Background: an optimization exercise with open tools, aiming at small area. Do not read the settings as production practice. Only simulation tests tie the RTL to the original design; equivalence was not proved. The series may have gaps, and a smaller design here may also do less where the tests do not look. Power and IR drop assume default switching activity.

### design/flow/config.mk
export PLATFORM = sky130hd
export DESIGN_NAME = router_top
export DESIGN_NICKNAME = router_top
export VERILOG_FILES = /design/flow/design.v
export SDC_FILE = /design/flow/constraint.sdc
export NUM_CORES = 4
export LEC_CHECK = 0
export CAP_MARGIN = 20
export CORE_MARGIN = 2
export CORE_UTILIZATION = 40
export SLEW_MARGIN = 20
### design/flow/constraint.sdc
create_clock -name core_clock -period 5.0 [get_ports {clock}]
set_input_delay 1.0000 -clock core_clock [delete_from_list [all_inputs] [get_ports {clock}]]
set_output_delay 1.0000 -clock core_clock [all_outputs]
set_load 0.01 [all_outputs]
### design/flow/design.v
module router_fsm(input clock, resetn, pkt_valid, parity_done, soft_reset_0, soft_reset_1, soft_reset_2,
                        fifo_full, low_pkt_valid, fifo_empty_0, fifo_empty_1, fifo_empty_2,
                  input [1:0] data_in,
                  output busy, detect_add, ld_state, laf_state, full_state, write_enb_reg, rst_int_reg, lfd_state);
parameter Decode_Address = 3'b000, 
          Load_First_Data = 3'b001,
          Wait_Till_Empty = 3'b010,
          Load_Data = 3'b011,
          Check_Parity_Error = 3'b100,
          Load_Parity = 3'b101,
          Fifo_Full_State = 3'b110,
          Load_After_Full = 3'b111;
reg [2:0] state, next_state;
always @(posedge clock) begin
    if (!resetn) state <= Decode_Address;
    else if((soft_reset_0 && (data_in[1:0] == 0)) | (soft_reset_1 && (data_in[1:0] == 1)) | (soft_reset_2 && (data_in[1:0] == 2))) state <= Decode_Address;
    else state <= next_state; 
end
always @(*) begin
    case(state)
    Decode_Address : begin  
        if(pkt_valid & (data_in[1:0] == 0 & fifo_empty_0 | data_in[1:0] == 1 & fifo_empty_1 | data_in[1:0] == 2 & fifo_empty_2))
        begin
            next_state = Load_First_Data;
        end
        else if(pkt_valid & (data_in[1:0] == 0 & !fifo_empty_0 | data_in[1:0] == 1 & !fifo_empty_1 | data_in[1:0] == 2 & !fifo_empty_2))
        begin
            next_state = Wait_Till_Empty;
        end
        else next_state = Decode_Address;
    end
    Load_First_Data : next_state = Load_Data;  
    Wait_Till_Empty : begin  
        if( (fifo_empty_0 && (data_in[1:0] == 0)) || (fifo_empty_1 && (data_in[1:0] == 1)) || (fifo_empty_2 && (data_in[1:0] == 2)) ) begin
            next_state = Load_First_Data;
        end
        else next_state = Wait_Till_Empty;
    end
    Load_Data : begin  
        if(fifo_full) next_state = Fifo_Full_State;
        else if (!fifo_full & !pkt_valid) next_state = Load_Parity;
        else next_state = Load_Data;
    end
    Fifo_Full_State : begin  
        if(!fifo_full) next_state = Load_After_Full;
        else next_state = Fifo_Full_State;
    end
    Load_Parity : next_state = Check_Parity_Error;  
    Check_Parity_Error : begin  
        if(fifo_full) next_state= Fifo_Full_State;
        else next_state = Decode_Address;
    end
    Load_After_Full : begin  
        if (parity_done) next_state = Decode_Address;
        else if(low_pkt_valid) next_state = Load_Parity;
        else next_state = Load_Data;
    end
    endcase
end
assign detect_add = (state == Decode_Address);
assign lfd_state = (state == Load_First_Data);
assign busy = (state == Load_First_Data) || (state == Load_Parity) || (state == Fifo_Full_State) || (state == Load_After_Full) || (state == Wait_Till_Empty) || (state == Check_Parity_Error);
assign ld_state = (state == Load_Data)||(state == Load_Parity) ;
assign write_enb_reg = (state == Load_First_Data)|(state == Load_Data)||(state == Load_Parity);
assign full_state = (state == Fifo_Full_State);
assign laf_state = (state == Load_After_Full);  
assign rst_int_reg = (state == Check_Parity_Error);
endmodule
module router_reg(input clock, resetn, pkt_valid, fifo_full, rst_int_reg, detect_add, 
                        ld_state, laf_state, full_state, lfd_state, 
                  output reg parity_done, low_pkt_valid, err, 
                  input [7:0] data_in, output reg [7:0] dout);
reg [7:0] a,c,d,e;
reg [8:0] b [31:0];
reg [4:0] count_b,count_a ;
always@(posedge clock) begin
    if(!resetn) begin
        dout <= 8'd0;
        parity_done <= 1'b0;
        low_pkt_valid <= 1'b0;
        err <= 1'b0;
        count_b <= 0;
        count_a <= 0;
        c <= 8'd0;
        d <= 8'd0;
    end
    else begin
    parity_done <= ((ld_state & !fifo_full & !pkt_valid) | (laf_state & low_pkt_valid & !parity_done)) & !detect_add;
    low_pkt_valid <= (ld_state & !pkt_valid);
        if(pkt_valid) begin
            if(detect_add) begin
                dout <= data_in;
                c <= data_in;
            end
            else if(ld_state||lfd_state) begin
                if(full_state) begin
                    b[count_b] <= data_in;
                    count_b <= count_b + 1;
                end
                else if(!full_state) begin
                    if(laf_state) begin
                        dout <= b[count_a];
                        count_a <= count_a + 1;
                    end
                    else begin
                        c <= c^data_in;
                        dout <= data_in;
                    end
                end 
            end 
        end
        else begin
            d <= data_in;
            dout <= data_in;
        end
    end
err <= (c==d) ? 0 : 1 ;
end
endmodule
module router_sync(input detect_add, write_enb_reg, clock, resetn, 
                         read_enb_0, read_enb_1, read_enb_2,
                         empty_0, empty_1, empty_2, 
                         full_0, full_1, full_2, 
                   input [1:0] data_in,
                   output reg vld_out_0, vld_out_1, vld_out_2,
                   output reg soft_reset_0, soft_reset_1, soft_reset_2, 
                   output reg fifo_full,
                   output reg [2:0] write_enb);
reg [1:0] q;
reg [4:0] count0,count1,count2;
always@(posedge clock)begin
    if(detect_add) q <= data_in;
end
always@(*)begin
    vld_out_0 <= !empty_0;
    vld_out_1 <= !empty_1;
    vld_out_2 <= !empty_2;
    case(q)
    2'b00 : begin
            fifo_full = full_0;
            write_enb = {2'b00, write_enb_reg};
            end 
    2'b01 : begin
            fifo_full = full_1;
            write_enb = {1'b0, write_enb_reg,1'b0};
            end
    2'b10 : begin
            fifo_full = full_2;
            write_enb = {write_enb_reg, 2'b00};
            end
    default : begin
                fifo_full = 0;
                write_enb = 3'd0;
    end
    endcase
end
always@(posedge clock) begin
    if(!resetn)begin
        count0<=5'd0;
        count1<=5'd0;
        count2<=5'd0;
        soft_reset_0 <= 1'b0;
        soft_reset_1 <= 1'b0;
        soft_reset_2 <= 1'b0;
    end
    else begin
        soft_reset_0 <= 1'b0;
        soft_reset_1 <= 1'b0;
        soft_reset_2 <= 1'b0;
        if (vld_out_0 && !read_enb_0) begin
            if (count0 == 5'b11101) begin
                soft_reset_0 <= 1'b1;
                count0 <= 5'd0;
            end
            else count0 <= count0 + 1'b1;
        end
        else count0 <= 5'd0;
        if (vld_out_1 && !read_enb_1) begin
            if (count1 == 5'b11101) begin
                soft_reset_1 <= 1'b1;
                count1 <= 5'd0;
            end
            else count1 <= count1 + 1'b1;
        end
        else count1 <= 5'd0;
        if (vld_out_2 && !read_enb_2) begin
            if (count2 == 5'b11101) begin
                soft_reset_2 <= 1'b1;
                count2 <= 5'd0;
            end
            else count2 <= count2 + 1'b1;
        end
        else count2 <= 5'd0;
    end
end
endmodule
module router_fifo(input clock, resetn, write_enb, read_enb, soft_reset, lfd_state,
                   input [7:0] data_in, output full, empty, output [7:0] data_out);
reg [8:0] mem [0:15];
reg [3:0] rd_pointer, wr_pointer;
reg [8:0] packet_out;
wire [8:0]packet;
reg [6:0] length;
reg [4:0] status_count;
assign empty = (status_count == 0 ) ? 1'b1 : 1'b0 ;
assign full = (status_count == 5'd16) ? 1'b1 : 1'b0 ;
assign packet[7:0] = data_in[7:0];
assign packet[8] = lfd_state;
assign data_out = resetn ?  packet_out[7:0] : 8'd0;
always@(posedge clock) begin
    if(!resetn || soft_reset) status_count <= 5'd0;
    else if(full == 1'b0 && write_enb & empty == 1'b0 && read_enb) status_count <= status_count;
    else if (full == 1'b0 && write_enb) status_count <= status_count + 1'b1;
    else if(empty == 1'b0 && read_enb ) status_count <= status_count - 1'b1;
    else status_count <= status_count;
end
always@(posedge clock) begin
    if(!resetn || soft_reset) begin  
        wr_pointer <= 4'd0;
    end
    else if(full == 1'b0 && write_enb) begin  
            mem[wr_pointer[3:0]] <= packet;
            wr_pointer <= wr_pointer + 1'b1;
    end
end
always@(posedge clock) begin
    if(!resetn || soft_reset) begin  
        rd_pointer <= 4'd0;
        packet_out <= 9'd0;
    end
    else begin 
        if(empty == 1'b0 && read_enb ) begin  
                packet_out <= mem[rd_pointer[3:0]];
                rd_pointer <= rd_pointer + 1'b1;
        end
        if (length == 0 && (empty || !mem[rd_pointer[3:0]][8])) packet_out <= 9'd0;
    end
end
always@(posedge clock)begin
    if (!resetn || soft_reset) begin
        length <= 0;
    end
    else if(empty == 1'b0 && read_enb ) begin
        if(mem[rd_pointer[3:0]][8])begin
                length <= mem[rd_pointer[3:0]][7:2] + 1'b1;
        end
        else if (length != 0)  begin
                length <= length - 1'b1;
        end
    end
end
endmodule
module router_top(input clock, resetn, read_enb_0, read_enb_1, read_enb_2, pkt_valid,
                  input [7:0] data_in, output [7:0] data_out_0, data_out_1, data_out_2,
                  output valid_out_0, valid_out_1, valid_out_2, error, busy);
wire parity_done,detect_add;
wire ld_state, laf_state, full_state, write_enb_reg, rst_int_reg, lfd_state;
wire [2:0] fifo_empty, full,w_enb, write_enb, soft_reset_temp;
wire fifo_full,low_pkt_valid,soft_reset_0,soft_reset_1,soft_reset_2;
wire [7:0] dout;
wire read_enb_temp[2:0];
wire [7:0] data_out_temp[2:0];
assign soft_reset_temp[0] = soft_reset_0;
assign soft_reset_temp[1] = soft_reset_1;
assign soft_reset_temp[2] = soft_reset_2;
assign read_enb_temp[0] = read_enb_0;
assign read_enb_temp[1] = read_enb_1;
assign read_enb_temp[2] = read_enb_2;
assign data_out_0 = data_out_temp[0];
assign data_out_1 = data_out_temp[1];
assign data_out_2 = data_out_temp[2];
router_fsm dut1(.clock(clock),
                .resetn(resetn),
                .pkt_valid(pkt_valid),
                .parity_done(parity_done),
                .soft_reset_0(soft_reset_0),
                .soft_reset_1(soft_reset_1),
                .soft_reset_2(soft_reset_2),
                .fifo_full(fifo_full),
                .low_pkt_valid(low_pkt_valid),
                .fifo_empty_0(fifo_empty[0]),
                .fifo_empty_1(fifo_empty[1]),
                .fifo_empty_2(fifo_empty[2]),
                .data_in(data_in[1:0]),
                .busy(busy),
                .detect_add(detect_add),
                .ld_state(ld_state),
                .laf_state(laf_state),
                .full_state(full_state),
                .write_enb_reg(write_enb_reg),
                .rst_int_reg(rst_int_reg),
                .lfd_state(lfd_state));
router_reg dut2(.clock(clock),
                .resetn(resetn),
                .pkt_valid(pkt_valid),
                .fifo_full(fifo_full),
                .detect_add(detect_add),
                .ld_state(ld_state),
                .laf_state(laf_state),
                .full_state(full_state),
                .rst_int_reg(rst_int_reg),
                .lfd_state(lfd_state),
                .parity_done(parity_done),
                .low_pkt_valid(low_pkt_valid),
                .err(error),
                .data_in(data_in),
                .dout(dout));
router_sync dut3(.clock(clock),
                .resetn(resetn),
                .detect_add(detect_add),
                .read_enb_0(read_enb_0),
                .read_enb_1(read_enb_1),
                .read_enb_2(read_enb_2),
                .write_enb_reg(write_enb_reg),
                .empty_0(fifo_empty[0]),
                .empty_1(fifo_empty[1]),
                .empty_2(fifo_empty[2]),
                .full_0(full[0]),
                .full_1(full[1]),
                .full_2(full[2]),
                .data_in(data_in[1:0]),
                .vld_out_0(valid_out_0),
                .vld_out_1(valid_out_1),
                .vld_out_2(valid_out_2),
                .soft_reset_0(soft_reset_0),
                .soft_reset_1(soft_reset_1),
                .soft_reset_2(soft_reset_2),
                .fifo_full(fifo_full),
                .write_enb(w_enb));
genvar x;
generate for (x= 0 ; x<3 ; x = x+1)
begin:fifo
	router_fifo f(.clock(clock),
                  .resetn(resetn), 
                  .soft_reset(soft_reset_temp[x]),
	              .lfd_state(lfd_state),
                  .write_enb(w_enb[x]),
                  .data_in(dout), 
                  .read_enb(read_enb_temp[x]),
	              .full(full[x]), 
                  .empty(fifo_empty[x]), 
                  .data_out(data_out_temp[x]));
end
endgenerate	
endmodule
### design/flow/run.sh
#!/bin/bash
# synth_recipe.tcl (not shown) runs the flow's synth.tcl, then flattens the netlist and writes it again
# the make line also repeats each setting of config.mk as NAME=value (left out here)
make -C /OpenROAD-flow-scripts/flow DESIGN_CONFIG=/design/flow/config.mk WORK_HOME=/design/flow/orfs CLKGATE_MAP_FILE= SYNTH_SCRIPT=/design/flow/synth_recipe.tcl finish
Fig. 1: run 1, routing view
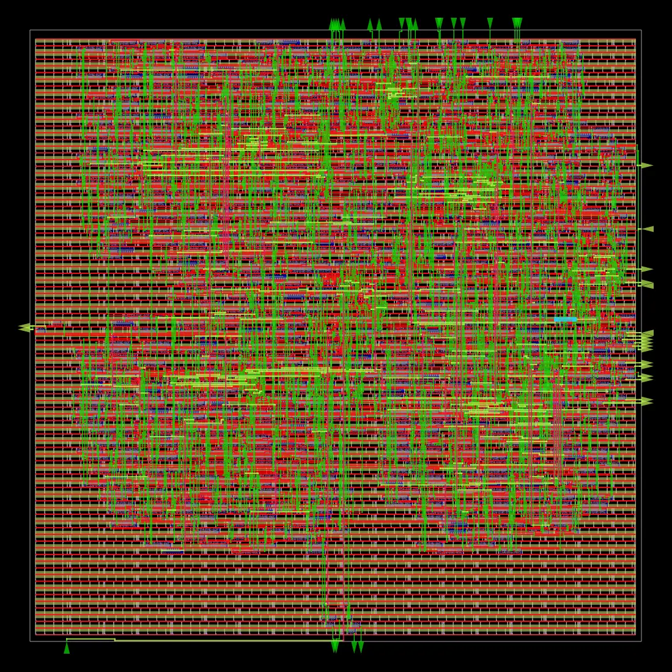
met3 routed wirelength: 2.96 mm
Overall Global Routing Usage: 0.171
Top Layer Used: met5
total number of vias: 13,500

Fig. 2: run 1, close-up of the layout
Region (42, 166) to (82, 206) µm. Cells in grey, sequential cells in the stronger grey; small squares are vias.
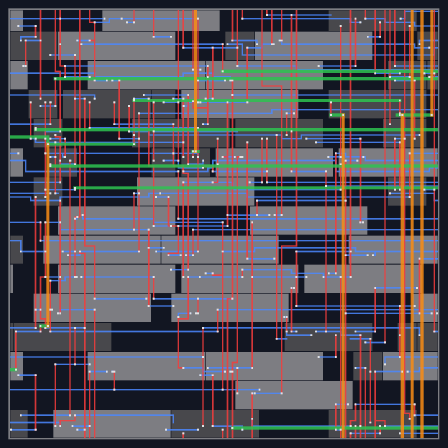
Key: blue = metal 1; green = metal 3; red = metal 2; orange = metal 4
Most frequent: edfxtp_1 (23), mux4_2 (7), a22oi_1 (5). Sequential cells in the window: 23. 49 logic cells have their middle in the window. Netlist names of flops here include fifo.f.mem (23).

Fig. 3: run 1, sequential cells grouped by signal name
(2 px per µm) Other sequential cells in the stronger grey, the rest of the logic in the fainter grey.
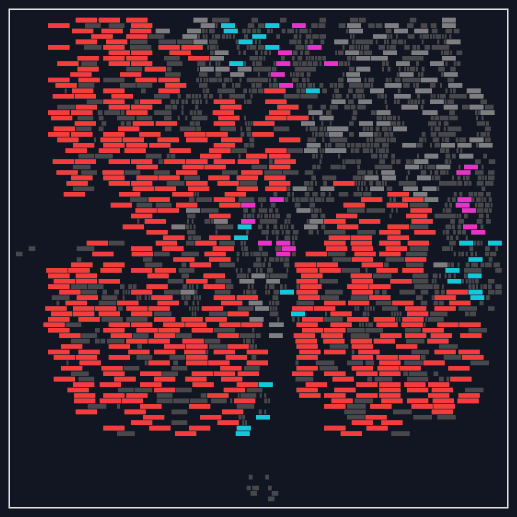
Key: magenta = fifo.f.length [flops 21]; cyan = fifo.f.packet_out [flops 24]; red = fifo.f.mem [flops 432]
Another 101 sequential cells are not coloured.
Seq group: 6130 µW
utilization after layout: 0.462
Seq area share: 0.585
FF+latch area: 15,900 µm²

[run 1: synthesized netlist by cell type (8+ instances only)]
cell / n
a21o_1: 12
a21oi_1: 54
a22oi_1: 33
a31oi_1: 15
and2_1: 36
buf_2: 17
buf_6: 8
clkbuf_1: 31
dfxtp_1: 144
edfxtp_1: 434
ha_1: 39
inv_1: 36
mux2i_1: 22
mux4_1: 33
mux4_2: 84
nand2_1: 138
nand3_1: 40
nand4_1: 14
nor2_1: 139
nor3_1: 20
nor4_1: 15
o211ai_1: 8
o21ai_0: 17
or3_1: 8
xnor2_1: 27
xor2_1: 40
[run 1: final cells by class]
class,count,area [µm²],area share
Sequential cell,578,15900,0.585
Multi-Input combinational cell,884,7480,0.275
Inverter,37,139,0.00510
Timing Repair Buffer,71,633,0.0232
Clock inverter,42,577,0.0212
Clock buffer,66,1500,0.0551
Tap cell,773,967,0.0355
[run 1: final timing paths]
| path | startpoint | endpoint | slack [ns] | cells past startpoint |
|---|---|---|---|---|
| worst max-delay path | dut1.state[0] | fifo[1].f.status_count[4] | 1.20 | 9 |
| worst min-delay path | fifo[2].f.packet_out[4] | fifo[2].f.packet_out[4] | 0.45 | 2 |
| worst max register to register | dut1.state[0] | fifo[1].f.status_count[4] | 1.20 | 9 |
| worst min register to register | fifo[2].f.packet_out[4] | fifo[2].f.packet_out[4] | 0.45 | 2 |
[run 1: logic make-up after synthesis]
family,after synthesis,synth area share
flops,578,0.666
simple gates,447,0.0865
compound gates,182,0.0504
mux,146,0.128
buf+inv,104,0.0221
xor+xnor,67,0.0245
fa+ha+maj,42,0.0229
[run 1: registers in the layout, summed over array words and instances, names as in the netlist, named ones only]
signal and count:
dut1.state 3, dut2.c 8, dut2.d 8, dut2.dout 8
dut2.err 1, dut2.low_pkt_valid 1, dut2.parity_done 1, dut3.count0 5
dut3.count1 5, dut3.count2 5, dut3.q 2, dut3.soft_reset_0 1
dut3.soft_reset_1 1, dut3.soft_reset_2 1, fifo.f.length 21, fifo.f.mem 432
fifo.f.packet_out 24, fifo.f.rd_pointer 12, fifo.f.status_count 15, fifo.f.wr_pointer 12
[run 1: per-stage QoR]
step           setup WS, ns  instance area (µm²)
6_report               1.20                27200
2_1_floorplan          2.00                23900
5_1_grt                1.04                27200
3_5_place_dp           1.33                25200
4_1_cts                1.30                27200
3_3_place_gp           1.39                25200
[run 1: tightest hold or removal path, delay by kind of cell, from the launching register on]
| family | cells | cell delay (ns) |
|---|---|---|
| flip-flops | 1 | 0.31 |
| AO/OA/AOI/OAI | 1 | 0.05 |
| AND/OR/NAND/NOR | 1 | 0.05 |
[run 1: routing by layer]
metal / share of wire / up-vias / GRT usage / wire length, µm
met5: 0.00013 / - / 0 / 7
met1: 0.42 / 6856 / 0.221 / 22400
li1: - / 6134 / - / -
met2: 0.49 / 384 / 0.283 / 25900
met4: 0.035 / 2 / 0.0707 / 1890
met3: 0.056 / 101 / 0.0323 / 2960
[run 1: power by group through the flow]
stage	clock network (µW)	registers [µW]	logic (µW)
5_1_grt	4960	6200	3430
3_5_place_dp	0	6250	3110
6_report	4690	6130	3110
3_3_place_gp	0	6230	3050
4_1_cts	4780	6150	3130
2_1_floorplan	0	5890	2530
==> out/results.ini, run 1 <==
[cts]
cts_hold_buf = 0
clk_pin_slew_worst_paths_ns = 0.06
post-cts-setup-buffers = 0
cts.repair.resized = 0
clock_path_buffers = 3
cts_buffers = 58
htreeDepth = 2
cts_tree = yes
cts-root-buf = clkbuf_16
cts_num_sinks = 578
clock_latency_ns = 0.61

[power]
switching_share = 0.292
clkPwrFrac = 0.336
intPower_uw = 9870
finalPower_uw = 13900
switchingPower_uw = 4060
p_seq_frac = 0.440
cellPowerDensity_nw_per_um2 = 511
leakagePower_uw = 0.00904
p_comb_frac = 0.224
irDropWorstVdd_mv = 0.353

[synthesis]
synthArstFlopShare = 0
synth.top_cell.area_share = 0.545
ys.flop_type = edfxtp_1
avgSynthCellArea_um2 = 15.3
synth_top_cell_by_area = edfxtp_1
yosys_warnings = 5
synth_edf_count = 434
synth_cells = 1566
ys_seq_area_frac = 0.666
syn_nets = 1622
synth_seq_cells = 578
synth_area_um2 = 23900
yosysUniqueCellTypes = 73
synth_area_leaders = edfxtp_1 54%, dfxtp_1 12%, mux4_2 7.9%, mux4_1 3.6%, nor2_1 2.2%

[drt]
drtAntennaViolNets = 0
totalWireLength_mm = 53.1
remaining_drc_errors = 0
vias_per_cell = 5.50
firstDrtPassIters = 7
drtIter0Drc = 1096
wl_per_cell_um = 21.7

[global_routing]
grt_start_max_net_pins = 50
antenna_found_initial = 3
grt_overflow = 0
grt_pass1_wl_mm = 81.4
grt_pass1_vias = 13700

[timing]
tns_ns = 0
rsz0062_at_grt = no
worst_slew_pin_slew_ns = 1.12
holdWs_ns = 0.451
relSlewSlack = 0.249
fin_skew_ns = 0.0203
fin_crit_ns = 3.80
drv_slew = 0
setup_viol = 0
finalCritPeriodShare = 0.760
fmax_mhz = 263
hold_violations = 0

[die]
dieArea_um2 = 61800
core-area_um2 = 59000
start_util = 0.405
fp.dieW_um = 249
ioPinCount = 43
die_h_um = 249
rows = 89

[run]
max_cap_violations = 0

[cells_and_area]
mostFrequentLayoutCells = 434 x edfxtp_1, 139 x nor2_1, 138 x nand2_1
fin_nets = 1686
antennaDiodeCount = 0
area.growth.synth_to_final_pct = 13.9
nFillCells = 5095
layout_commonest_cell = edfxtp_1
layout-drive-gt1-share = 0.144
fin_cells = 2451

[critical_path]
path_cells = a21bo_2, a2111oi_2, inv_1, fa_1, a21o_1, a21o_1, or3_1, and3_1, nor3_1
cp.required_ns = 5.52
slowest_delay_ns = 1.00
worst_path_max_delay_cell = a2111oi_2
crit_path_frequent_cell = a21o_1
critPathTopFamily = compound AO/OA/AOI/OAI gates
crit_path_end_kind = register
critPathKind = register to register
critPathMaxFanout = 14
crit_path_start_kind = register
cp.arrival_ns = 4.32
cp.buffers_inverters = 1

[place]
dp_hpwl_mm = 33.9
place_congestion = 0.833
place_inst = 2343
io_buffers = 42

[min_path]
hold_path.class = register to register

[outcome]
outcome = complete, no violations

Fig. 4: run 1, I/O nets highlighted
(2 px per µm)
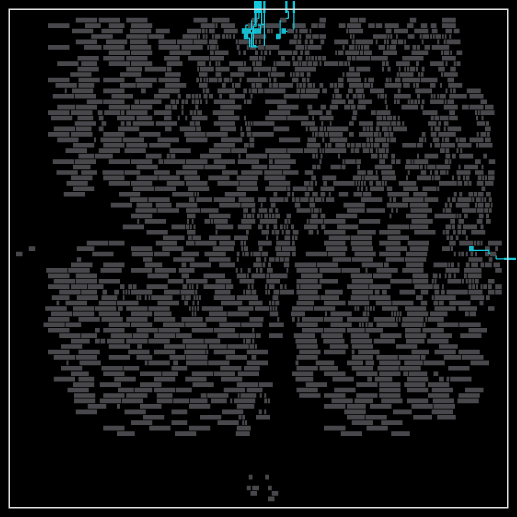

--- run 2 (changed files replaced; the others as in run 1) ---
==> design/flow/design.v <==
module router_fifo(input clock, input [15:0] ld, sh, hd, input [8:0] din_x,
                   output [8:0] row0);
reg [8:0] row [0:15];
assign row0 = row[0];
genvar g;
generate for (g = 0; g < 16; g = g + 1) begin : rows
    wire [8:0] above = (g == 15) ? 9'd0 : row[(g + 1) % 16];
    always @(posedge clock)
        row[g] <= ~((din_x & {9{ld[g]}}) | (above & {9{sh[g]}}) | (row[g] & {9{hd[g]}}));
end endgenerate
endmodule
module router_top(input clock, resetn, read_enb_0, read_enb_1, read_enb_2, pkt_valid,
                  input [7:0] data_in, output [7:0] data_out_0, data_out_1, data_out_2,
                  output valid_out_0, valid_out_1, valid_out_2, error, busy);
localparam Decode_Address     = 3'b000,
           Load_First_Data    = 3'b001,
           Wait_Till_Empty    = 3'b010,
           Load_Data          = 3'b011,
           Check_Parity_Error = 3'b100,
           Load_Parity        = 3'b101,
           Fifo_Full_State    = 3'b110,
           Load_After_Full    = 3'b111;
reg [2:0] state, next_state;
wire [1:0] addr = data_in[1:0];
wire detect_add = (state == Decode_Address);
wire lfd_state  = (state == Load_First_Data);
wire ld_state   = (state == Load_Data) || (state == Load_Parity);
wire laf_state  = (state == Load_After_Full);
wire write_enb_reg = lfd_state || ld_state;
assign busy = !(detect_add || state == Load_Data);
wire [2:0] empty, full;      
assign valid_out_0 = !empty[0];
assign valid_out_1 = !empty[1];
assign valid_out_2 = !empty[2];
reg [1:0] q;
always @(posedge clock) if (detect_add) q <= addr;
wire fifo_full = (q == 2'd0) ? full[0] : (q == 2'd1) ? full[1] : (q == 2'd2) ? full[2] : 1'b0;
wire [2:0] write_enb = {write_enb_reg && q == 2'd2, write_enb_reg && q == 2'd1, write_enb_reg && q == 2'd0};
reg [4:0] cnt0, cnt1, cnt2;
wire soft_reset_0 = (cnt0 == 5'd30);
wire soft_reset_1 = (cnt1 == 5'd30);
wire soft_reset_2 = (cnt2 == 5'd30);
function [4:0] next_count(input [4:0] c, input stall);
    if (!stall) next_count = 5'd0;
    else if (c == 5'd30) next_count = 5'd1;
    else next_count = c + 1'b1;
endfunction
always @(posedge clock) begin
    if (!resetn) begin
        cnt0 <= 5'd0; cnt1 <= 5'd0; cnt2 <= 5'd0;
    end
    else begin
        cnt0 <= next_count(cnt0, !empty[0] && !read_enb_0);
        cnt1 <= next_count(cnt1, !empty[1] && !read_enb_1);
        cnt2 <= next_count(cnt2, !empty[2] && !read_enb_2);
    end
end
reg parity_done, low_pkt_valid;
wire addr_empty = (addr == 2'd0) ? empty[0] : (addr == 2'd1) ? empty[1] : (addr == 2'd2) ? empty[2] : 1'b0;
always @(posedge clock) begin
    if (!resetn) state <= Decode_Address;
    else if ((soft_reset_0 && addr == 2'd0) || (soft_reset_1 && addr == 2'd1) || (soft_reset_2 && addr == 2'd2))
        state <= Decode_Address;
    else state <= next_state;
end
always @(*) begin
    case (state)
    Decode_Address:     next_state = !pkt_valid || addr == 2'd3 ? Decode_Address :
                                     addr_empty ? Load_First_Data : Wait_Till_Empty;
    Load_First_Data:    next_state = Load_Data;
    Wait_Till_Empty:    next_state = addr_empty ? Load_First_Data : Wait_Till_Empty;
    Load_Data:          next_state = fifo_full ? Fifo_Full_State : !pkt_valid ? Load_Parity : Load_Data;
    Fifo_Full_State:    next_state = fifo_full ? Fifo_Full_State : Load_After_Full;
    Load_Parity:        next_state = Check_Parity_Error;
    Check_Parity_Error: next_state = fifo_full ? Fifo_Full_State : Decode_Address;
    default:            next_state = parity_done ? Decode_Address : low_pkt_valid ? Load_Parity : Load_Data;
    endcase
end
reg [7:0] dout, c, d;
reg err;
assign error = err;
always @(posedge clock) begin
    if (!resetn) begin
        parity_done <= 1'b0;
        low_pkt_valid <= 1'b0;
        dout <= 8'd0;
        c <= 8'd0;
        d <= 8'd0;
    end
    else begin
        parity_done <= (ld_state && !fifo_full && !pkt_valid) || (laf_state && low_pkt_valid && !parity_done);
        low_pkt_valid <= ld_state && !pkt_valid;
        if (!pkt_valid || detect_add || write_enb_reg) dout <= data_in;
        if (pkt_valid && detect_add) c <= data_in;
        else if (pkt_valid && write_enb_reg) c <= c ^ data_in;
        if (!pkt_valid) d <= data_in;
    end
    err <= (c != d);
end
reg ph;
always @(posedge clock) begin
    if (!resetn) ph <= 1'b0;
    else ph <= !ph;
end
wire [8:0] din_x = {lfd_state, dout} ^ {9{ph}};
wire [2:0] soft_reset = {soft_reset_2, soft_reset_1, soft_reset_0};
wire [2:0] read_enb = {read_enb_2, read_enb_1, read_enb_0};
wire [7:0] data_out [0:2];
assign data_out_0 = data_out[0];
assign data_out_1 = data_out[1];
assign data_out_2 = data_out[2];
genvar k, g;
generate for (k = 0; k < 3; k = k + 1) begin : fifo
    reg  [4:0] n;            
    assign empty[k] = (n == 5'd0);
    assign full[k] = n[4];
    reg  [7:0] packet_out;
    reg        lz;           
    reg  [5:0] lm;           
    wire rst = !resetn || soft_reset[k];
    wire r = !empty[k] && read_enb[k];
    wire w = !full[k] && write_enb[k];
    wire [8:0] row0;
    wire [8:0] head = row0 ^ {9{ph}};
    wire hdr = head[8];
    wire [4:0] t = n - {4'd0, r};
    wire [15:0] ld, sh, hd;
    for (g = 0; g < 16; g = g + 1) begin : sel
        assign ld[g] = (t == g);
        assign sh[g] = r && !ld[g];
        assign hd[g] = !r && !ld[g];
    end
    router_fifo mem(.clock(clock), .ld(ld), .sh(sh), .hd(hd), .din_x(din_x), .row0(row0));
    assign data_out[k] = resetn ? packet_out : 8'd0;
    always @(posedge clock) begin
        if (rst) n <= 5'd0;
        else if (w && !r) n <= n + 1'b1;
        else if (!w && r) n <= n - 1'b1;
    end
    always @(posedge clock) begin
        if (rst) packet_out <= 8'd0;
        else if (lz && (empty[k] || !hdr)) packet_out <= 8'd0;
        else if (r) packet_out <= head[7:0];
    end
    always @(posedge clock) begin
        if (rst) lz <= 1'b1;
        else if (r) begin
            if (hdr) begin
                lz <= 1'b0;
                lm <= head[7:2];
            end
            else if (!lz) begin
                if (lm == 6'd0) lz <= 1'b1;
                lm <= lm - 1'b1;
            end
        end
    end
end endgenerate
endmodule
==> design/flow/config.mk <==
export PLATFORM = sky130hd
export DESIGN_NAME = router_top
export DESIGN_NICKNAME = router_top
export VERILOG_FILES = /design/flow/design.v
export SDC_FILE = /design/flow/constraint.sdc
export NUM_CORES = 4
export LEC_CHECK = 0
export CAP_MARGIN = 20
export CORE_MARGIN = 2
export CORE_UTILIZATION = 40
export CTS_CLUSTER_DIAMETER = 60
export CTS_CLUSTER_SIZE = 25
export SLEW_MARGIN = 20
export SYNTH_HIERARCHICAL = 1
Fig. 5: run 2, I/O nets highlighted
(2 px per µm)
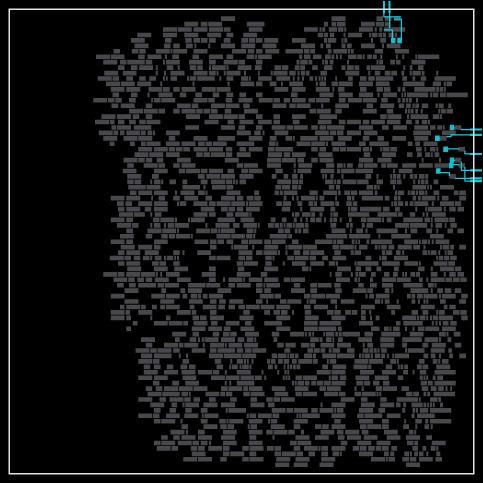
Key: cyan = data_out_2 [bits 8, direction output, end cells 8, buffers 8, wire 114 µm]
PortBufs: 42
# IOs: 43

Fig. 6: run 2, routing view
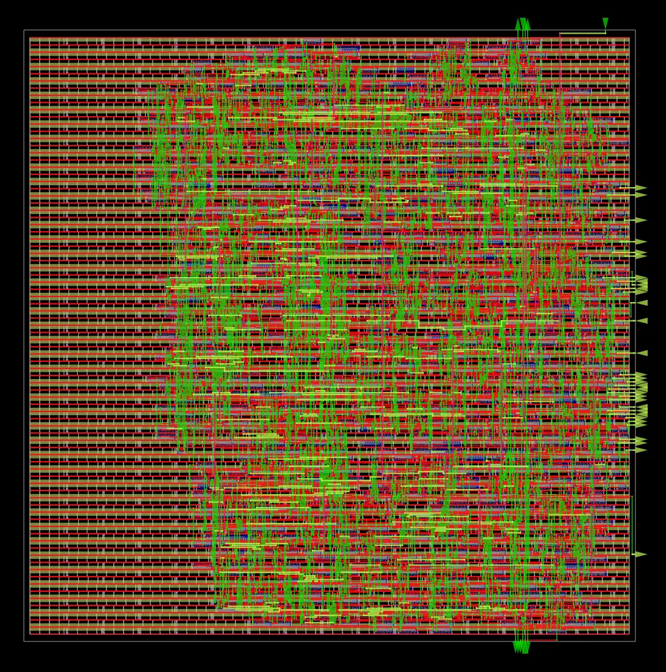
WL/cell: 19.9 µm
Overall Global Routing Usage: 0.179
Routed met1 length: 22.5 mm
DR WL met2: 23.2 mm

==> run 2 against run 1 <==
Net effect: clock skew about the same; critical path depth increased by 1; sequential share of layout area decreased by 9.5 points; still clean on timing, DRC and antenna.
==> out/results.ini, run 2 <==
[outcome]
outcome = complete, no violations

[drt]
vias_per_cell = 6.36
drtAntennaViolNets = 0
totalWireLength_mm = 50.0
firstDrtPassIters = 17
vias = 16000
drtIter0Drc = 2775
remaining_drc_errors = 0

[timing]
relSlewSlack = 0.316
setup_viol = 0
worst_slew_pin_slew_ns = 1.02
fin_crit_ns = 4.01
tns_ns = 0
hold_violations = 0
fin_skew_ns = 0.0204
finalCritPeriodShare = 0.801
rsz0062_at_grt = no
finalWorstSetupSlack_ns = 0.993
fmax_mhz = 250
drv_slew = 0

[cells_and_area]
fin_cells = 2509
final_area_um2 = 22500
area.growth.synth_to_final_pct = 8.59
mostFrequentLayoutCells = 519 x dfxtp_1, 405 x a222oi_1, 227 x nor2_1
largest_reg_flops = 432
layout-drive-gt1-share = 0.0574
layout_commonest_cell = dfxtp_1
fin_nets = 1850
antennaDiodeCount = 0

[min_path]
hold_end = fifo[0].mem.row[12][8]
hold_depth = 1
hold_path.class = register to register
hp-start = fifo[0].mem.row[13][8]

[cts]
cts_hold_buf = 0
post-cts-setup-buffers = 0
cts-root-buf = clkbuf_16
cts.repair.resized = 0
cts_buffers = 34
clock_path_buffers = 3
cts_num_sinks = 540
htreeDepth = 2
clk_pin_slew_worst_paths_ns = 0.09
cts_tree = yes
clock_latency_ns = 0.55

[critical_path]
cp.required_ns = 5.44
r2r_cells = 10
critPathMaxFanout = 11
critPathTopFamily = simple AND/OR/NAND/NOR gates
crit_path_end_kind = register
cp.buffers_inverters = 1
slowest_delay_ns = 0.56
path_cells = clkdlybuf4s50_1, o31a_1, ha_1, ha_1, nor3b_1, xnor2_1, or3b_1, nor2_1, nor2_1, a222oi_1
cp.arrival_ns = 4.45
r2r_start = fifo[0].n[4]
rrSetupSlack_ns = 1.15
crit_path_start_kind = primary input
critPathKind = primary input to register
worst_path_max_delay_cell = nor2_1
r2r-end = fifo[0].mem.row[11][7]

[place]
place_ws_ns = 0.471
place_inst = 2451
dpl_cell_area_um2 = 21300
place_congestion = 0.785
dp_hpwl_mm = 32.6

[die]
rows = 83
fp.dieW_um = 231
die_h_um = 231
dieArea_um2 = 53600
start_util = 0.404
core-area_um2 = 51200

[global_routing]
grt_pass1_wl_mm = 80.1
grt_start_max_net_pins = 54
antenna_found_initial = 0
grt_overflow = 0
grt_pass1_vias = 15000

[synthesis]
avgSynthCellArea_um2 = 10.8
synth_area_um2 = 20700
synth_cells = 1924
yosys_warnings = 9
syn_nets = 1967

[power]
leakagePower_uw = 0.00823
cellPowerDensity_nw_per_um2 = 797
irDropWorstVdd_mv = 0.323

[run]
max_cap_violations = 0

Fig. 7: run 2, close-up of the layout
Region (38, 154) to (78, 194) µm. Cells in grey, sequential cells in the stronger grey; small squares are vias.
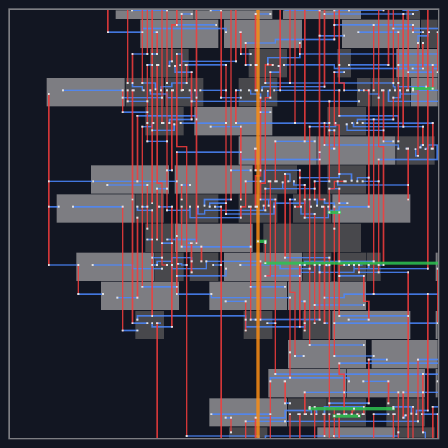
Key: orange = metal 4; red = metal 2; blue = metal 1; green = metal 3
54 logic cells have their middle in the window. Most frequent: dfxtp_1 (24), a222oi_1 (17), a22oi_1 (9). Netlist names of flops here include fifo.mem.row (24). Sequential cells in the window: 24.

==> run 2: metrics by stage <==
step,utilization,hold WS [ns],power (µW)
finish,0.439,0.439,17900
global route,0.439,0.453,19100
CTS,0.439,0.439,17900
detailed placement,0.416,0.432,14800
global placement,0.416,0.426,14500
floorplan,-,0.414,13300
==> run 2: worst max path at each step <==
stage	from	to	slack, ns	depth (start not counted)
global placement	read_enb_0	fifo[0].mem.row[11][8]	0.64	10
global route	read_enb_0	fifo[0].mem.row[11][7]	0.75	10
floorplan	read_enb_0	fifo[0].mem.row[11][8]	1.18	13
detailed placement	read_enb_0	fifo[0].mem.row[11][7]	0.47	10
finish	read_enb_0	fifo[0].mem.row[11][7]	0.99	10
CTS	read_enb_0	fifo[0].mem.row[11][7]	1.03	10
==> run 2: final cells by class <==
cell class	instances	area, µm²
fill	4732	28700
sequential	540	11000
multi-input combinational	1130	8690
clock buffer	39	955
tap	680	851
timing repair buffer	66	601
clock inverter	19	233
inverter	35	131
==> run 2: per-layer routing <==
| layer | track usage | up-vias | routed length, µm |
|---|---|---|---|
| met4 | 0.0512 | 0 | 1040 |
| met5 | 0 | - | 0 |
| met3 | 0.0198 | 64 | 3280 |
| li1 | - | 7486 | - |
| met2 | 0.296 | 574 | 23200 |
| met1 | 0.246 | 7827 | 22500 |
==> run 2: where the power goes <==
group	leakage [µW]	switching [µW]	internal (µW)
clock	0.000579	1580	1500
combinational	0.00310	3800	2970
sequential	0.00455	1450	6610
total	0.00823	6830	11100
Fig. 8: run 2, sequential cells grouped by signal name
(2 px per µm) Other sequential cells in the stronger grey, the rest of the logic in the fainter grey.
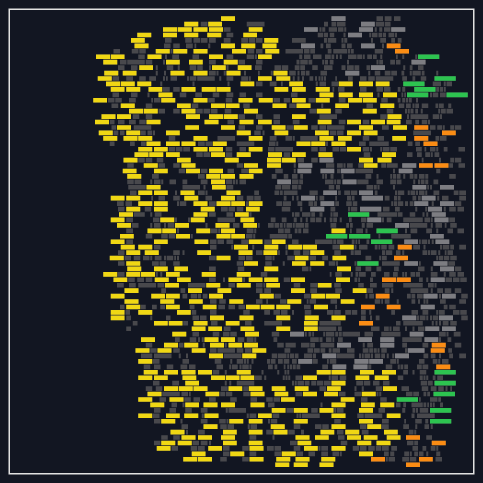

--- run 3 (diff from run 2) ---
--- a/design/flow/config.mk
+++ b/design/flow/config.mk
@@ -10,4 +10,2 @@
 export CORE_UTILIZATION = 40
-export CTS_CLUSTER_DIAMETER = 60
-export CTS_CLUSTER_SIZE = 25
 export SLEW_MARGIN = 20
Fig. 9: run 3, sequential cells grouped by signal name
(2 px per µm) Other sequential cells in the stronger grey, the rest of the logic in the fainter grey.
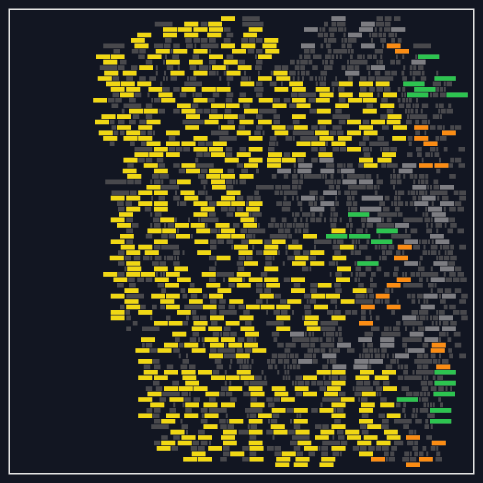
Key: green = fifo.lm [flops 18]; yellow = fifo.mem.row [flops 432]; orange = fifo.packet_out [flops 24]
Another 66 sequential cells are not coloured.
utilization after layout: 0.452
FF+latch area: 11,000 µm²
Seq group: 8070 µW
Seq area share: 0.476

Fig. 10: run 3, cell outlines without signal wires
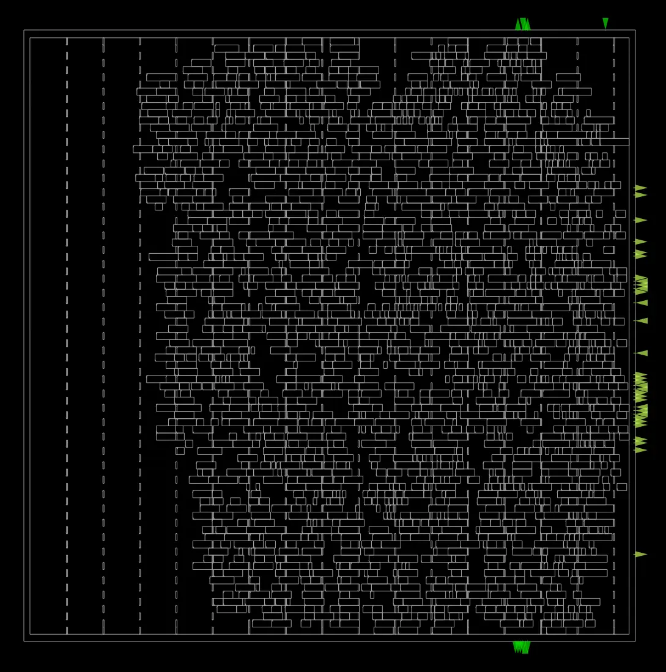
Layout Cells excl Fill: 2,550
FFs & Latches: 540
Core ar.: 51,200 µm²

==> run 3 against run 2 <==
Net effect: flip-flop and latch count did not move; wire length grew 1.2%; via count grew 0.92%; critical path depth unchanged; die area is the same; clock skew increased by 0.0080 ns; sequential power about the same; combinational power barely moved; critical path type unchanged; highest routed layer unchanged; still clean; synthesized cell count stayed put.
==> out/results.ini, run 3 <==
[cells_and_area]
nFillCells = 4661
multiInputGateArea_um2 = 8690
largest_reg_flops = 432
fin_nets = 1869
antennaDiodeCount = 0
area.growth.synth_to_final_pct = 11.7
final_area_um2 = 23100
layout_commonest_cell = dfxtp_1
layout-drive-gt1-share = 0.0717
mostFrequentLayoutCells = 519 x dfxtp_1, 405 x a222oi_1, 227 x nor2_1

[die]
dieArea_um2 = 53600
start_util = 0.404
fp.dieW_um = 231
die_h_um = 231
rows = 83

[critical_path]
crit_path_start_kind = primary input
cp.arrival_ns = 4.42
critPathKind = primary input to register
crit_path_end_kind = register
cp.required_ns = 5.49

[drt]
firstDrtPassIters = 15
vias_per_cell = 6.31
drtIter0Drc = 2889
wl_per_cell_um = 19.8
drtAntennaViolNets = 0

[timing]
relSlewSlack = 0.345
fin_crit_ns = 3.93
drv_slew = 0
holdWs_ns = 0.427
finalCritPeriodShare = 0.787
fmax_mhz = 254
hold_violations = 0
worst_slew_pin_slew_ns = 0.977
rsz0062_at_grt = no
finalWorstSetupSlack_ns = 1.07
tns_ns = 0
fin_skew_ns = 0.0283

[place]
io_buffers = 42
place_ws_ns = 0.471
dpl_cell_area_um2 = 21300

[synthesis]
synth_area_um2 = 20700
avgSynthCellArea_um2 = 10.8
yosys_warnings = 9
syn_nets = 1967

[run]
max_cap_violations = 0

[global_routing]
antenna_found_initial = 0
grt_overflow = 0
grt_pass1_vias = 15200
grt_start_max_net_pins = 54
grt_usage = 0.181
grt_pass1_wl_mm = 81.0

[cts]
cts_buffers = 53
htreeDepth = 2
clock_path_buffers = 3
cts_num_sinks = 540
cts_hold_buf = 0
cts_tree = yes
cts-root-buf = clkbuf_16
clk_pin_slew_worst_paths_ns = 0.06

[power]
irDropWorstVdd_mv = 0.361
leakagePower_uw = 0.00855
intPower_uw = 12000
cellPowerDensity_nw_per_um2 = 820

[outcome]
outcome = complete, no violations

[min_path]
hold_path.class = register to register

Fig. 11: run 3, M3 wires
(2 px per µm)
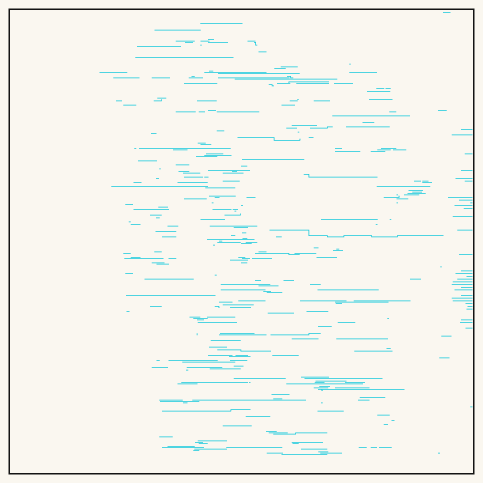
The longest straight run is 56.6 µm. The layer holds 6.5% of the routed length. The wires run mostly horizontal. 189 nets have wire on it.
GRT met3 Usage: 0.0226
WL final: 50.6 mm
total number of vias: 16,100

-- run 3: power groups by stage --
stage                     Sequential, µW  Clock, µW  Combinational [µW]
final                               8070       4110                6770
after global routing                8280       4340                7530
after CTS                           8040       4180                6730
after detailed placement            8130          0                6720
after global placement              8070          0                6390
after floorplan                     7530          0                5740
-- run 3: area by class of cell --
| cell class | instances | share of cell area |
|---|---|---|
| Sequential cell | 540 | 0.476 |
| Multi-Input combinational cell | 1130 | 0.376 |
| Clock buffer | 78 | 0.0676 |
| Tap cell | 680 | 0.0368 |
| Timing Repair Buffer | 66 | 0.0260 |
| Clock inverter | 21 | 0.0117 |
| Inverter | 35 | 0.00568 |
-- run 3: metal layers --
| layer | vias up | part of all wire | track usage |
|---|---|---|---|
| met2 | 594 | 0.47 | 0.298 |
| met5 | - | 0 | 0 |
| met1 | 7895 | 0.45 | 0.246 |
| met4 | 0 | 0.021 | 0.0552 |
| li1 | 7527 | - | - |
| met3 | 82 | 0.065 | 0.0226 |
-- run 3: critical path: stages --
cell and delay, ns:
clkdlybuf4s50_1 0.54, o31a_1 0.18, ha_1 0.17, ha_1 0.30, nor3b_1 0.27, xnor2_1 0.21, or3b_1 0.50, nor2_1 0.56
nor2_1 0.29, a222oi_1 0.38
-- run 3: worst paths after layout --
| path | endpoint | startpoint | cells after the start | slack, ns |
|---|---|---|---|---|
| worst max-delay path | fifo[0].mem.row[11][7] | read_enb_0 | 10 | 1.07 |
| worst min-delay path | fifo[0].mem.row[12][8] | fifo[0].mem.row[13][8] | 1 | 0.43 |
| worst max register to register | fifo[0].mem.row[11][7] | fifo[0].n[4] | 10 | 1.17 |
| worst min register to register | fifo[0].mem.row[12][8] | fifo[0].mem.row[13][8] | 1 | 0.43 |
-- run 3: through the flow --
stage,util,cells
floorplan,-,1924
global placement,0.416,2451
detailed placement,0.416,2451
CTS,0.452,2550
global route,0.452,2550
finish,0.452,2550
Fig. 12: run 3, close-up of the layout
Region (38, 154) to (78, 194) µm. Cells in grey, sequential cells in the stronger grey; small squares are vias.
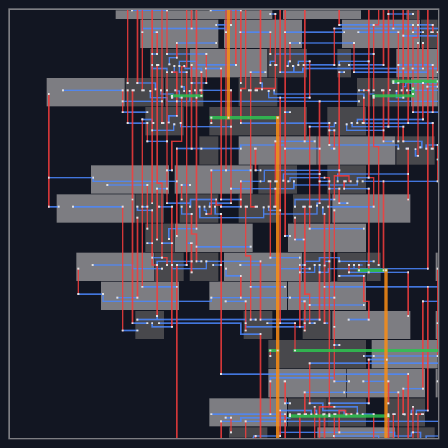

--- run 4 (diff from run 3) ---
--- a/design/flow/config.mk
+++ b/design/flow/config.mk
@@ -10,2 +10,4 @@
 export CORE_UTILIZATION = 40
+export CTS_CLUSTER_DIAMETER = 80
+export CTS_CLUSTER_SIZE = 30
 export SLEW_MARGIN = 20
Fig. 13: run 4, close-up of the layout
Region (38, 154) to (78, 194) µm. Cells in grey, sequential cells in the stronger grey; small squares are vias.
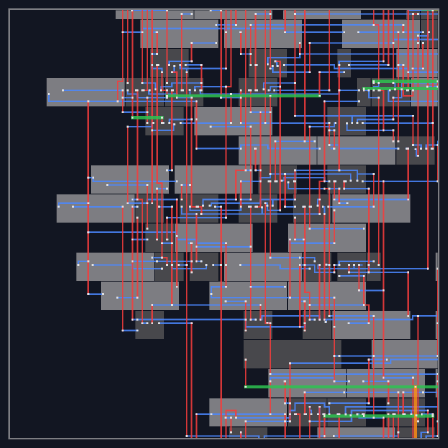
Key: red = metal 2; orange = metal 4; green = metal 3; blue = metal 1
Most frequent: dfxtp_1 (24), a222oi_1 (17), a22oi_1 (9). 54 logic cells have their middle in the window. Sequential cells in the window: 24. Netlist names of flops here include fifo.mem.row (24).

Fig. 14: run 4, I/O nets highlighted
(2 px per µm)
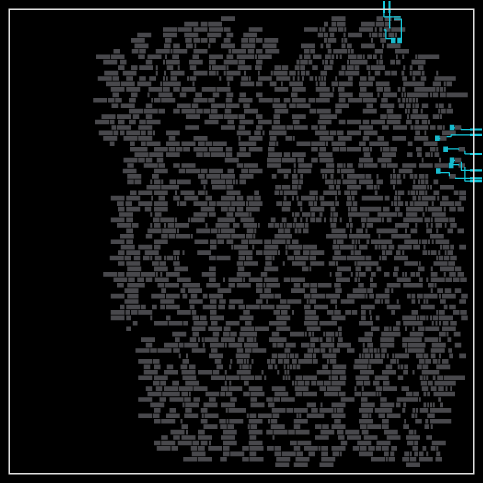

==> run 4 against run 3 <==
Net effect: total power down 8.9%; area after synthesis unchanged; first-iteration DRC count grew 2.0%; sequential share of layout area up 2.2 points; via count down 0.92%; sequential power about the same; largest power group unchanged; maximum frequency decreased by 1.4%; final area shrank 4.5%; critical path depth is the same; die area did not move; global-route usage fell by 0.36 points.
==> out/results.ini, run 4 <==
[die]
dieArea_um2 = 53600
fp.dieW_um = 231
die_h_um = 231
start_util = 0.404
ioPinCount = 43
core-area_um2 = 51200

[synthesis]
synth_cells = 1924
syn_nets = 1967
yosys_warnings = 9
avgSynthCellArea_um2 = 10.8
synth_area_um2 = 20700

[power]
leakagePower_uw = 0.00804
irDropWorstVdd_mv = 0.361
p_comb_frac = 0.393
switching_share = 0.385
p_seq_frac = 0.467
intPower_uw = 10600
cellPowerDensity_nw_per_um2 = 781
switchingPower_uw = 6650

[critical_path]
path_cells = clkdlybuf4s50_1, o31a_1, ha_1, ha_1, nor3b_1, xnor2_1, or3b_1, nor2_1, nor2_1, a222oi_1
crit_path_start_kind = primary input
worst_path_max_delay_cell = nor2_1
crit_path_end_kind = register
critPathKind = primary input to register
cp.required_ns = 5.47
slowest_delay_ns = 0.58
cp.arrival_ns = 4.46
critPathMaxFanout = 11
cp.buffers_inverters = 1

[drt]
drtIter0Drc = 2947
firstDrtPassIters = 14
wl_met3_mm = 3.36
remaining_drc_errors = 0
drtAntennaViolNets = 0
met1_length_mm = 22.3
wl_met2_mm = 23.1
top_layer = met4
vias = 16000
totalWireLength_mm = 49.7
vias_per_cell = 6.41
wl_per_cell_um = 20.0

[place]
dp_hpwl_mm = 32.6
io_buffers = 42
place_ws_ns = 0.471
place_congestion = 0.785
place_inst = 2451

[timing]
hold_violations = 0
fmax_mhz = 251
relSlewSlack = 0.345
rsz0062_at_grt = no
finalWorstSetupSlack_ns = 1.01
finalCritPeriodShare = 0.798
fin_skew_ns = 0.0232
holdWs_ns = 0.434
fin_crit_ns = 3.99
worst_slew_pin_slew_ns = 0.977

[run]
max_cap_violations = 0

[cells_and_area]
fin_cells = 2489
antennaDiodeCount = 0
mostFrequentLayoutCells = 519 x dfxtp_1, 405 x a222oi_1, 227 x nor2_1
layout-drive-gt1-share = 0.0464
fin_nets = 1840
area.growth.synth_to_final_pct = 6.71
largest_reg_flops = 432
layout_commonest_cell = dfxtp_1

[cts]
post-cts-setup-buffers = 0
cts.repair.resized = 0
clk_pin_slew_worst_paths_ns = 0.11
cts_tree = yes
htreeDepth = 1
clock_latency_ns = 0.57
cts_num_sinks = 540
clock_path_buffers = 3
cts_hold_buf = 0
cts-root-buf = clkbuf_16
cts_buffers = 24

[global_routing]
grt_start_max_net_pins = 54
grt_pass1_wl_mm = 79.7
grt_pass1_vias = 14900
antenna_found_initial = 0
grt_overflow = 0
grt_usage = 0.177

[min_path]
hold_path.class = register to register

[outcome]
outcome = complete, no violations

Fig. 15: run 4, cell outlines without signal wires
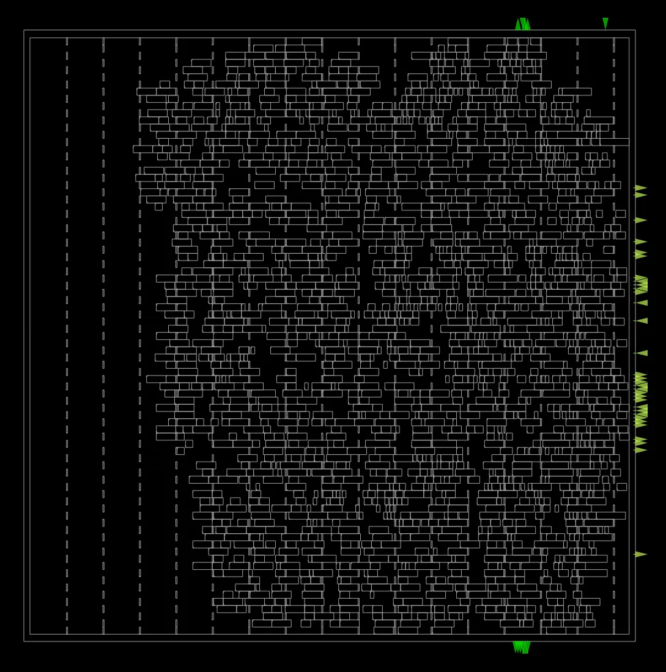
Seq area share: 0.499
fillcell total: 4,748
row count: 83
utilization after layout: 0.431

run 4: stage by stage:
stage	total power, µW	cell area, µm²
after floorplan	13300	20700
after global placement	14500	21300
after detailed placement	14800	21300
after CTS	17200	22100
after global routing	18400	22100
final	17300	22100
run 4: layer usage:
| layer | up-vias | GRT usage |
|---|---|---|
| li1 | 7453 | - |
| met1 | 7810 | 0.246 |
| met2 | 632 | 0.296 |
| met3 | 55 | 0.0143 |
| met4 | 0 | 0.0476 |
| met5 | - | 0 |
run 4: power groups by stage:
stage                     combinational (µW)  clock [µW]  sequential (µW)
after floorplan                         5740           0             7530
after global placement                  6390           0             8070
after detailed placement                6720           0             8130
after CTS                               6730        2490             8020
after global routing                    7530        2630             8260
final                                   6780        2430             8050
run 4: worst paths after layout:
kind / startpoint / endpoint / slack (ns) / cells past startpoint
worst max-delay path: read_enb_0 / fifo[0].mem.row[11][7] / 1.01 / 10
worst max register to register: fifo[0].n[4] / fifo[0].mem.row[11][7] / 1.13 / 10
worst min-delay path: fifo[0].mem.row[13][3] / fifo[0].mem.row[12][3] / 0.43 / 1
worst min register to register: fifo[0].mem.row[13][3] / fifo[0].mem.row[12][3] / 0.43 / 1
run 4: worst register-to-register path, stage by stage, from the launching register on:
cell	delay, ns
dfxtp_1	0.40
or3_1	0.41
o31a_1	0.27
ha_1	0.20
ha_1	0.28
nor3b_1	0.18
xnor2_1	0.27
or3b_1	0.50
nor2_1	0.58
nor2_1	0.30
a222oi_1	0.38
run 4: cell type report:
class	instances	area [µm²]
fill	4748	29100
inverter	35	131
multi-input combinational	1130	8690
timing repair buffer	66	601
clock inverter	8	100
sequential	540	11000
clock buffer	30	697
tap	680	851
Fig. 16: run 4, sequential cells grouped by signal name
(2 px per µm) Other sequential cells in the stronger grey, the rest of the logic in the fainter grey.
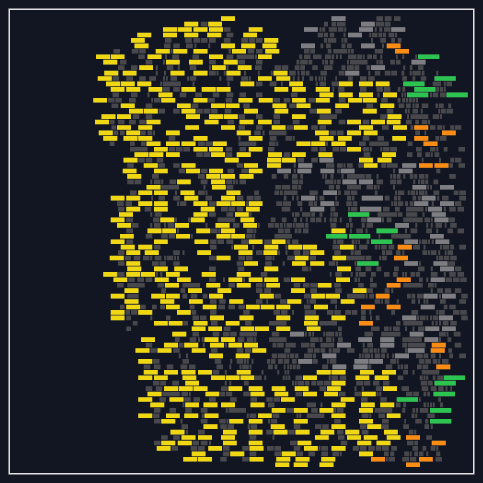

--- run 5 (diff from run 4) ---
==> design/flow/flow/run.sh (new file) <==
#!/bin/bash
# The standard layout (standard.sh) with three changes:
#  - synthesis maps the logic with an area-oriented ABC script (flow/synth.tcl);
#  - the port buffers are the smallest buffer cell;
#  - clock tree synthesis adds no dummy loads.
set -euo pipefail
here=$(pwd)
export MY_ABC_SCRIPT=$here/flow/abc_area.script
export BUFFER_PORTS_ARGS="-buffer_cell sky130_fd_sc_hd__buf_1"
export CTS_ARGS="-sink_clustering_enable -repair_clock_nets -dont_use_dummy_load -sink_clustering_size 30 -sink_clustering_max_diameter 80"
sed "s|SYNTH_SCRIPT=[^ ]*|SYNTH_SCRIPT=$here/flow/synth.tcl|" standard.sh > my_standard.sh
grep -q "SYNTH_SCRIPT=$here/flow/synth.tcl" my_standard.sh
bash my_standard.sh > standard.log 2>&1
==> design/flow/flow/abc_area.script (new file) <==
strash
dch -f
&get -n
&nf -R 1000
&put
==> design/flow/flow/synth.tcl (new file) <==
# The standard synthesis (synth_recipe.tcl), except that ABC maps the logic
# with an area-oriented script (abc_area.script beside this file, named by
# MY_ABC_SCRIPT) instead of ORFS's delay-oriented one.  Everything else,
# including the flip-flop mapping, is ORFS's synth.tcl unchanged.
proc synth {args} { yosys synth -nofsm -noshare {*}$args }
set f [open $::env(SCRIPTS_DIR)/synth.tcl]
set src [read $f]
close $f
set old {log_cmd abc {*}$abc_args}
if {[string first $old $src] < 0} { error "abc call not found in synth.tcl" }
set src [string map [list $old {log_cmd abc {*}[lreplace $abc_args 1 1 $::env(MY_ABC_SCRIPT)]}] $src]
eval $src
# left out here: clear keep_hierarchy, flatten, clean up, hide names made inside functions, write 1_2_yosys.v
==> design/flow/standard.sh (new file) <==
#!/bin/bash
# synth_recipe.tcl (not shown) runs the flow's synth.tcl, then flattens the netlist and writes it again
# the make line also repeats each setting of config.mk as NAME=value (left out here)
make -C /OpenROAD-flow-scripts/flow DESIGN_CONFIG=/design/flow/config.mk WORK_HOME=/design/flow/orfs CLKGATE_MAP_FILE= SYNTH_SCRIPT=/design/flow/synth_recipe.tcl "${@:-finish}"
removed: design/flow/run.sh
Fig. 17: run 5, sequential cells grouped by signal name
(2 px per µm) Other sequential cells in the stronger grey, the rest of the logic in the fainter grey.
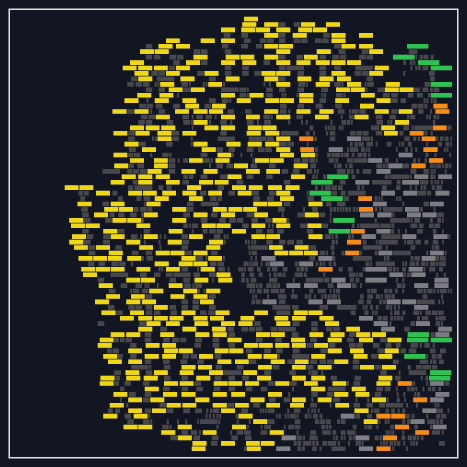
utilization after layout: 0.446
Seq area share: 0.518
Seq group: 7940 µW

Fig. 18: run 5, routing view
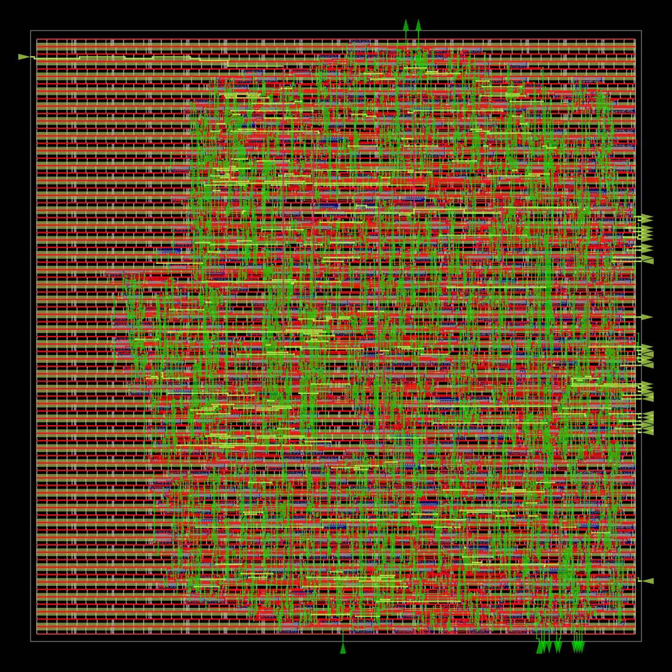
DR WL met2: 22.7 mm
WL/cell: 20.0 µm
Overall Global Routing Usage: 0.184
met3 routed wirelength: 2.49 mm

==> run 5 against run 4 <==
Net effect: highest routed layer unchanged; setup slack worse by 0.38 ns; first-iteration DRC count shrank 8.1%; via count shrank 4.0%; register-to-register slack worse by 0.50 ns.
==> out/results.ini, run 5 <==
[outcome]
outcome = complete, no violations

[cts]
clock_path_buffers = 3
post-cts-setup-buffers = 0
clk_pin_slew_worst_paths_ns = 0.11
cts-root-buf = clkbuf_16
clock_latency_ns = 0.60
cts_tree = yes
cts_hold_buf = 0
htreeDepth = 1
cts.repair.resized = 0
cts_buffers = 27
cts_num_sinks = 540

[timing]
holdWs_ns = 0.374
worst_slew_pin_slew_ns = 1.11
setup_viol = 0
relSlewSlack = 0.256
tns_ns = 0
fmax_mhz = 229
finalCritPeriodShare = 0.874
drv_slew = 0
hold_violations = 0
fin_crit_ns = 4.37
rsz0062_at_grt = no
fin_skew_ns = 0.0657

[power]
irDropWorstVdd_mv = 0.306
cellPowerDensity_nw_per_um2 = 796
leakagePower_uw = 0.00769

[die]
core-area_um2 = 47600
ioPinCount = 43
dieArea_um2 = 49900
start_util = 0.404
rows = 80
die_h_um = 223
fp.dieW_um = 223

[synthesis]
syn_nets = 1716
synth_area_um2 = 19300
avgSynthCellArea_um2 = 11.5
synth_cells = 1673
yosys_warnings = 9

[place]
dpl_cell_area_um2 = 20500
io_buffers = 42
place_inst = 2349
dp_hpwl_mm = 31.7
place_congestion = 0.772

[critical_path]
cp.required_ns = 5.50
cp.arrival_ns = 4.87
critPathMaxFanout = 28
crit_path_end_kind = register
crit_path_start_kind = register
critPathKind = register to register

[drt]
vias = 15300
firstDrtPassIters = 15
totalWireLength_mm = 47.5
drtIter0Drc = 2708
vias_per_cell = 6.44
drtAntennaViolNets = 0
remaining_drc_errors = 0

[cells_and_area]
antennaDiodeCount = 0
fin_cells = 2378
mostFrequentLayoutCells = 519 x dfxtp_1, 406 x a222oi_1, 199 x nor2_1
final_area_um2 = 21200
layout_commonest_cell = dfxtp_1
fin_nets = 1808
largest_reg_flops = 432
area.growth.synth_to_final_pct = 10.3
layout-drive-gt1-share = 0.0329

[global_routing]
grt_pass1_wl_mm = 77.2
grt_start_max_net_pins = 49
grt_overflow = 0
grt_pass1_vias = 14600
antenna_found_initial = 0

[run]
max_cap_violations = 0

[min_path]
hold_path.class = register to register

Fig. 19: run 5, I/O nets highlighted
(2 px per µm)
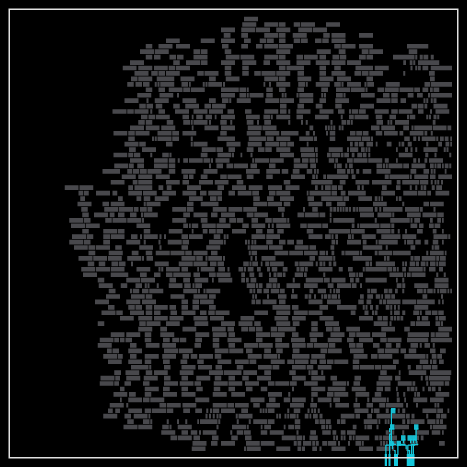
Key: cyan = data_out_2 [bits 8, direction output, end cells 8, buffers 8, wire 111 µm]

==> run 5: critical path, cell delays in order (launching register included) <==
cell and delay, ns:
dfxtp_1 0.37, or3_1 0.41, or3_1 0.46, and2_0 0.24, clkinv_1 0.05, buf_4 0.32
nor2_1 0.10, ha_1 0.25, nor3b_1 0.17, xnor2_1 0.22, nor2b_1 0.21, nand2_1 0.17
nor2_1 0.65, nor2_1 0.32, a222oi_1 0.36
==> run 5: stage by stage <==
step / util / setup WS, ns / power, µW
after global placement: 0.430 / 0.688 / 14400
after global routing: 0.446 / 0.191 / 18200
after CTS: 0.445 / 0.612 / 16900
after floorplan: - / 0.350 / 12700
final: 0.446 / 0.630 / 16900
after detailed placement: 0.431 / 0.615 / 14700
==> run 5: area by class of cell <==
class / instances / area [µm²]
fill: 4443 / 26400
sequential: 540 / 11000
multi-input combinational: 1103 / 8310
tap: 615 / 769
clock buffer: 27 / 676
timing repair buffer: 63 / 363
inverter: 30 / 113
==> run 5: path summary, 6_finish.rpt <==
path,startpoint,to,slack (ns),cells after the start
worst max register to register,fifo[2].n[0],fifo[2].mem.row[14][8],0.63,14
worst max-delay path,fifo[2].n[0],fifo[2].mem.row[14][8],0.63,14
worst min register to register,fifo[1].mem.row[14][3],fifo[1].mem.row[13][3],0.37,1
worst min-delay path,fifo[1].mem.row[14][3],fifo[1].mem.row[13][3],0.37,1
==> run 5: routing by layer <==
| metal | part of all wire | GRT usage | vias up |
|---|---|---|---|
| li1 | - | - | 7255 |
| met5 | 0 | 0 | - |
| met2 | 0.48 | 0.320 | 433 |
| met4 | 0.0097 | 0.0318 | 0 |
| met3 | 0.052 | 0.0191 | 35 |
| met1 | 0.46 | 0.250 | 7585 |
==> run 5: power breakdown <==
| part | total (µW) | switching (µW) | leakage [µW] | internal, µW |
|---|---|---|---|---|
| registers | 7940 | 1320 | 0.00455 | 6620 |
| clock network | 2270 | 1300 | 0.000333 | 963 |
| logic | 6720 | 3930 | 0.00281 | 2780 |
Fig. 20: run 5, close-up of the layout
Region (36, 148) to (76, 188) µm. Cells in grey, sequential cells in the stronger grey; small squares are vias.
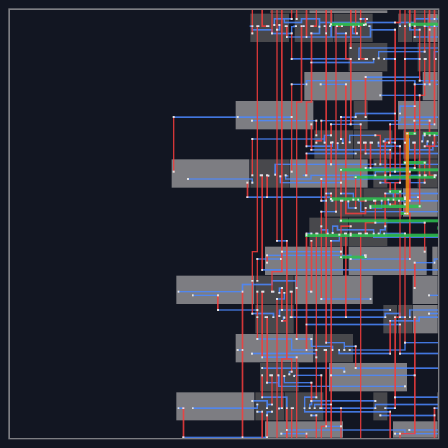

--- run 6 (diff from run 5) ---
--- a/design/flow/design.v
+++ b/design/flow/design.v
@@ -39,9 +39,8 @@
 reg [4:0] cnt0, cnt1, cnt2;
-wire soft_reset_0 = (cnt0 == 5'd30);
-wire soft_reset_1 = (cnt1 == 5'd30);
-wire soft_reset_2 = (cnt2 == 5'd30);
+localparam [31:0] FEEDBACK = 32'b10101000111111110101011100000001;
+wire soft_reset_0 = (cnt0 == 5'b10000);
+wire soft_reset_1 = (cnt1 == 5'b10000);
+wire soft_reset_2 = (cnt2 == 5'b10000);
 function [4:0] next_count(input [4:0] c, input stall);
-    if (!stall) next_count = 5'd0;
-    else if (c == 5'd30) next_count = 5'd1;
-    else next_count = c + 1'b1;
+    next_count = stall ? {c[3:0], FEEDBACK[c]} : 5'd0;
 endfunction
==> design/flow/flow/abc_area.script (replaced) <==
strash
dch -f
amap
Fig. 21: run 6, close-up of the layout
Region (36, 147) to (76, 187) µm. Cells in grey, sequential cells in the stronger grey; small squares are vias.
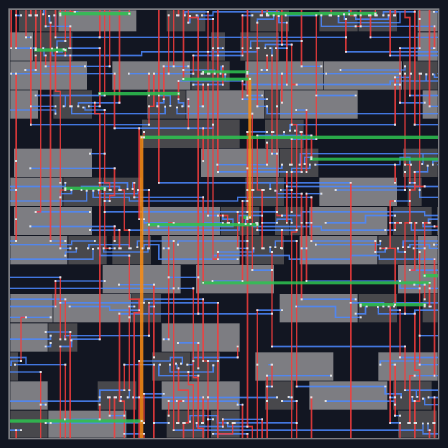
Key: green = metal 3; orange = metal 4; red = metal 2; blue = metal 1
Sequential cells in the window: 29. Netlist names of flops here include fifo.mem.row (29). Most frequent: a222oi_1 (29), dfxtp_1 (29). 69 logic cells have their middle in the window.

Fig. 22: run 6, M3 wires
(2 px per µm)
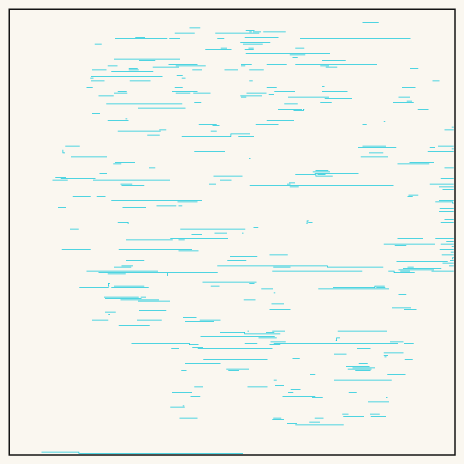
The layer carries 3,280 µm of wire. The wires run mostly horizontal. 230 nets have wire on it. The layer holds 6.6% of the routed length. The longest straight run is 81.9 µm.
WL final: 49.9 mm
GRT met3 Usage: 0.0191
total number of vias: 16,000

Fig. 23: run 6, routing view
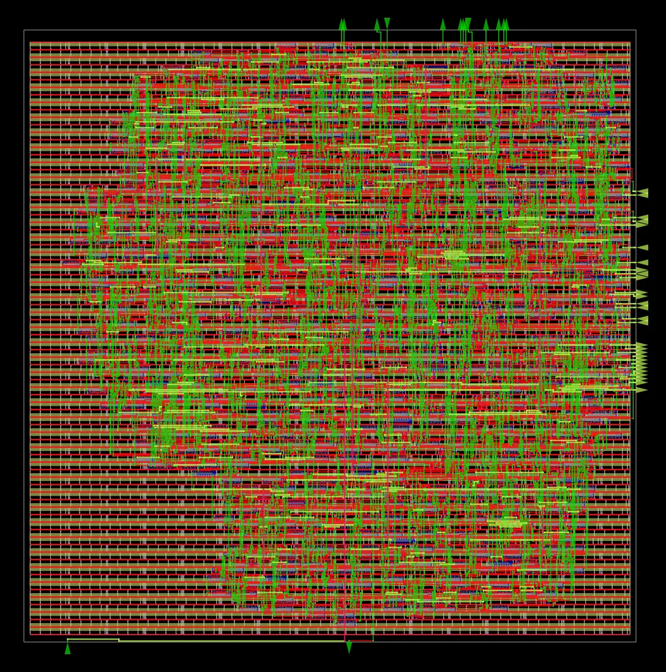
WL/cell: 20.5 µm
Top Layer Used: met4
DR WL met2: 22.7 mm
met3 routed wirelength: 3.28 mm
Routed met1 length: 23.4 mm

==> run 6 against run 5 <==
Net effect: flip-flop and latch count unchanged; setup slack improved by 0.25 ns; sequential share of layout area increased by 0.69 points; still clean; clock power about the same; combinational power increased by 3.3%; highest routed layer unchanged.
==> out/results.ini, run 6 <==
[timing]
fmax_mhz = 243
finalCritPeriodShare = 0.824
fin_skew_ns = 0.0695
tns_ns = 0
hold_violations = 0
setup_viol = 0
relSlewSlack = 0.296
holdWs_ns = 0.405
drv_slew = 0
worst_slew_pin_slew_ns = 1.04
rsz0062_at_grt = no
fin_crit_ns = 4.12

[critical_path]
critPathKind = register to register
crit_path_frequent_cell = nor2_1
critPathMaxFanout = 11
cp.buffers_inverters = 3
worst_path_max_delay_cell = nor2_1
critPathTopFamily = simple AND/OR/NAND/NOR gates
cp.required_ns = 5.45
crit_path_start_kind = register
path_cells = clkinv_1, nand3_1, nor3_1, clkinv_1, nand2_1, nor2_1, ha_1, clkinv_1, nor3_1, nor2_1, a21oi_1, or3_1, nor2_1, nor2_1, a222oi_1
crit_path_end_kind = register
slowest_delay_ns = 0.64
cp.arrival_ns = 4.57

[cts]
clock_path_buffers = 3
cts-root-buf = clkbuf_16
cts_buffers = 27
cts_hold_buf = 0
clk_pin_slew_worst_paths_ns = 0.12
htreeDepth = 1
post-cts-setup-buffers = 0
clock_latency_ns = 0.59
cts.repair.resized = 0
cts_tree = yes
cts_num_sinks = 540

[synthesis]
synth_area_um2 = 19000
yosys_warnings = 9
avgSynthCellArea_um2 = 11.0
synth_cells = 1732
syn_nets = 1769

[cells_and_area]
antennaDiodeCount = 0
nFillCells = 4365
fin_cells = 2433
layout_commonest_cell = dfxtp_1
layout-drive-gt1-share = 0.0340
area.growth.synth_to_final_pct = 10.2
largest_reg_flops = 432
fin_nets = 1865
final_area_um2 = 21000
mostFrequentLayoutCells = 519 x dfxtp_1, 405 x a222oi_1, 288 x nor2_1

[global_routing]
grt_start_max_net_pins = 49
grt_overflow = 0
antenna_found_initial = 0
grt_pass1_vias = 14800
grt_pass1_wl_mm = 80.7
grt_usage = 0.194

[place]
place_inst = 2405
io_buffers = 42
place_congestion = 0.801
dpl_cell_area_um2 = 20300
dp_hpwl_mm = 33.1

[die]
ioPinCount = 43
dieArea_um2 = 49300
rows = 79
fp.dieW_um = 222
core-area_um2 = 46800
start_util = 0.407
die_h_um = 222

[outcome]
outcome = complete, no violations

[drt]
drtAntennaViolNets = 0
vias_per_cell = 6.56
firstDrtPassIters = 10
drtIter0Drc = 3073
remaining_drc_errors = 0

[power]
leakagePower_uw = 0.00784
cellPowerDensity_nw_per_um2 = 820
irDropWorstVdd_mv = 0.323

[run]
max_cap_violations = 0

[min_path]
hold_path.class = register to register

[run 6: metrics by stage]
stage	setup WS [ns]	total power (µW)	utilization
global placement	0.983	14600	0.432
global route	0.515	18500	0.448
finish	0.880	17200	0.448
floorplan	0.930	12800	-
CTS	0.952	17200	0.448
detailed placement	0.916	14900	0.433
[run 6: path summary, 6_finish.rpt]
kind / to / slack, ns / startpoint / depth (start not counted)
max: fifo[0].mem.row[0][0] / 0.88 / fifo[0].n[1] / 15
max reg2reg: fifo[0].mem.row[0][0] / 0.88 / fifo[0].n[1] / 15
min reg2reg: cnt0[1] / 0.40 / cnt0[0] / 2
min: cnt0[1] / 0.40 / cnt0[0] / 2
[run 6: per-layer routing]
layer / track usage / up-vias / share of wire
met5: 0 / - / 0
met4: 0.0440 / 0 / 0.012
met3: 0.0191 / 34 / 0.066
met2: 0.314 / 609 / 0.45
met1: 0.280 / 7780 / 0.47
li1: - / 7542 / -
[run 6: area by class of cell]
cell class	instances	area, µm²	share of cell area
Sequential cell	540	11000	0.525
Multi-Input combinational cell	1100	7770	0.371
Tap cell	607	759	0.0362
Clock buffer	27	676	0.0322
Timing Repair Buffer	67	405	0.0193
Inverter	92	345	0.0165
[run 6: tightest hold or removal path: cells and delay by family (launching register included)]
| kind | cells | cell delay, ns |
|---|---|---|
| buf+inv | 1 | 0.06 |
| simple gates | 1 | 0.04 |
| flops | 1 | 0.31 |
[run 6: report_power, final]
part           internal (µW)  leakage [µW]  switching [µW]  total [µW]
Combinational           2800       0.00295            4140        6940
Sequential              6620       0.00455            1370        7990
Clock                    961      0.000333            1290        2260
Total                  10400       0.00784            6800       17200
Fig. 24: run 6, sequential cells grouped by signal name
(2 px per µm) Other sequential cells in the stronger grey, the rest of the logic in the fainter grey.
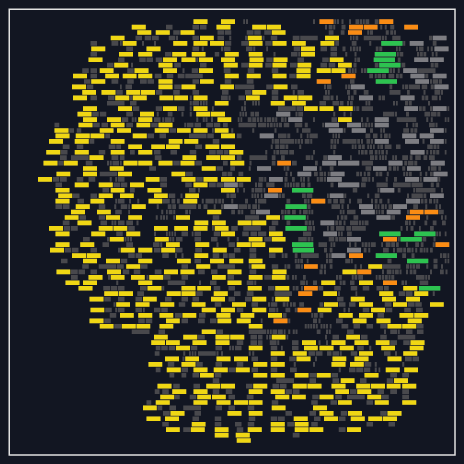

--- run 7 (diff from run 6) ---
--- a/design/flow/flow/run.sh
+++ b/design/flow/flow/run.sh
@@ -4,3 +4,4 @@
 #  - the port buffers are the smallest buffer cell;
-#  - clock tree synthesis adds no dummy loads.
+#  - clock tree synthesis adds no dummy loads and uses clkbuf_8 for
+#    clusters of at most 20 flip-flops.
 set -euo pipefail
@@ -9,3 +10,3 @@
 export BUFFER_PORTS_ARGS="-buffer_cell sky130_fd_sc_hd__buf_1"
-export CTS_ARGS="-sink_clustering_enable -repair_clock_nets -dont_use_dummy_load -sink_clustering_size 30 -sink_clustering_max_diameter 80"
+export CTS_ARGS="-sink_clustering_enable -repair_clock_nets -dont_use_dummy_load -sink_clustering_size 20 -sink_clustering_max_diameter 60 -buf_list sky130_fd_sc_hd__clkbuf_8"
 sed "s|SYNTH_SCRIPT=[^ ]*|SYNTH_SCRIPT=$here/flow/synth.tcl|" standard.sh > my_standard.sh
Fig. 25: run 7, sequential cells grouped by signal name
(2 px per µm) Other sequential cells in the stronger grey, the rest of the logic in the fainter grey.
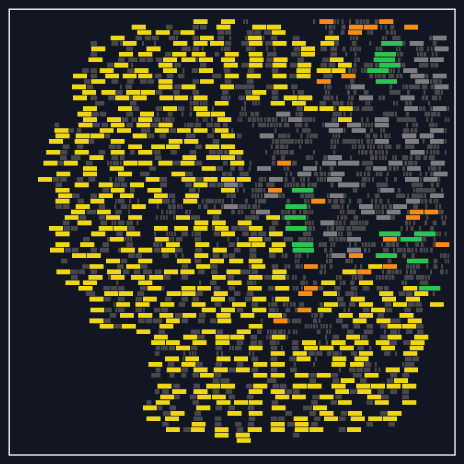
Key: green = fifo.lm [flops 18]; orange = fifo.packet_out [flops 24]; yellow = fifo.mem.row [flops 432]
Another 66 sequential cells are not coloured.
FF+latch area: 11,000 µm²
utilization after layout: 0.446
Seq group: 7990 µW
Seq area share: 0.528

Fig. 26: run 7, close-up of the layout
Region (36, 147) to (76, 187) µm. Cells in grey, sequential cells in the stronger grey; small squares are vias.
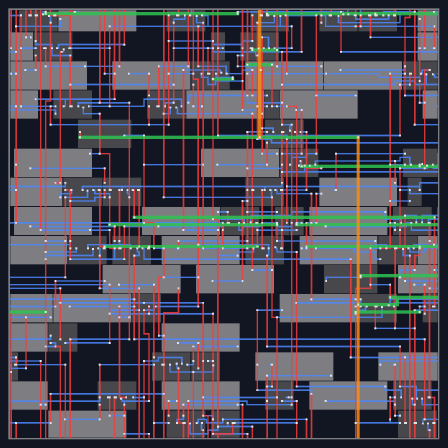

Fig. 27: run 7, I/O nets highlighted
(2 px per µm)
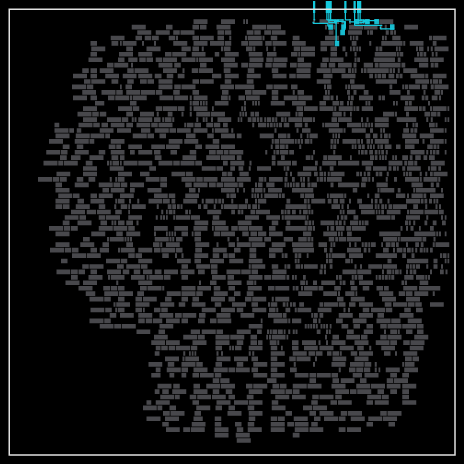
Key: cyan = data_out_2 [bits 8, direction output, end cells 8, buffers 8, wire 146 µm]

==> run 7 against run 6 <==
Net effect: cell count up 0.58%; area after synthesis unchanged; critical path depth unchanged; utilization down 0.26 points; highest routed layer unchanged; non-clock buffer count unchanged; still clean on timing, DRC and antenna; flip-flop and latch count unchanged; wire length up 0.83%; hold slack better by 0.013 ns; final area down 0.59%; clock skew up 0.0086 ns; sequential power about the same.
==> out/results.ini, run 7 <==
[cts]
htreeDepth = 2
cts_num_sinks = 540
clock_latency_ns = 0.65
clk_pin_slew_worst_paths_ns = 0.12
cts_hold_buf = 0
clock_path_buffers = 3
cts-root-buf = clkbuf_8
cts.repair.resized = 0
cts_buffers = 40
cts_tree = yes
post-cts-setup-buffers = 0

[power]
cellPowerDensity_nw_per_um2 = 814
leakagePower_uw = 0.00779
irDropWorstVdd_mv = 0.240

[critical_path]
r2r-end = fifo[0].mem.row[8][3]
critPathMaxFanout = 11
r2r_start = fifo[0].n[0]
crit_path_end_kind = register
slowest_delay_ns = 0.59
critPathCapture = fifo[0].mem.row[8][3]
worst_path_max_delay_cell = nor2_1
crit_path_frequent_cell = nor2_1
critPathKind = register to register
rrSetupSlack_ns = 0.90
cp.arrival_ns = 4.56
path_cells = clkinv_1, nand3_1, nor3_1, clkinv_1, nand2_1, nor2_1, ha_1, clkinv_1, nor3_1, nor2_1, a21oi_1, or3_1, nor2_1, nor2_1, a222oi_1
cp.required_ns = 5.46
crit_start = fifo[0].n[0]
r2r_cells = 15
crit_path_start_kind = register

[die]
core-area_um2 = 46800
die_h_um = 222
rows = 79
dieArea_um2 = 49300
ioPinCount = 43
start_util = 0.407
fp.dieW_um = 222

[cells_and_area]
layout-drive-gt1-share = 0.0408
mostFrequentLayoutCells = 519 x dfxtp_1, 405 x a222oi_1, 288 x nor2_1
layout_commonest_cell = dfxtp_1
largest_reg_flops = 432
fin_nets = 1878
area.growth.synth_to_final_pct = 9.58
fin_cells = 2447
nFillCells = 4379

[drt]
vias = 16000
wl_per_cell_um = 20.6
drtIter0Drc = 3233
remaining_drc_errors = 0
firstDrtPassIters = 14
vias_per_cell = 6.55
drtAntennaViolNets = 0
totalWireLength_mm = 50.3

[timing]
fmax_mhz = 244
drv_slew = 0
setup_viol = 0
tns_ns = 0
fin_skew_ns = 0.0781
fin_crit_ns = 4.10
finalCritPeriodShare = 0.820
rsz0062_at_grt = no
holdWs_ns = 0.418
worst_slew_pin_slew_ns = 1.05
hold_violations = 0
relSlewSlack = 0.293

[synthesis]
yosys_warnings = 9
avgSynthCellArea_um2 = 11.0
synth_cells = 1732
synth_area_um2 = 19000
syn_nets = 1769

[min_path]
hold_path.class = register to register

[place]
io_buffers = 42
place_inst = 2405
dp_hpwl_mm = 33.1
place_congestion = 0.801

[global_routing]
grt_overflow = 0
grt_usage = 0.198
grt_pass1_vias = 14900
grt_start_max_net_pins = 49
antenna_found_initial = 1
grt_pass1_wl_mm = 81.5

[run]
max_cap_violations = 0

[outcome]
outcome = complete, no violations

run 7: changes by cell type in the layout (fill, tap and decap cells not counted):
cell / before / now
clkbuf_16: 27 / 0
clkbuf_8: 0 / 40
diode_2: 0 / 1
run 7: layout make-up:
| type | instances | area, µm² | share of cell area |
|---|---|---|---|
| Clock buffer | 40 | 551 | 0.0264 |
| Multi-Input combinational cell | 1100 | 7770 | 0.373 |
| Tap cell | 607 | 759 | 0.0364 |
| Inverter | 92 | 345 | 0.0166 |
| Sequential cell | 540 | 11000 | 0.528 |
| Timing Repair Buffer | 67 | 405 | 0.0194 |
| Antenna cell | 1 | 2.50 | 0.000120 |
run 7: metrics by stage:
step           utilization  power (µW)  cell area (µm²)  worst slack (ns)
6_report             0.446       17000            20800             0.899
2_1_floorplan            -       12800            19000             0.930
5_1_grt              0.446       18300            20800             0.463
3_5_place_dp         0.433       14900            20300             0.916
3_3_place_gp         0.432       14600            20200             0.983
4_1_cts              0.445       17000            20800             0.880
run 7: worst min path at each step:
stage | startpoint | to | slack (ns) | cells after the start
floorplan | fifo[0].mem.row[15][6] | fifo[0].mem.row[15][6] | 0.41 | 1
global placement | cnt2[0] | cnt2[1] | 0.42 | 2
detailed placement | cnt1[0] | cnt1[1] | 0.42 | 2
CTS | fifo[1].mem.row[5][6] | fifo[1].mem.row[4][6] | 0.42 | 1
global route | fifo[1].mem.row[5][6] | fifo[1].mem.row[4][6] | 0.43 | 1
finish | fifo[1].mem.row[5][6] | fifo[1].mem.row[4][6] | 0.42 | 1
run 7: metal layers:
layer / routed length [µm] / vias to the layer above / track usage
li1: - / 7558 / -
met1: 23500 / 7866 / 0.281
met2: 23000 / 538 / 0.318
met3: 3110 / 54 / 0.0282
met4: 738 / 0 / 0.0460
met5: 0 / - / 0
run 7: critical path: cells and delay by family, from the launching register on:
family                     cells  cell delay, ns
and+or+nand+nor                9            2.32
DFF                            1            0.40
AOI/OAI and AO/OA              2            0.53
adders and majority gates      1            0.22
buffers and inverters          3            0.42
run 7: report_power, final:
part | total (µW) | switching [µW] | internal (µW)
clock network | 2040 | 1320 | 721
registers | 7990 | 1370 | 6620
logic | 6930 | 4130 | 2800
total | 17000 | 6830 | 10100
Fig. 28: run 7, M3 wires
(2 px per µm)
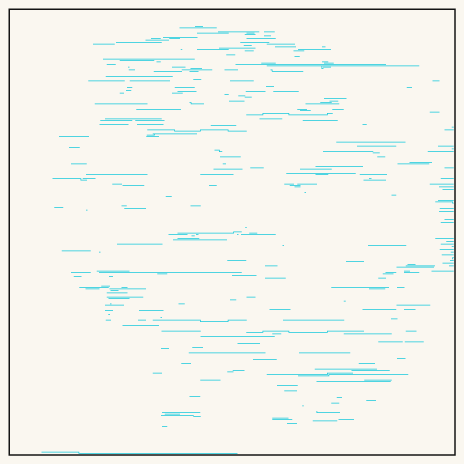

--- run 8 (diff from run 7) ---
--- a/design/flow/config.mk
+++ b/design/flow/config.mk
@@ -10,4 +10,3 @@
 export CORE_UTILIZATION = 40
-export CTS_CLUSTER_DIAMETER = 80
-export CTS_CLUSTER_SIZE = 30
+export PLACE_DENSITY = 0.9
 export SLEW_MARGIN = 20
Fig. 29: run 8, M3 wires
(2 px per µm)
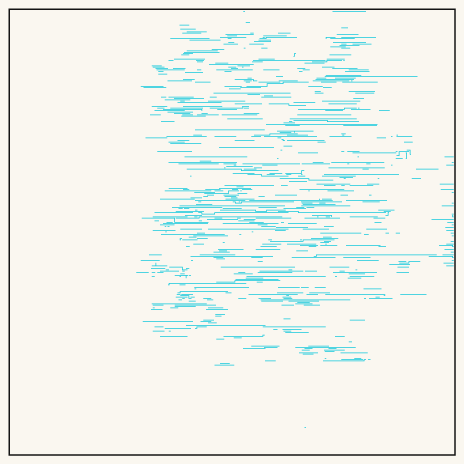
The longest straight run is 60.0 µm. 340 nets have wire on it.
WL final: 50.3 mm
GRT met3 Usage: 0.0227
total number of vias: 16,900

Fig. 30: run 8, I/O nets highlighted
(2 px per µm)
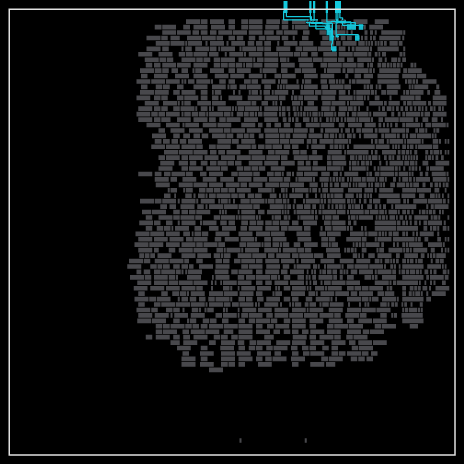

Fig. 31: run 8, routing view
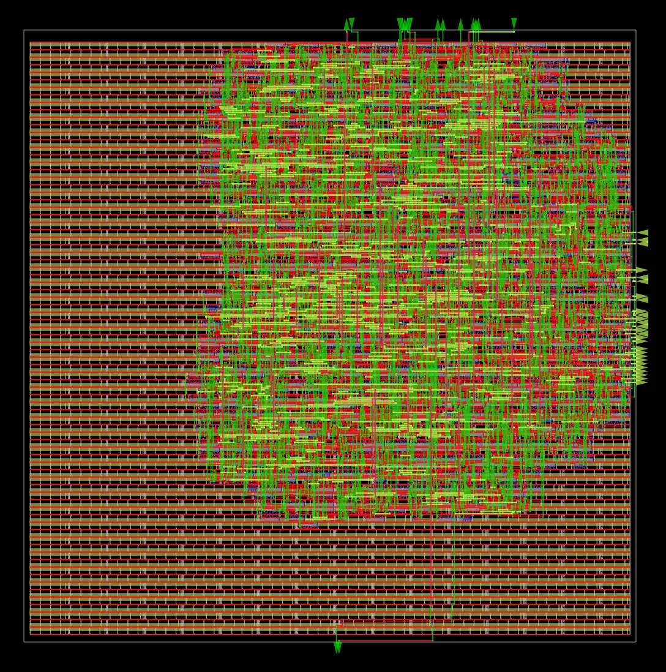
Routed met1 length: 19.8 mm
DR WL met2: 23.4 mm
met3 routed wirelength: 5.49 mm
WL/cell: 20.7 µm

==> run 8 against run 7 <==
Net effect: still clean; setup slack worse by 0.27 ns; combinational power is 3% higher; utilization is 0.54 points lower; critical path type unchanged.
==> out/results.ini, run 8 <==
[timing]
drv_slew = 0
finalCritPeriodShare = 0.874
hold_violations = 0
fin_skew_ns = 0.0543
setup_viol = 0
worst_slew_pin_slew_ns = 1.13
fin_crit_ns = 4.37
rsz0062_at_grt = no
tns_ns = 0
relSlewSlack = 0.242
fmax_mhz = 229

[drt]
remaining_drc_errors = 0
drtAntennaViolNets = 0
vias_per_cell = 6.94
drtIter0Drc = 4085
firstDrtPassIters = 15

[critical_path]
cp.arrival_ns = 4.90
crit_path_frequent_cell = nor2_1
worst_path_max_delay_cell = nor2_1
crit_start = fifo[0].n[0]
cp.required_ns = 5.53
critPathKind = register to register
r2r_start = fifo[0].n[0]
path_cells = clkinv_1, nand3_1, nor3_1, clkinv_1, nand2_1, nor2_1, ha_1, clkinv_1, nor3_1, nor2_1, a21oi_1, or3_1, nor2_1, nor2_1, a222oi_1
rrSetupSlack_ns = 0.63
slowest_delay_ns = 0.64
crit_path_start_kind = register
critPathTopFamily = simple AND/OR/NAND/NOR gates
crit_path_end_kind = register
cp.buffers_inverters = 3
critPathMaxFanout = 11

[cts]
clock_path_buffers = 3
clk_pin_slew_worst_paths_ns = 0.12
cts_tree = yes
post-cts-setup-buffers = 0
htreeDepth = 1
cts_num_sinks = 540
cts_hold_buf = 0
cts-root-buf = clkbuf_8
cts_buffers = 31
cts.repair.resized = 0
clock_latency_ns = 0.65

[global_routing]
grt_pass1_wl_mm = 82.0
antenna_found_initial = 0
grt_overflow = 0
grt_usage = 0.193
grt_start_max_net_pins = 55
grt_pass1_vias = 15900

[place]
place_congestion = 0.849
io_buffers = 42
place_inst = 2397
dp_hpwl_mm = 32.9
dpl_cell_area_um2 = 20200

[cells_and_area]
mostFrequentLayoutCells = 519 x dfxtp_1, 405 x a222oi_1, 288 x nor2_1
layout_commonest_cell = dfxtp_1
area.growth.synth_to_final_pct = 8.25
final_area_um2 = 20600
post-route-util = 0.440
largest_reg_flops = 432
layout-drive-gt1-share = 0.0313
antennaDiodeCount = 0
fin_nets = 1860
fin_cells = 2428

[power]
irDropWorstVdd_mv = 0.289
cellPowerDensity_nw_per_um2 = 824
leakagePower_uw = 0.00766

[die]
dieArea_um2 = 49300
ioPinCount = 43
rows = 79
start_util = 0.407
fp.dieW_um = 222
core-area_um2 = 46800
die_h_um = 222

[run]
max_cap_violations = 0

[synthesis]
synth_area_um2 = 19000
synth_cells = 1732
syn_nets = 1769
yosys_warnings = 9
avgSynthCellArea_um2 = 11.0

[outcome]
outcome = complete, no violations

[min_path]
hp-start = cnt1[3]
hold_path.class = register to register

## run 8: cell count changes in the layout (fill, tap and decap cells not counted)
cell	change
buf_16	-3
diode_2	-1
o21ai_1	-1
o21ai_0	+1
clkbuf_8	-9
buf_4	-6
## run 8: worst min-delay path, delay by kind of cell (launching register included)
kind / cells / cell delay (ns)
DFF: 1 / 0.32
buffers and inverters: 1 / 0.05
and+or+nand+nor: 1 / 0.04
## run 8: final timing paths
| check | end | depth (start not counted) |
|---|---|---|
| setup / recovery | fifo[0].mem.row[14][6] | 15 |
| hold reg to reg | cnt1[4] | 2 |
| setup reg to reg | fifo[0].mem.row[14][6] | 15 |
| hold / removal | cnt1[4] | 2 |
## run 8: final cells by class
type,count,area [µm²]
clock buffer,31,427
fill,4166,26200
inverter,92,345
multi-input combinational,1100,7770
sequential,540,11000
tap,607,759
timing repair buffer,58,278
## run 8: per-layer routing
metal	routed length [µm]	track usage
met1	19800	0.256
met2	23400	0.323
met3	5490	0.0227
met4	1640	0.0715
met5	0	0
## run 8: through the flow
stage | hold WS (ns) | total power, µW | setup WS (ns)
5_1_grt | 0.423 | 18000 | 0.410
3_5_place_dp | 0.433 | 15000 | 0.903
4_1_cts | 0.412 | 16700 | 0.838
3_3_place_gp | 0.417 | 14300 | 1.11
6_report | 0.406 | 17000 | 0.631
2_1_floorplan | 0.413 | 12800 | 0.930
## run 8: power by group
group,leakage [µW],switching (µW),internal (µW)
sequential,0.00455,1460,6620
clock,0.000223,1220,556
combinational,0.00288,4360,2750
Fig. 32: run 8, sequential cells grouped by signal name
(2 px per µm) Other sequential cells in the stronger grey, the rest of the logic in the fainter grey.
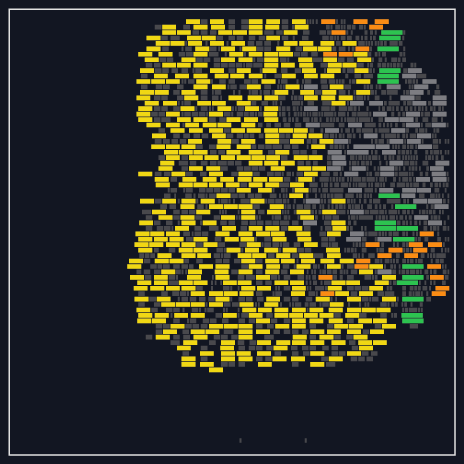

--- run 9 (diff from run 8) ---
--- a/design/flow/design.v
+++ b/design/flow/design.v
@@ -124,8 +124,11 @@
     wire hdr = head[8];
-    wire [4:0] t = n - {4'd0, r};
+    wire [16:0] e;           
     wire [15:0] ld, sh, hd;
+    for (g = 0; g < 17; g = g + 1) begin : dec
+        assign e[g] = (n == g);
+    end
     for (g = 0; g < 16; g = g + 1) begin : sel
-        assign ld[g] = (t == g);
-        assign sh[g] = r && !ld[g];
-        assign hd[g] = !r && !ld[g];
+        assign sh[g] = r && !e[g + 1];
+        assign hd[g] = !r && !e[g];
+        assign ld[g] = !(sh[g] || hd[g]);
     end
Fig. 33: run 9, sequential cells grouped by signal name
(2 px per µm) Other sequential cells in the stronger grey, the rest of the logic in the fainter grey.
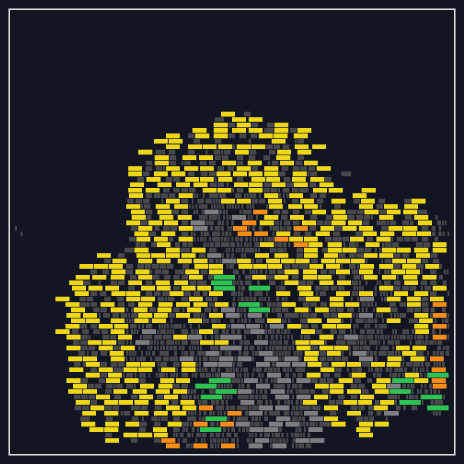
Key: yellow = fifo.mem.row [flops 432]; green = fifo.lm [flops 18]; orange = fifo.packet_out [flops 24]
Seq group: 8060 µW
utilization after layout: 0.441

Fig. 34: run 9, M3 wires
(2 px per µm)
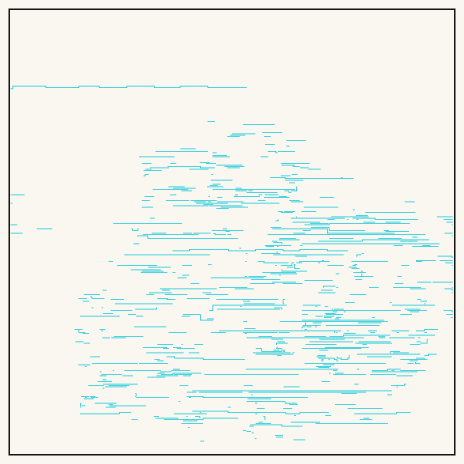
The layer carries 5,090 µm of wire. The longest straight run is 99.4 µm.
total number of vias: 16,800
GRT met3 Usage: 0.0326
WL final: 50.8 mm

Fig. 35: run 9, routing view
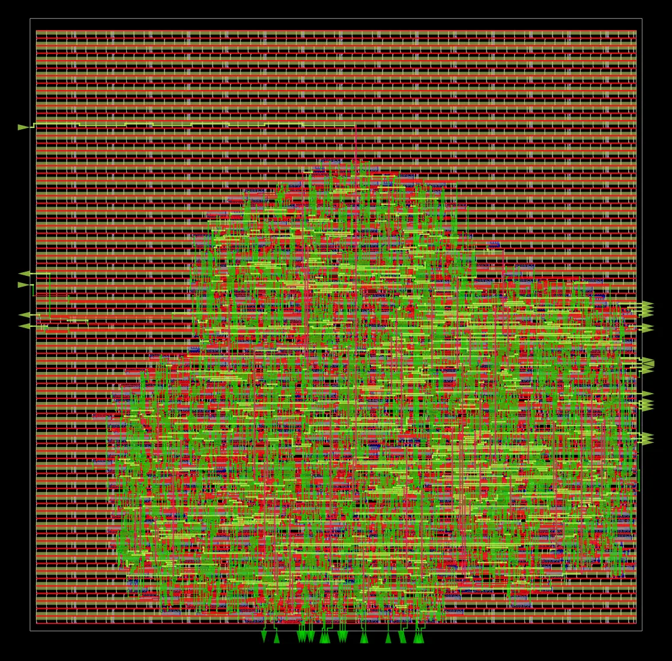
met3 routed wirelength: 5.09 mm
WL/cell: 20.8 µm
Routed met1 length: 20.0 mm
DR WL met2: 24.1 mm

==> run 9 against run 8 <==
Net effect: still clean on timing, DRC and antenna; non-clock buffer count grew 1; setup slack improved by 0.19 ns; area after synthesis about the same; clock skew is 0.010 ns higher; final area up 0.21%; maximum frequency is 4.5% higher; register-to-register slack better by 0.19 ns; critical path depth is 4 lower; wire length grew 0.92%; total power is 1.3% lower; first-iteration DRC count barely moved; global-route usage about the same; critical endpoint is now fifo[2].mem.row[4][5]; largest power group unchanged; highest routed layer unchanged.
==> out/results.ini, run 9 <==
[critical_path]
critPathMaxFanout = 29
critPathKind = register to register
crit_path_start_kind = register
cp.arrival_ns = 4.59
crit_path_end_kind = register
cp.required_ns = 5.41

[synthesis]
synth_edf_count = 20
yosys-top-cells-count = 520 x dfxtp_1, 405 x a222oi_1, 317 x nor2_1
synth_area_leaders = dfxtp_1 55%, a222oi_1 21%, nor2_1 6.3%, edfxtp_1 3.2%, a21oi_1 2.1%
synth_area_um2 = 19000
synth.top_cell.area_share = 0.547
yosysUniqueCellTypes = 32
syn_nets = 1783
synth_top_cell_by_area = dfxtp_1
synth_cells = 1745
synth.most_common_cell = dfxtp_1

[die]
rows = 79
core-area_um2 = 46800
die_h_um = 222
fp.dieW_um = 222
ioPinCount = 43
dieArea_um2 = 49300

[cts]
cts_num_sinks = 540
cts_buffers = 34
htreeDepth = 2
cts.repair.resized = 0
cts-root-buf = clkbuf_8
clk_pin_slew_worst_paths_ns = 0.12
cts_hold_buf = 0
cts_tree = yes
clock_path_buffers = 3

[cells_and_area]
area.growth.synth_to_final_pct = 8.51
antennaDiodeCount = 0
multiInputGateArea_um2 = 7810
fin_nets = 1878
layout-drive-gt1-share = 0.0332
final_area_um2 = 20600
layout_commonest_cell = dfxtp_1
mostFrequentLayoutCells = 519 x dfxtp_1, 405 x a222oi_1, 317 x nor2_1
largest_reg_flops = 432
seqCellArea_um2 = 11000

[timing]
rsz0062_at_grt = no
hold_violations = 0
fmax_mhz = 239
worst_slew_pin_slew_ns = 1.16
relSlewSlack = 0.224
holdWs_ns = 0.440
finalCritPeriodShare = 0.836
fin_crit_ns = 4.18
finalWorstSetupSlack_ns = 0.818
drv_slew = 0
tns_ns = 0
setup_viol = 0

[power]
cellPowerDensity_nw_per_um2 = 811
leakagePower_uw = 0.00778

[place]
place_congestion = 0.854
io_buffers = 42
place_ws_ns = 1.01
dpl_cell_area_um2 = 20200

[outcome]
outcome = complete, no violations

[drt]
top_layer = met4
remaining_drc_errors = 0
firstDrtPassIters = 13
vias_per_cell = 6.86
drtAntennaViolNets = 0

[global_routing]
grt_pass1_wl_mm = 80.6
grt_start_max_net_pins = 57
grt_usage = 0.193
grt_overflow = 0
grt_pass1_vias = 15900

[run]
max_cap_violations = 0

[min_path]
hold_path.class = register to register

==> run 9: layout make-up <==
class,instances,share of cell area
clock buffer,34,0.0227
sequential,540,0.534
tap,607,0.0368
inverter,80,0.0146
timing repair buffer,59,0.0138
multi-input combinational,1125,0.378
==> run 9: through the flow <==
stage               cells  total power [µW]   util
global placement     2411             14100  0.431
CTS                  2445             16500  0.441
detailed placement   2411             14700  0.431
finish               2445             16700  0.441
global route         2445             17700  0.441
floorplan            1745             12600      -
==> run 9: cells by family after synthesis <==
group	synth area share
buffers and inverters	0.0158
AND/OR/NAND/NOR	0.0982
AO/OA/AOI/OAI	0.289
XOR/XNOR	0.00230
flip-flops	0.579
adder cells (fa/ha/maj)	0.0158
==> run 9: power by group <==
part	switching (µW)	total, µW	internal (µW)
clock	1250	1870	619
combinational	4200	6810	2610
sequential	1450	8060	6620
==> run 9: critical path, cell delays in order (launching register included) <==
cell and delay [ns]:
dfxtp_1 0.44, clkinv_1 0.20, ha_1 0.26, and3_1 0.19, nand2_1 0.18, clkinv_1 0.15
nor2_1 0.11, buf_4 0.28, clkinv_1 0.70, nor2_1 0.77, nor2_1 0.31, a222oi_1 0.41
==> run 9: Yosys stat by module (local to each module, per instance) <==
module	cells inside	copies in the design	cell area, µm²	flops+latches
router_fifo	288	3	4300	144
router_top	881	1	6110	108
==> run 9: metal layers <==
metal,up-vias,global-route usage
li1,7514,-
met1,8124,0.247
met2,1006,0.325
met3,140,0.0326
met4,0,0.0776
met5,-,0
==> run 9: path summary, 6_finish.rpt <==
path,from,end,slack [ns],depth (start not counted)
hold / removal,cnt1[4],cnt1[0],0.44,2
hold reg to reg,cnt1[4],cnt1[0],0.44,2
setup reg to reg,fifo[2].n[0],fifo[2].mem.row[4][5],0.82,11
setup / recovery,fifo[2].n[0],fifo[2].mem.row[4][5],0.82,11

separate check: timing with driven ports:
How much do the figures lean on ideal ports? The routed layouts below were timed once more, with nothing changed but the port constraints. Step 1 sets driving cells, clkbuf_16 on the clock port and buf_2 on the other inputs (assumed; they add their load-dependent delay and slew). Step 2 moves the port delays by t, midway between the first and last clock arrival at a register: inputs arrive t later, outputs are due t later. That takes back most of the time a late clock gives input paths. Slacks: no drivers / after step 1 / after step 2; pairs: no drivers / after step 1.
run	shift t [ns]	setup slack, ns	clock arrival spread, ns
run 1	0.659	1.198 / 1.198 / 1.198	0.023 / 0.023
run 2	0.597	0.993 / 1.009 / 0.412	0.029 / 0.028
run 3	0.645	1.067 / 1.085 / 0.440	0.031 / 0.031
run 4	0.621	1.010 / 1.024 / 0.404	0.028 / 0.027
run 5	0.623	0.630 / 0.630 / 0.630	0.067 / 0.067
run 6	0.611	0.880 / 0.880 / 0.880	0.071 / 0.071
run 7	0.664	0.899 / 0.899 / 0.887	0.078 / 0.078
run 8	0.663	0.631 / 0.631 / 0.631	0.055 / 0.056
run 9	0.623	0.818 / 0.818 / 0.818	0.090 / 0.090
After both steps setup and hold are still met in every run listed. The setup slack of run 3, which loses most, moves by +0.018 ns with the drivers and by -0.627 ns with both steps.
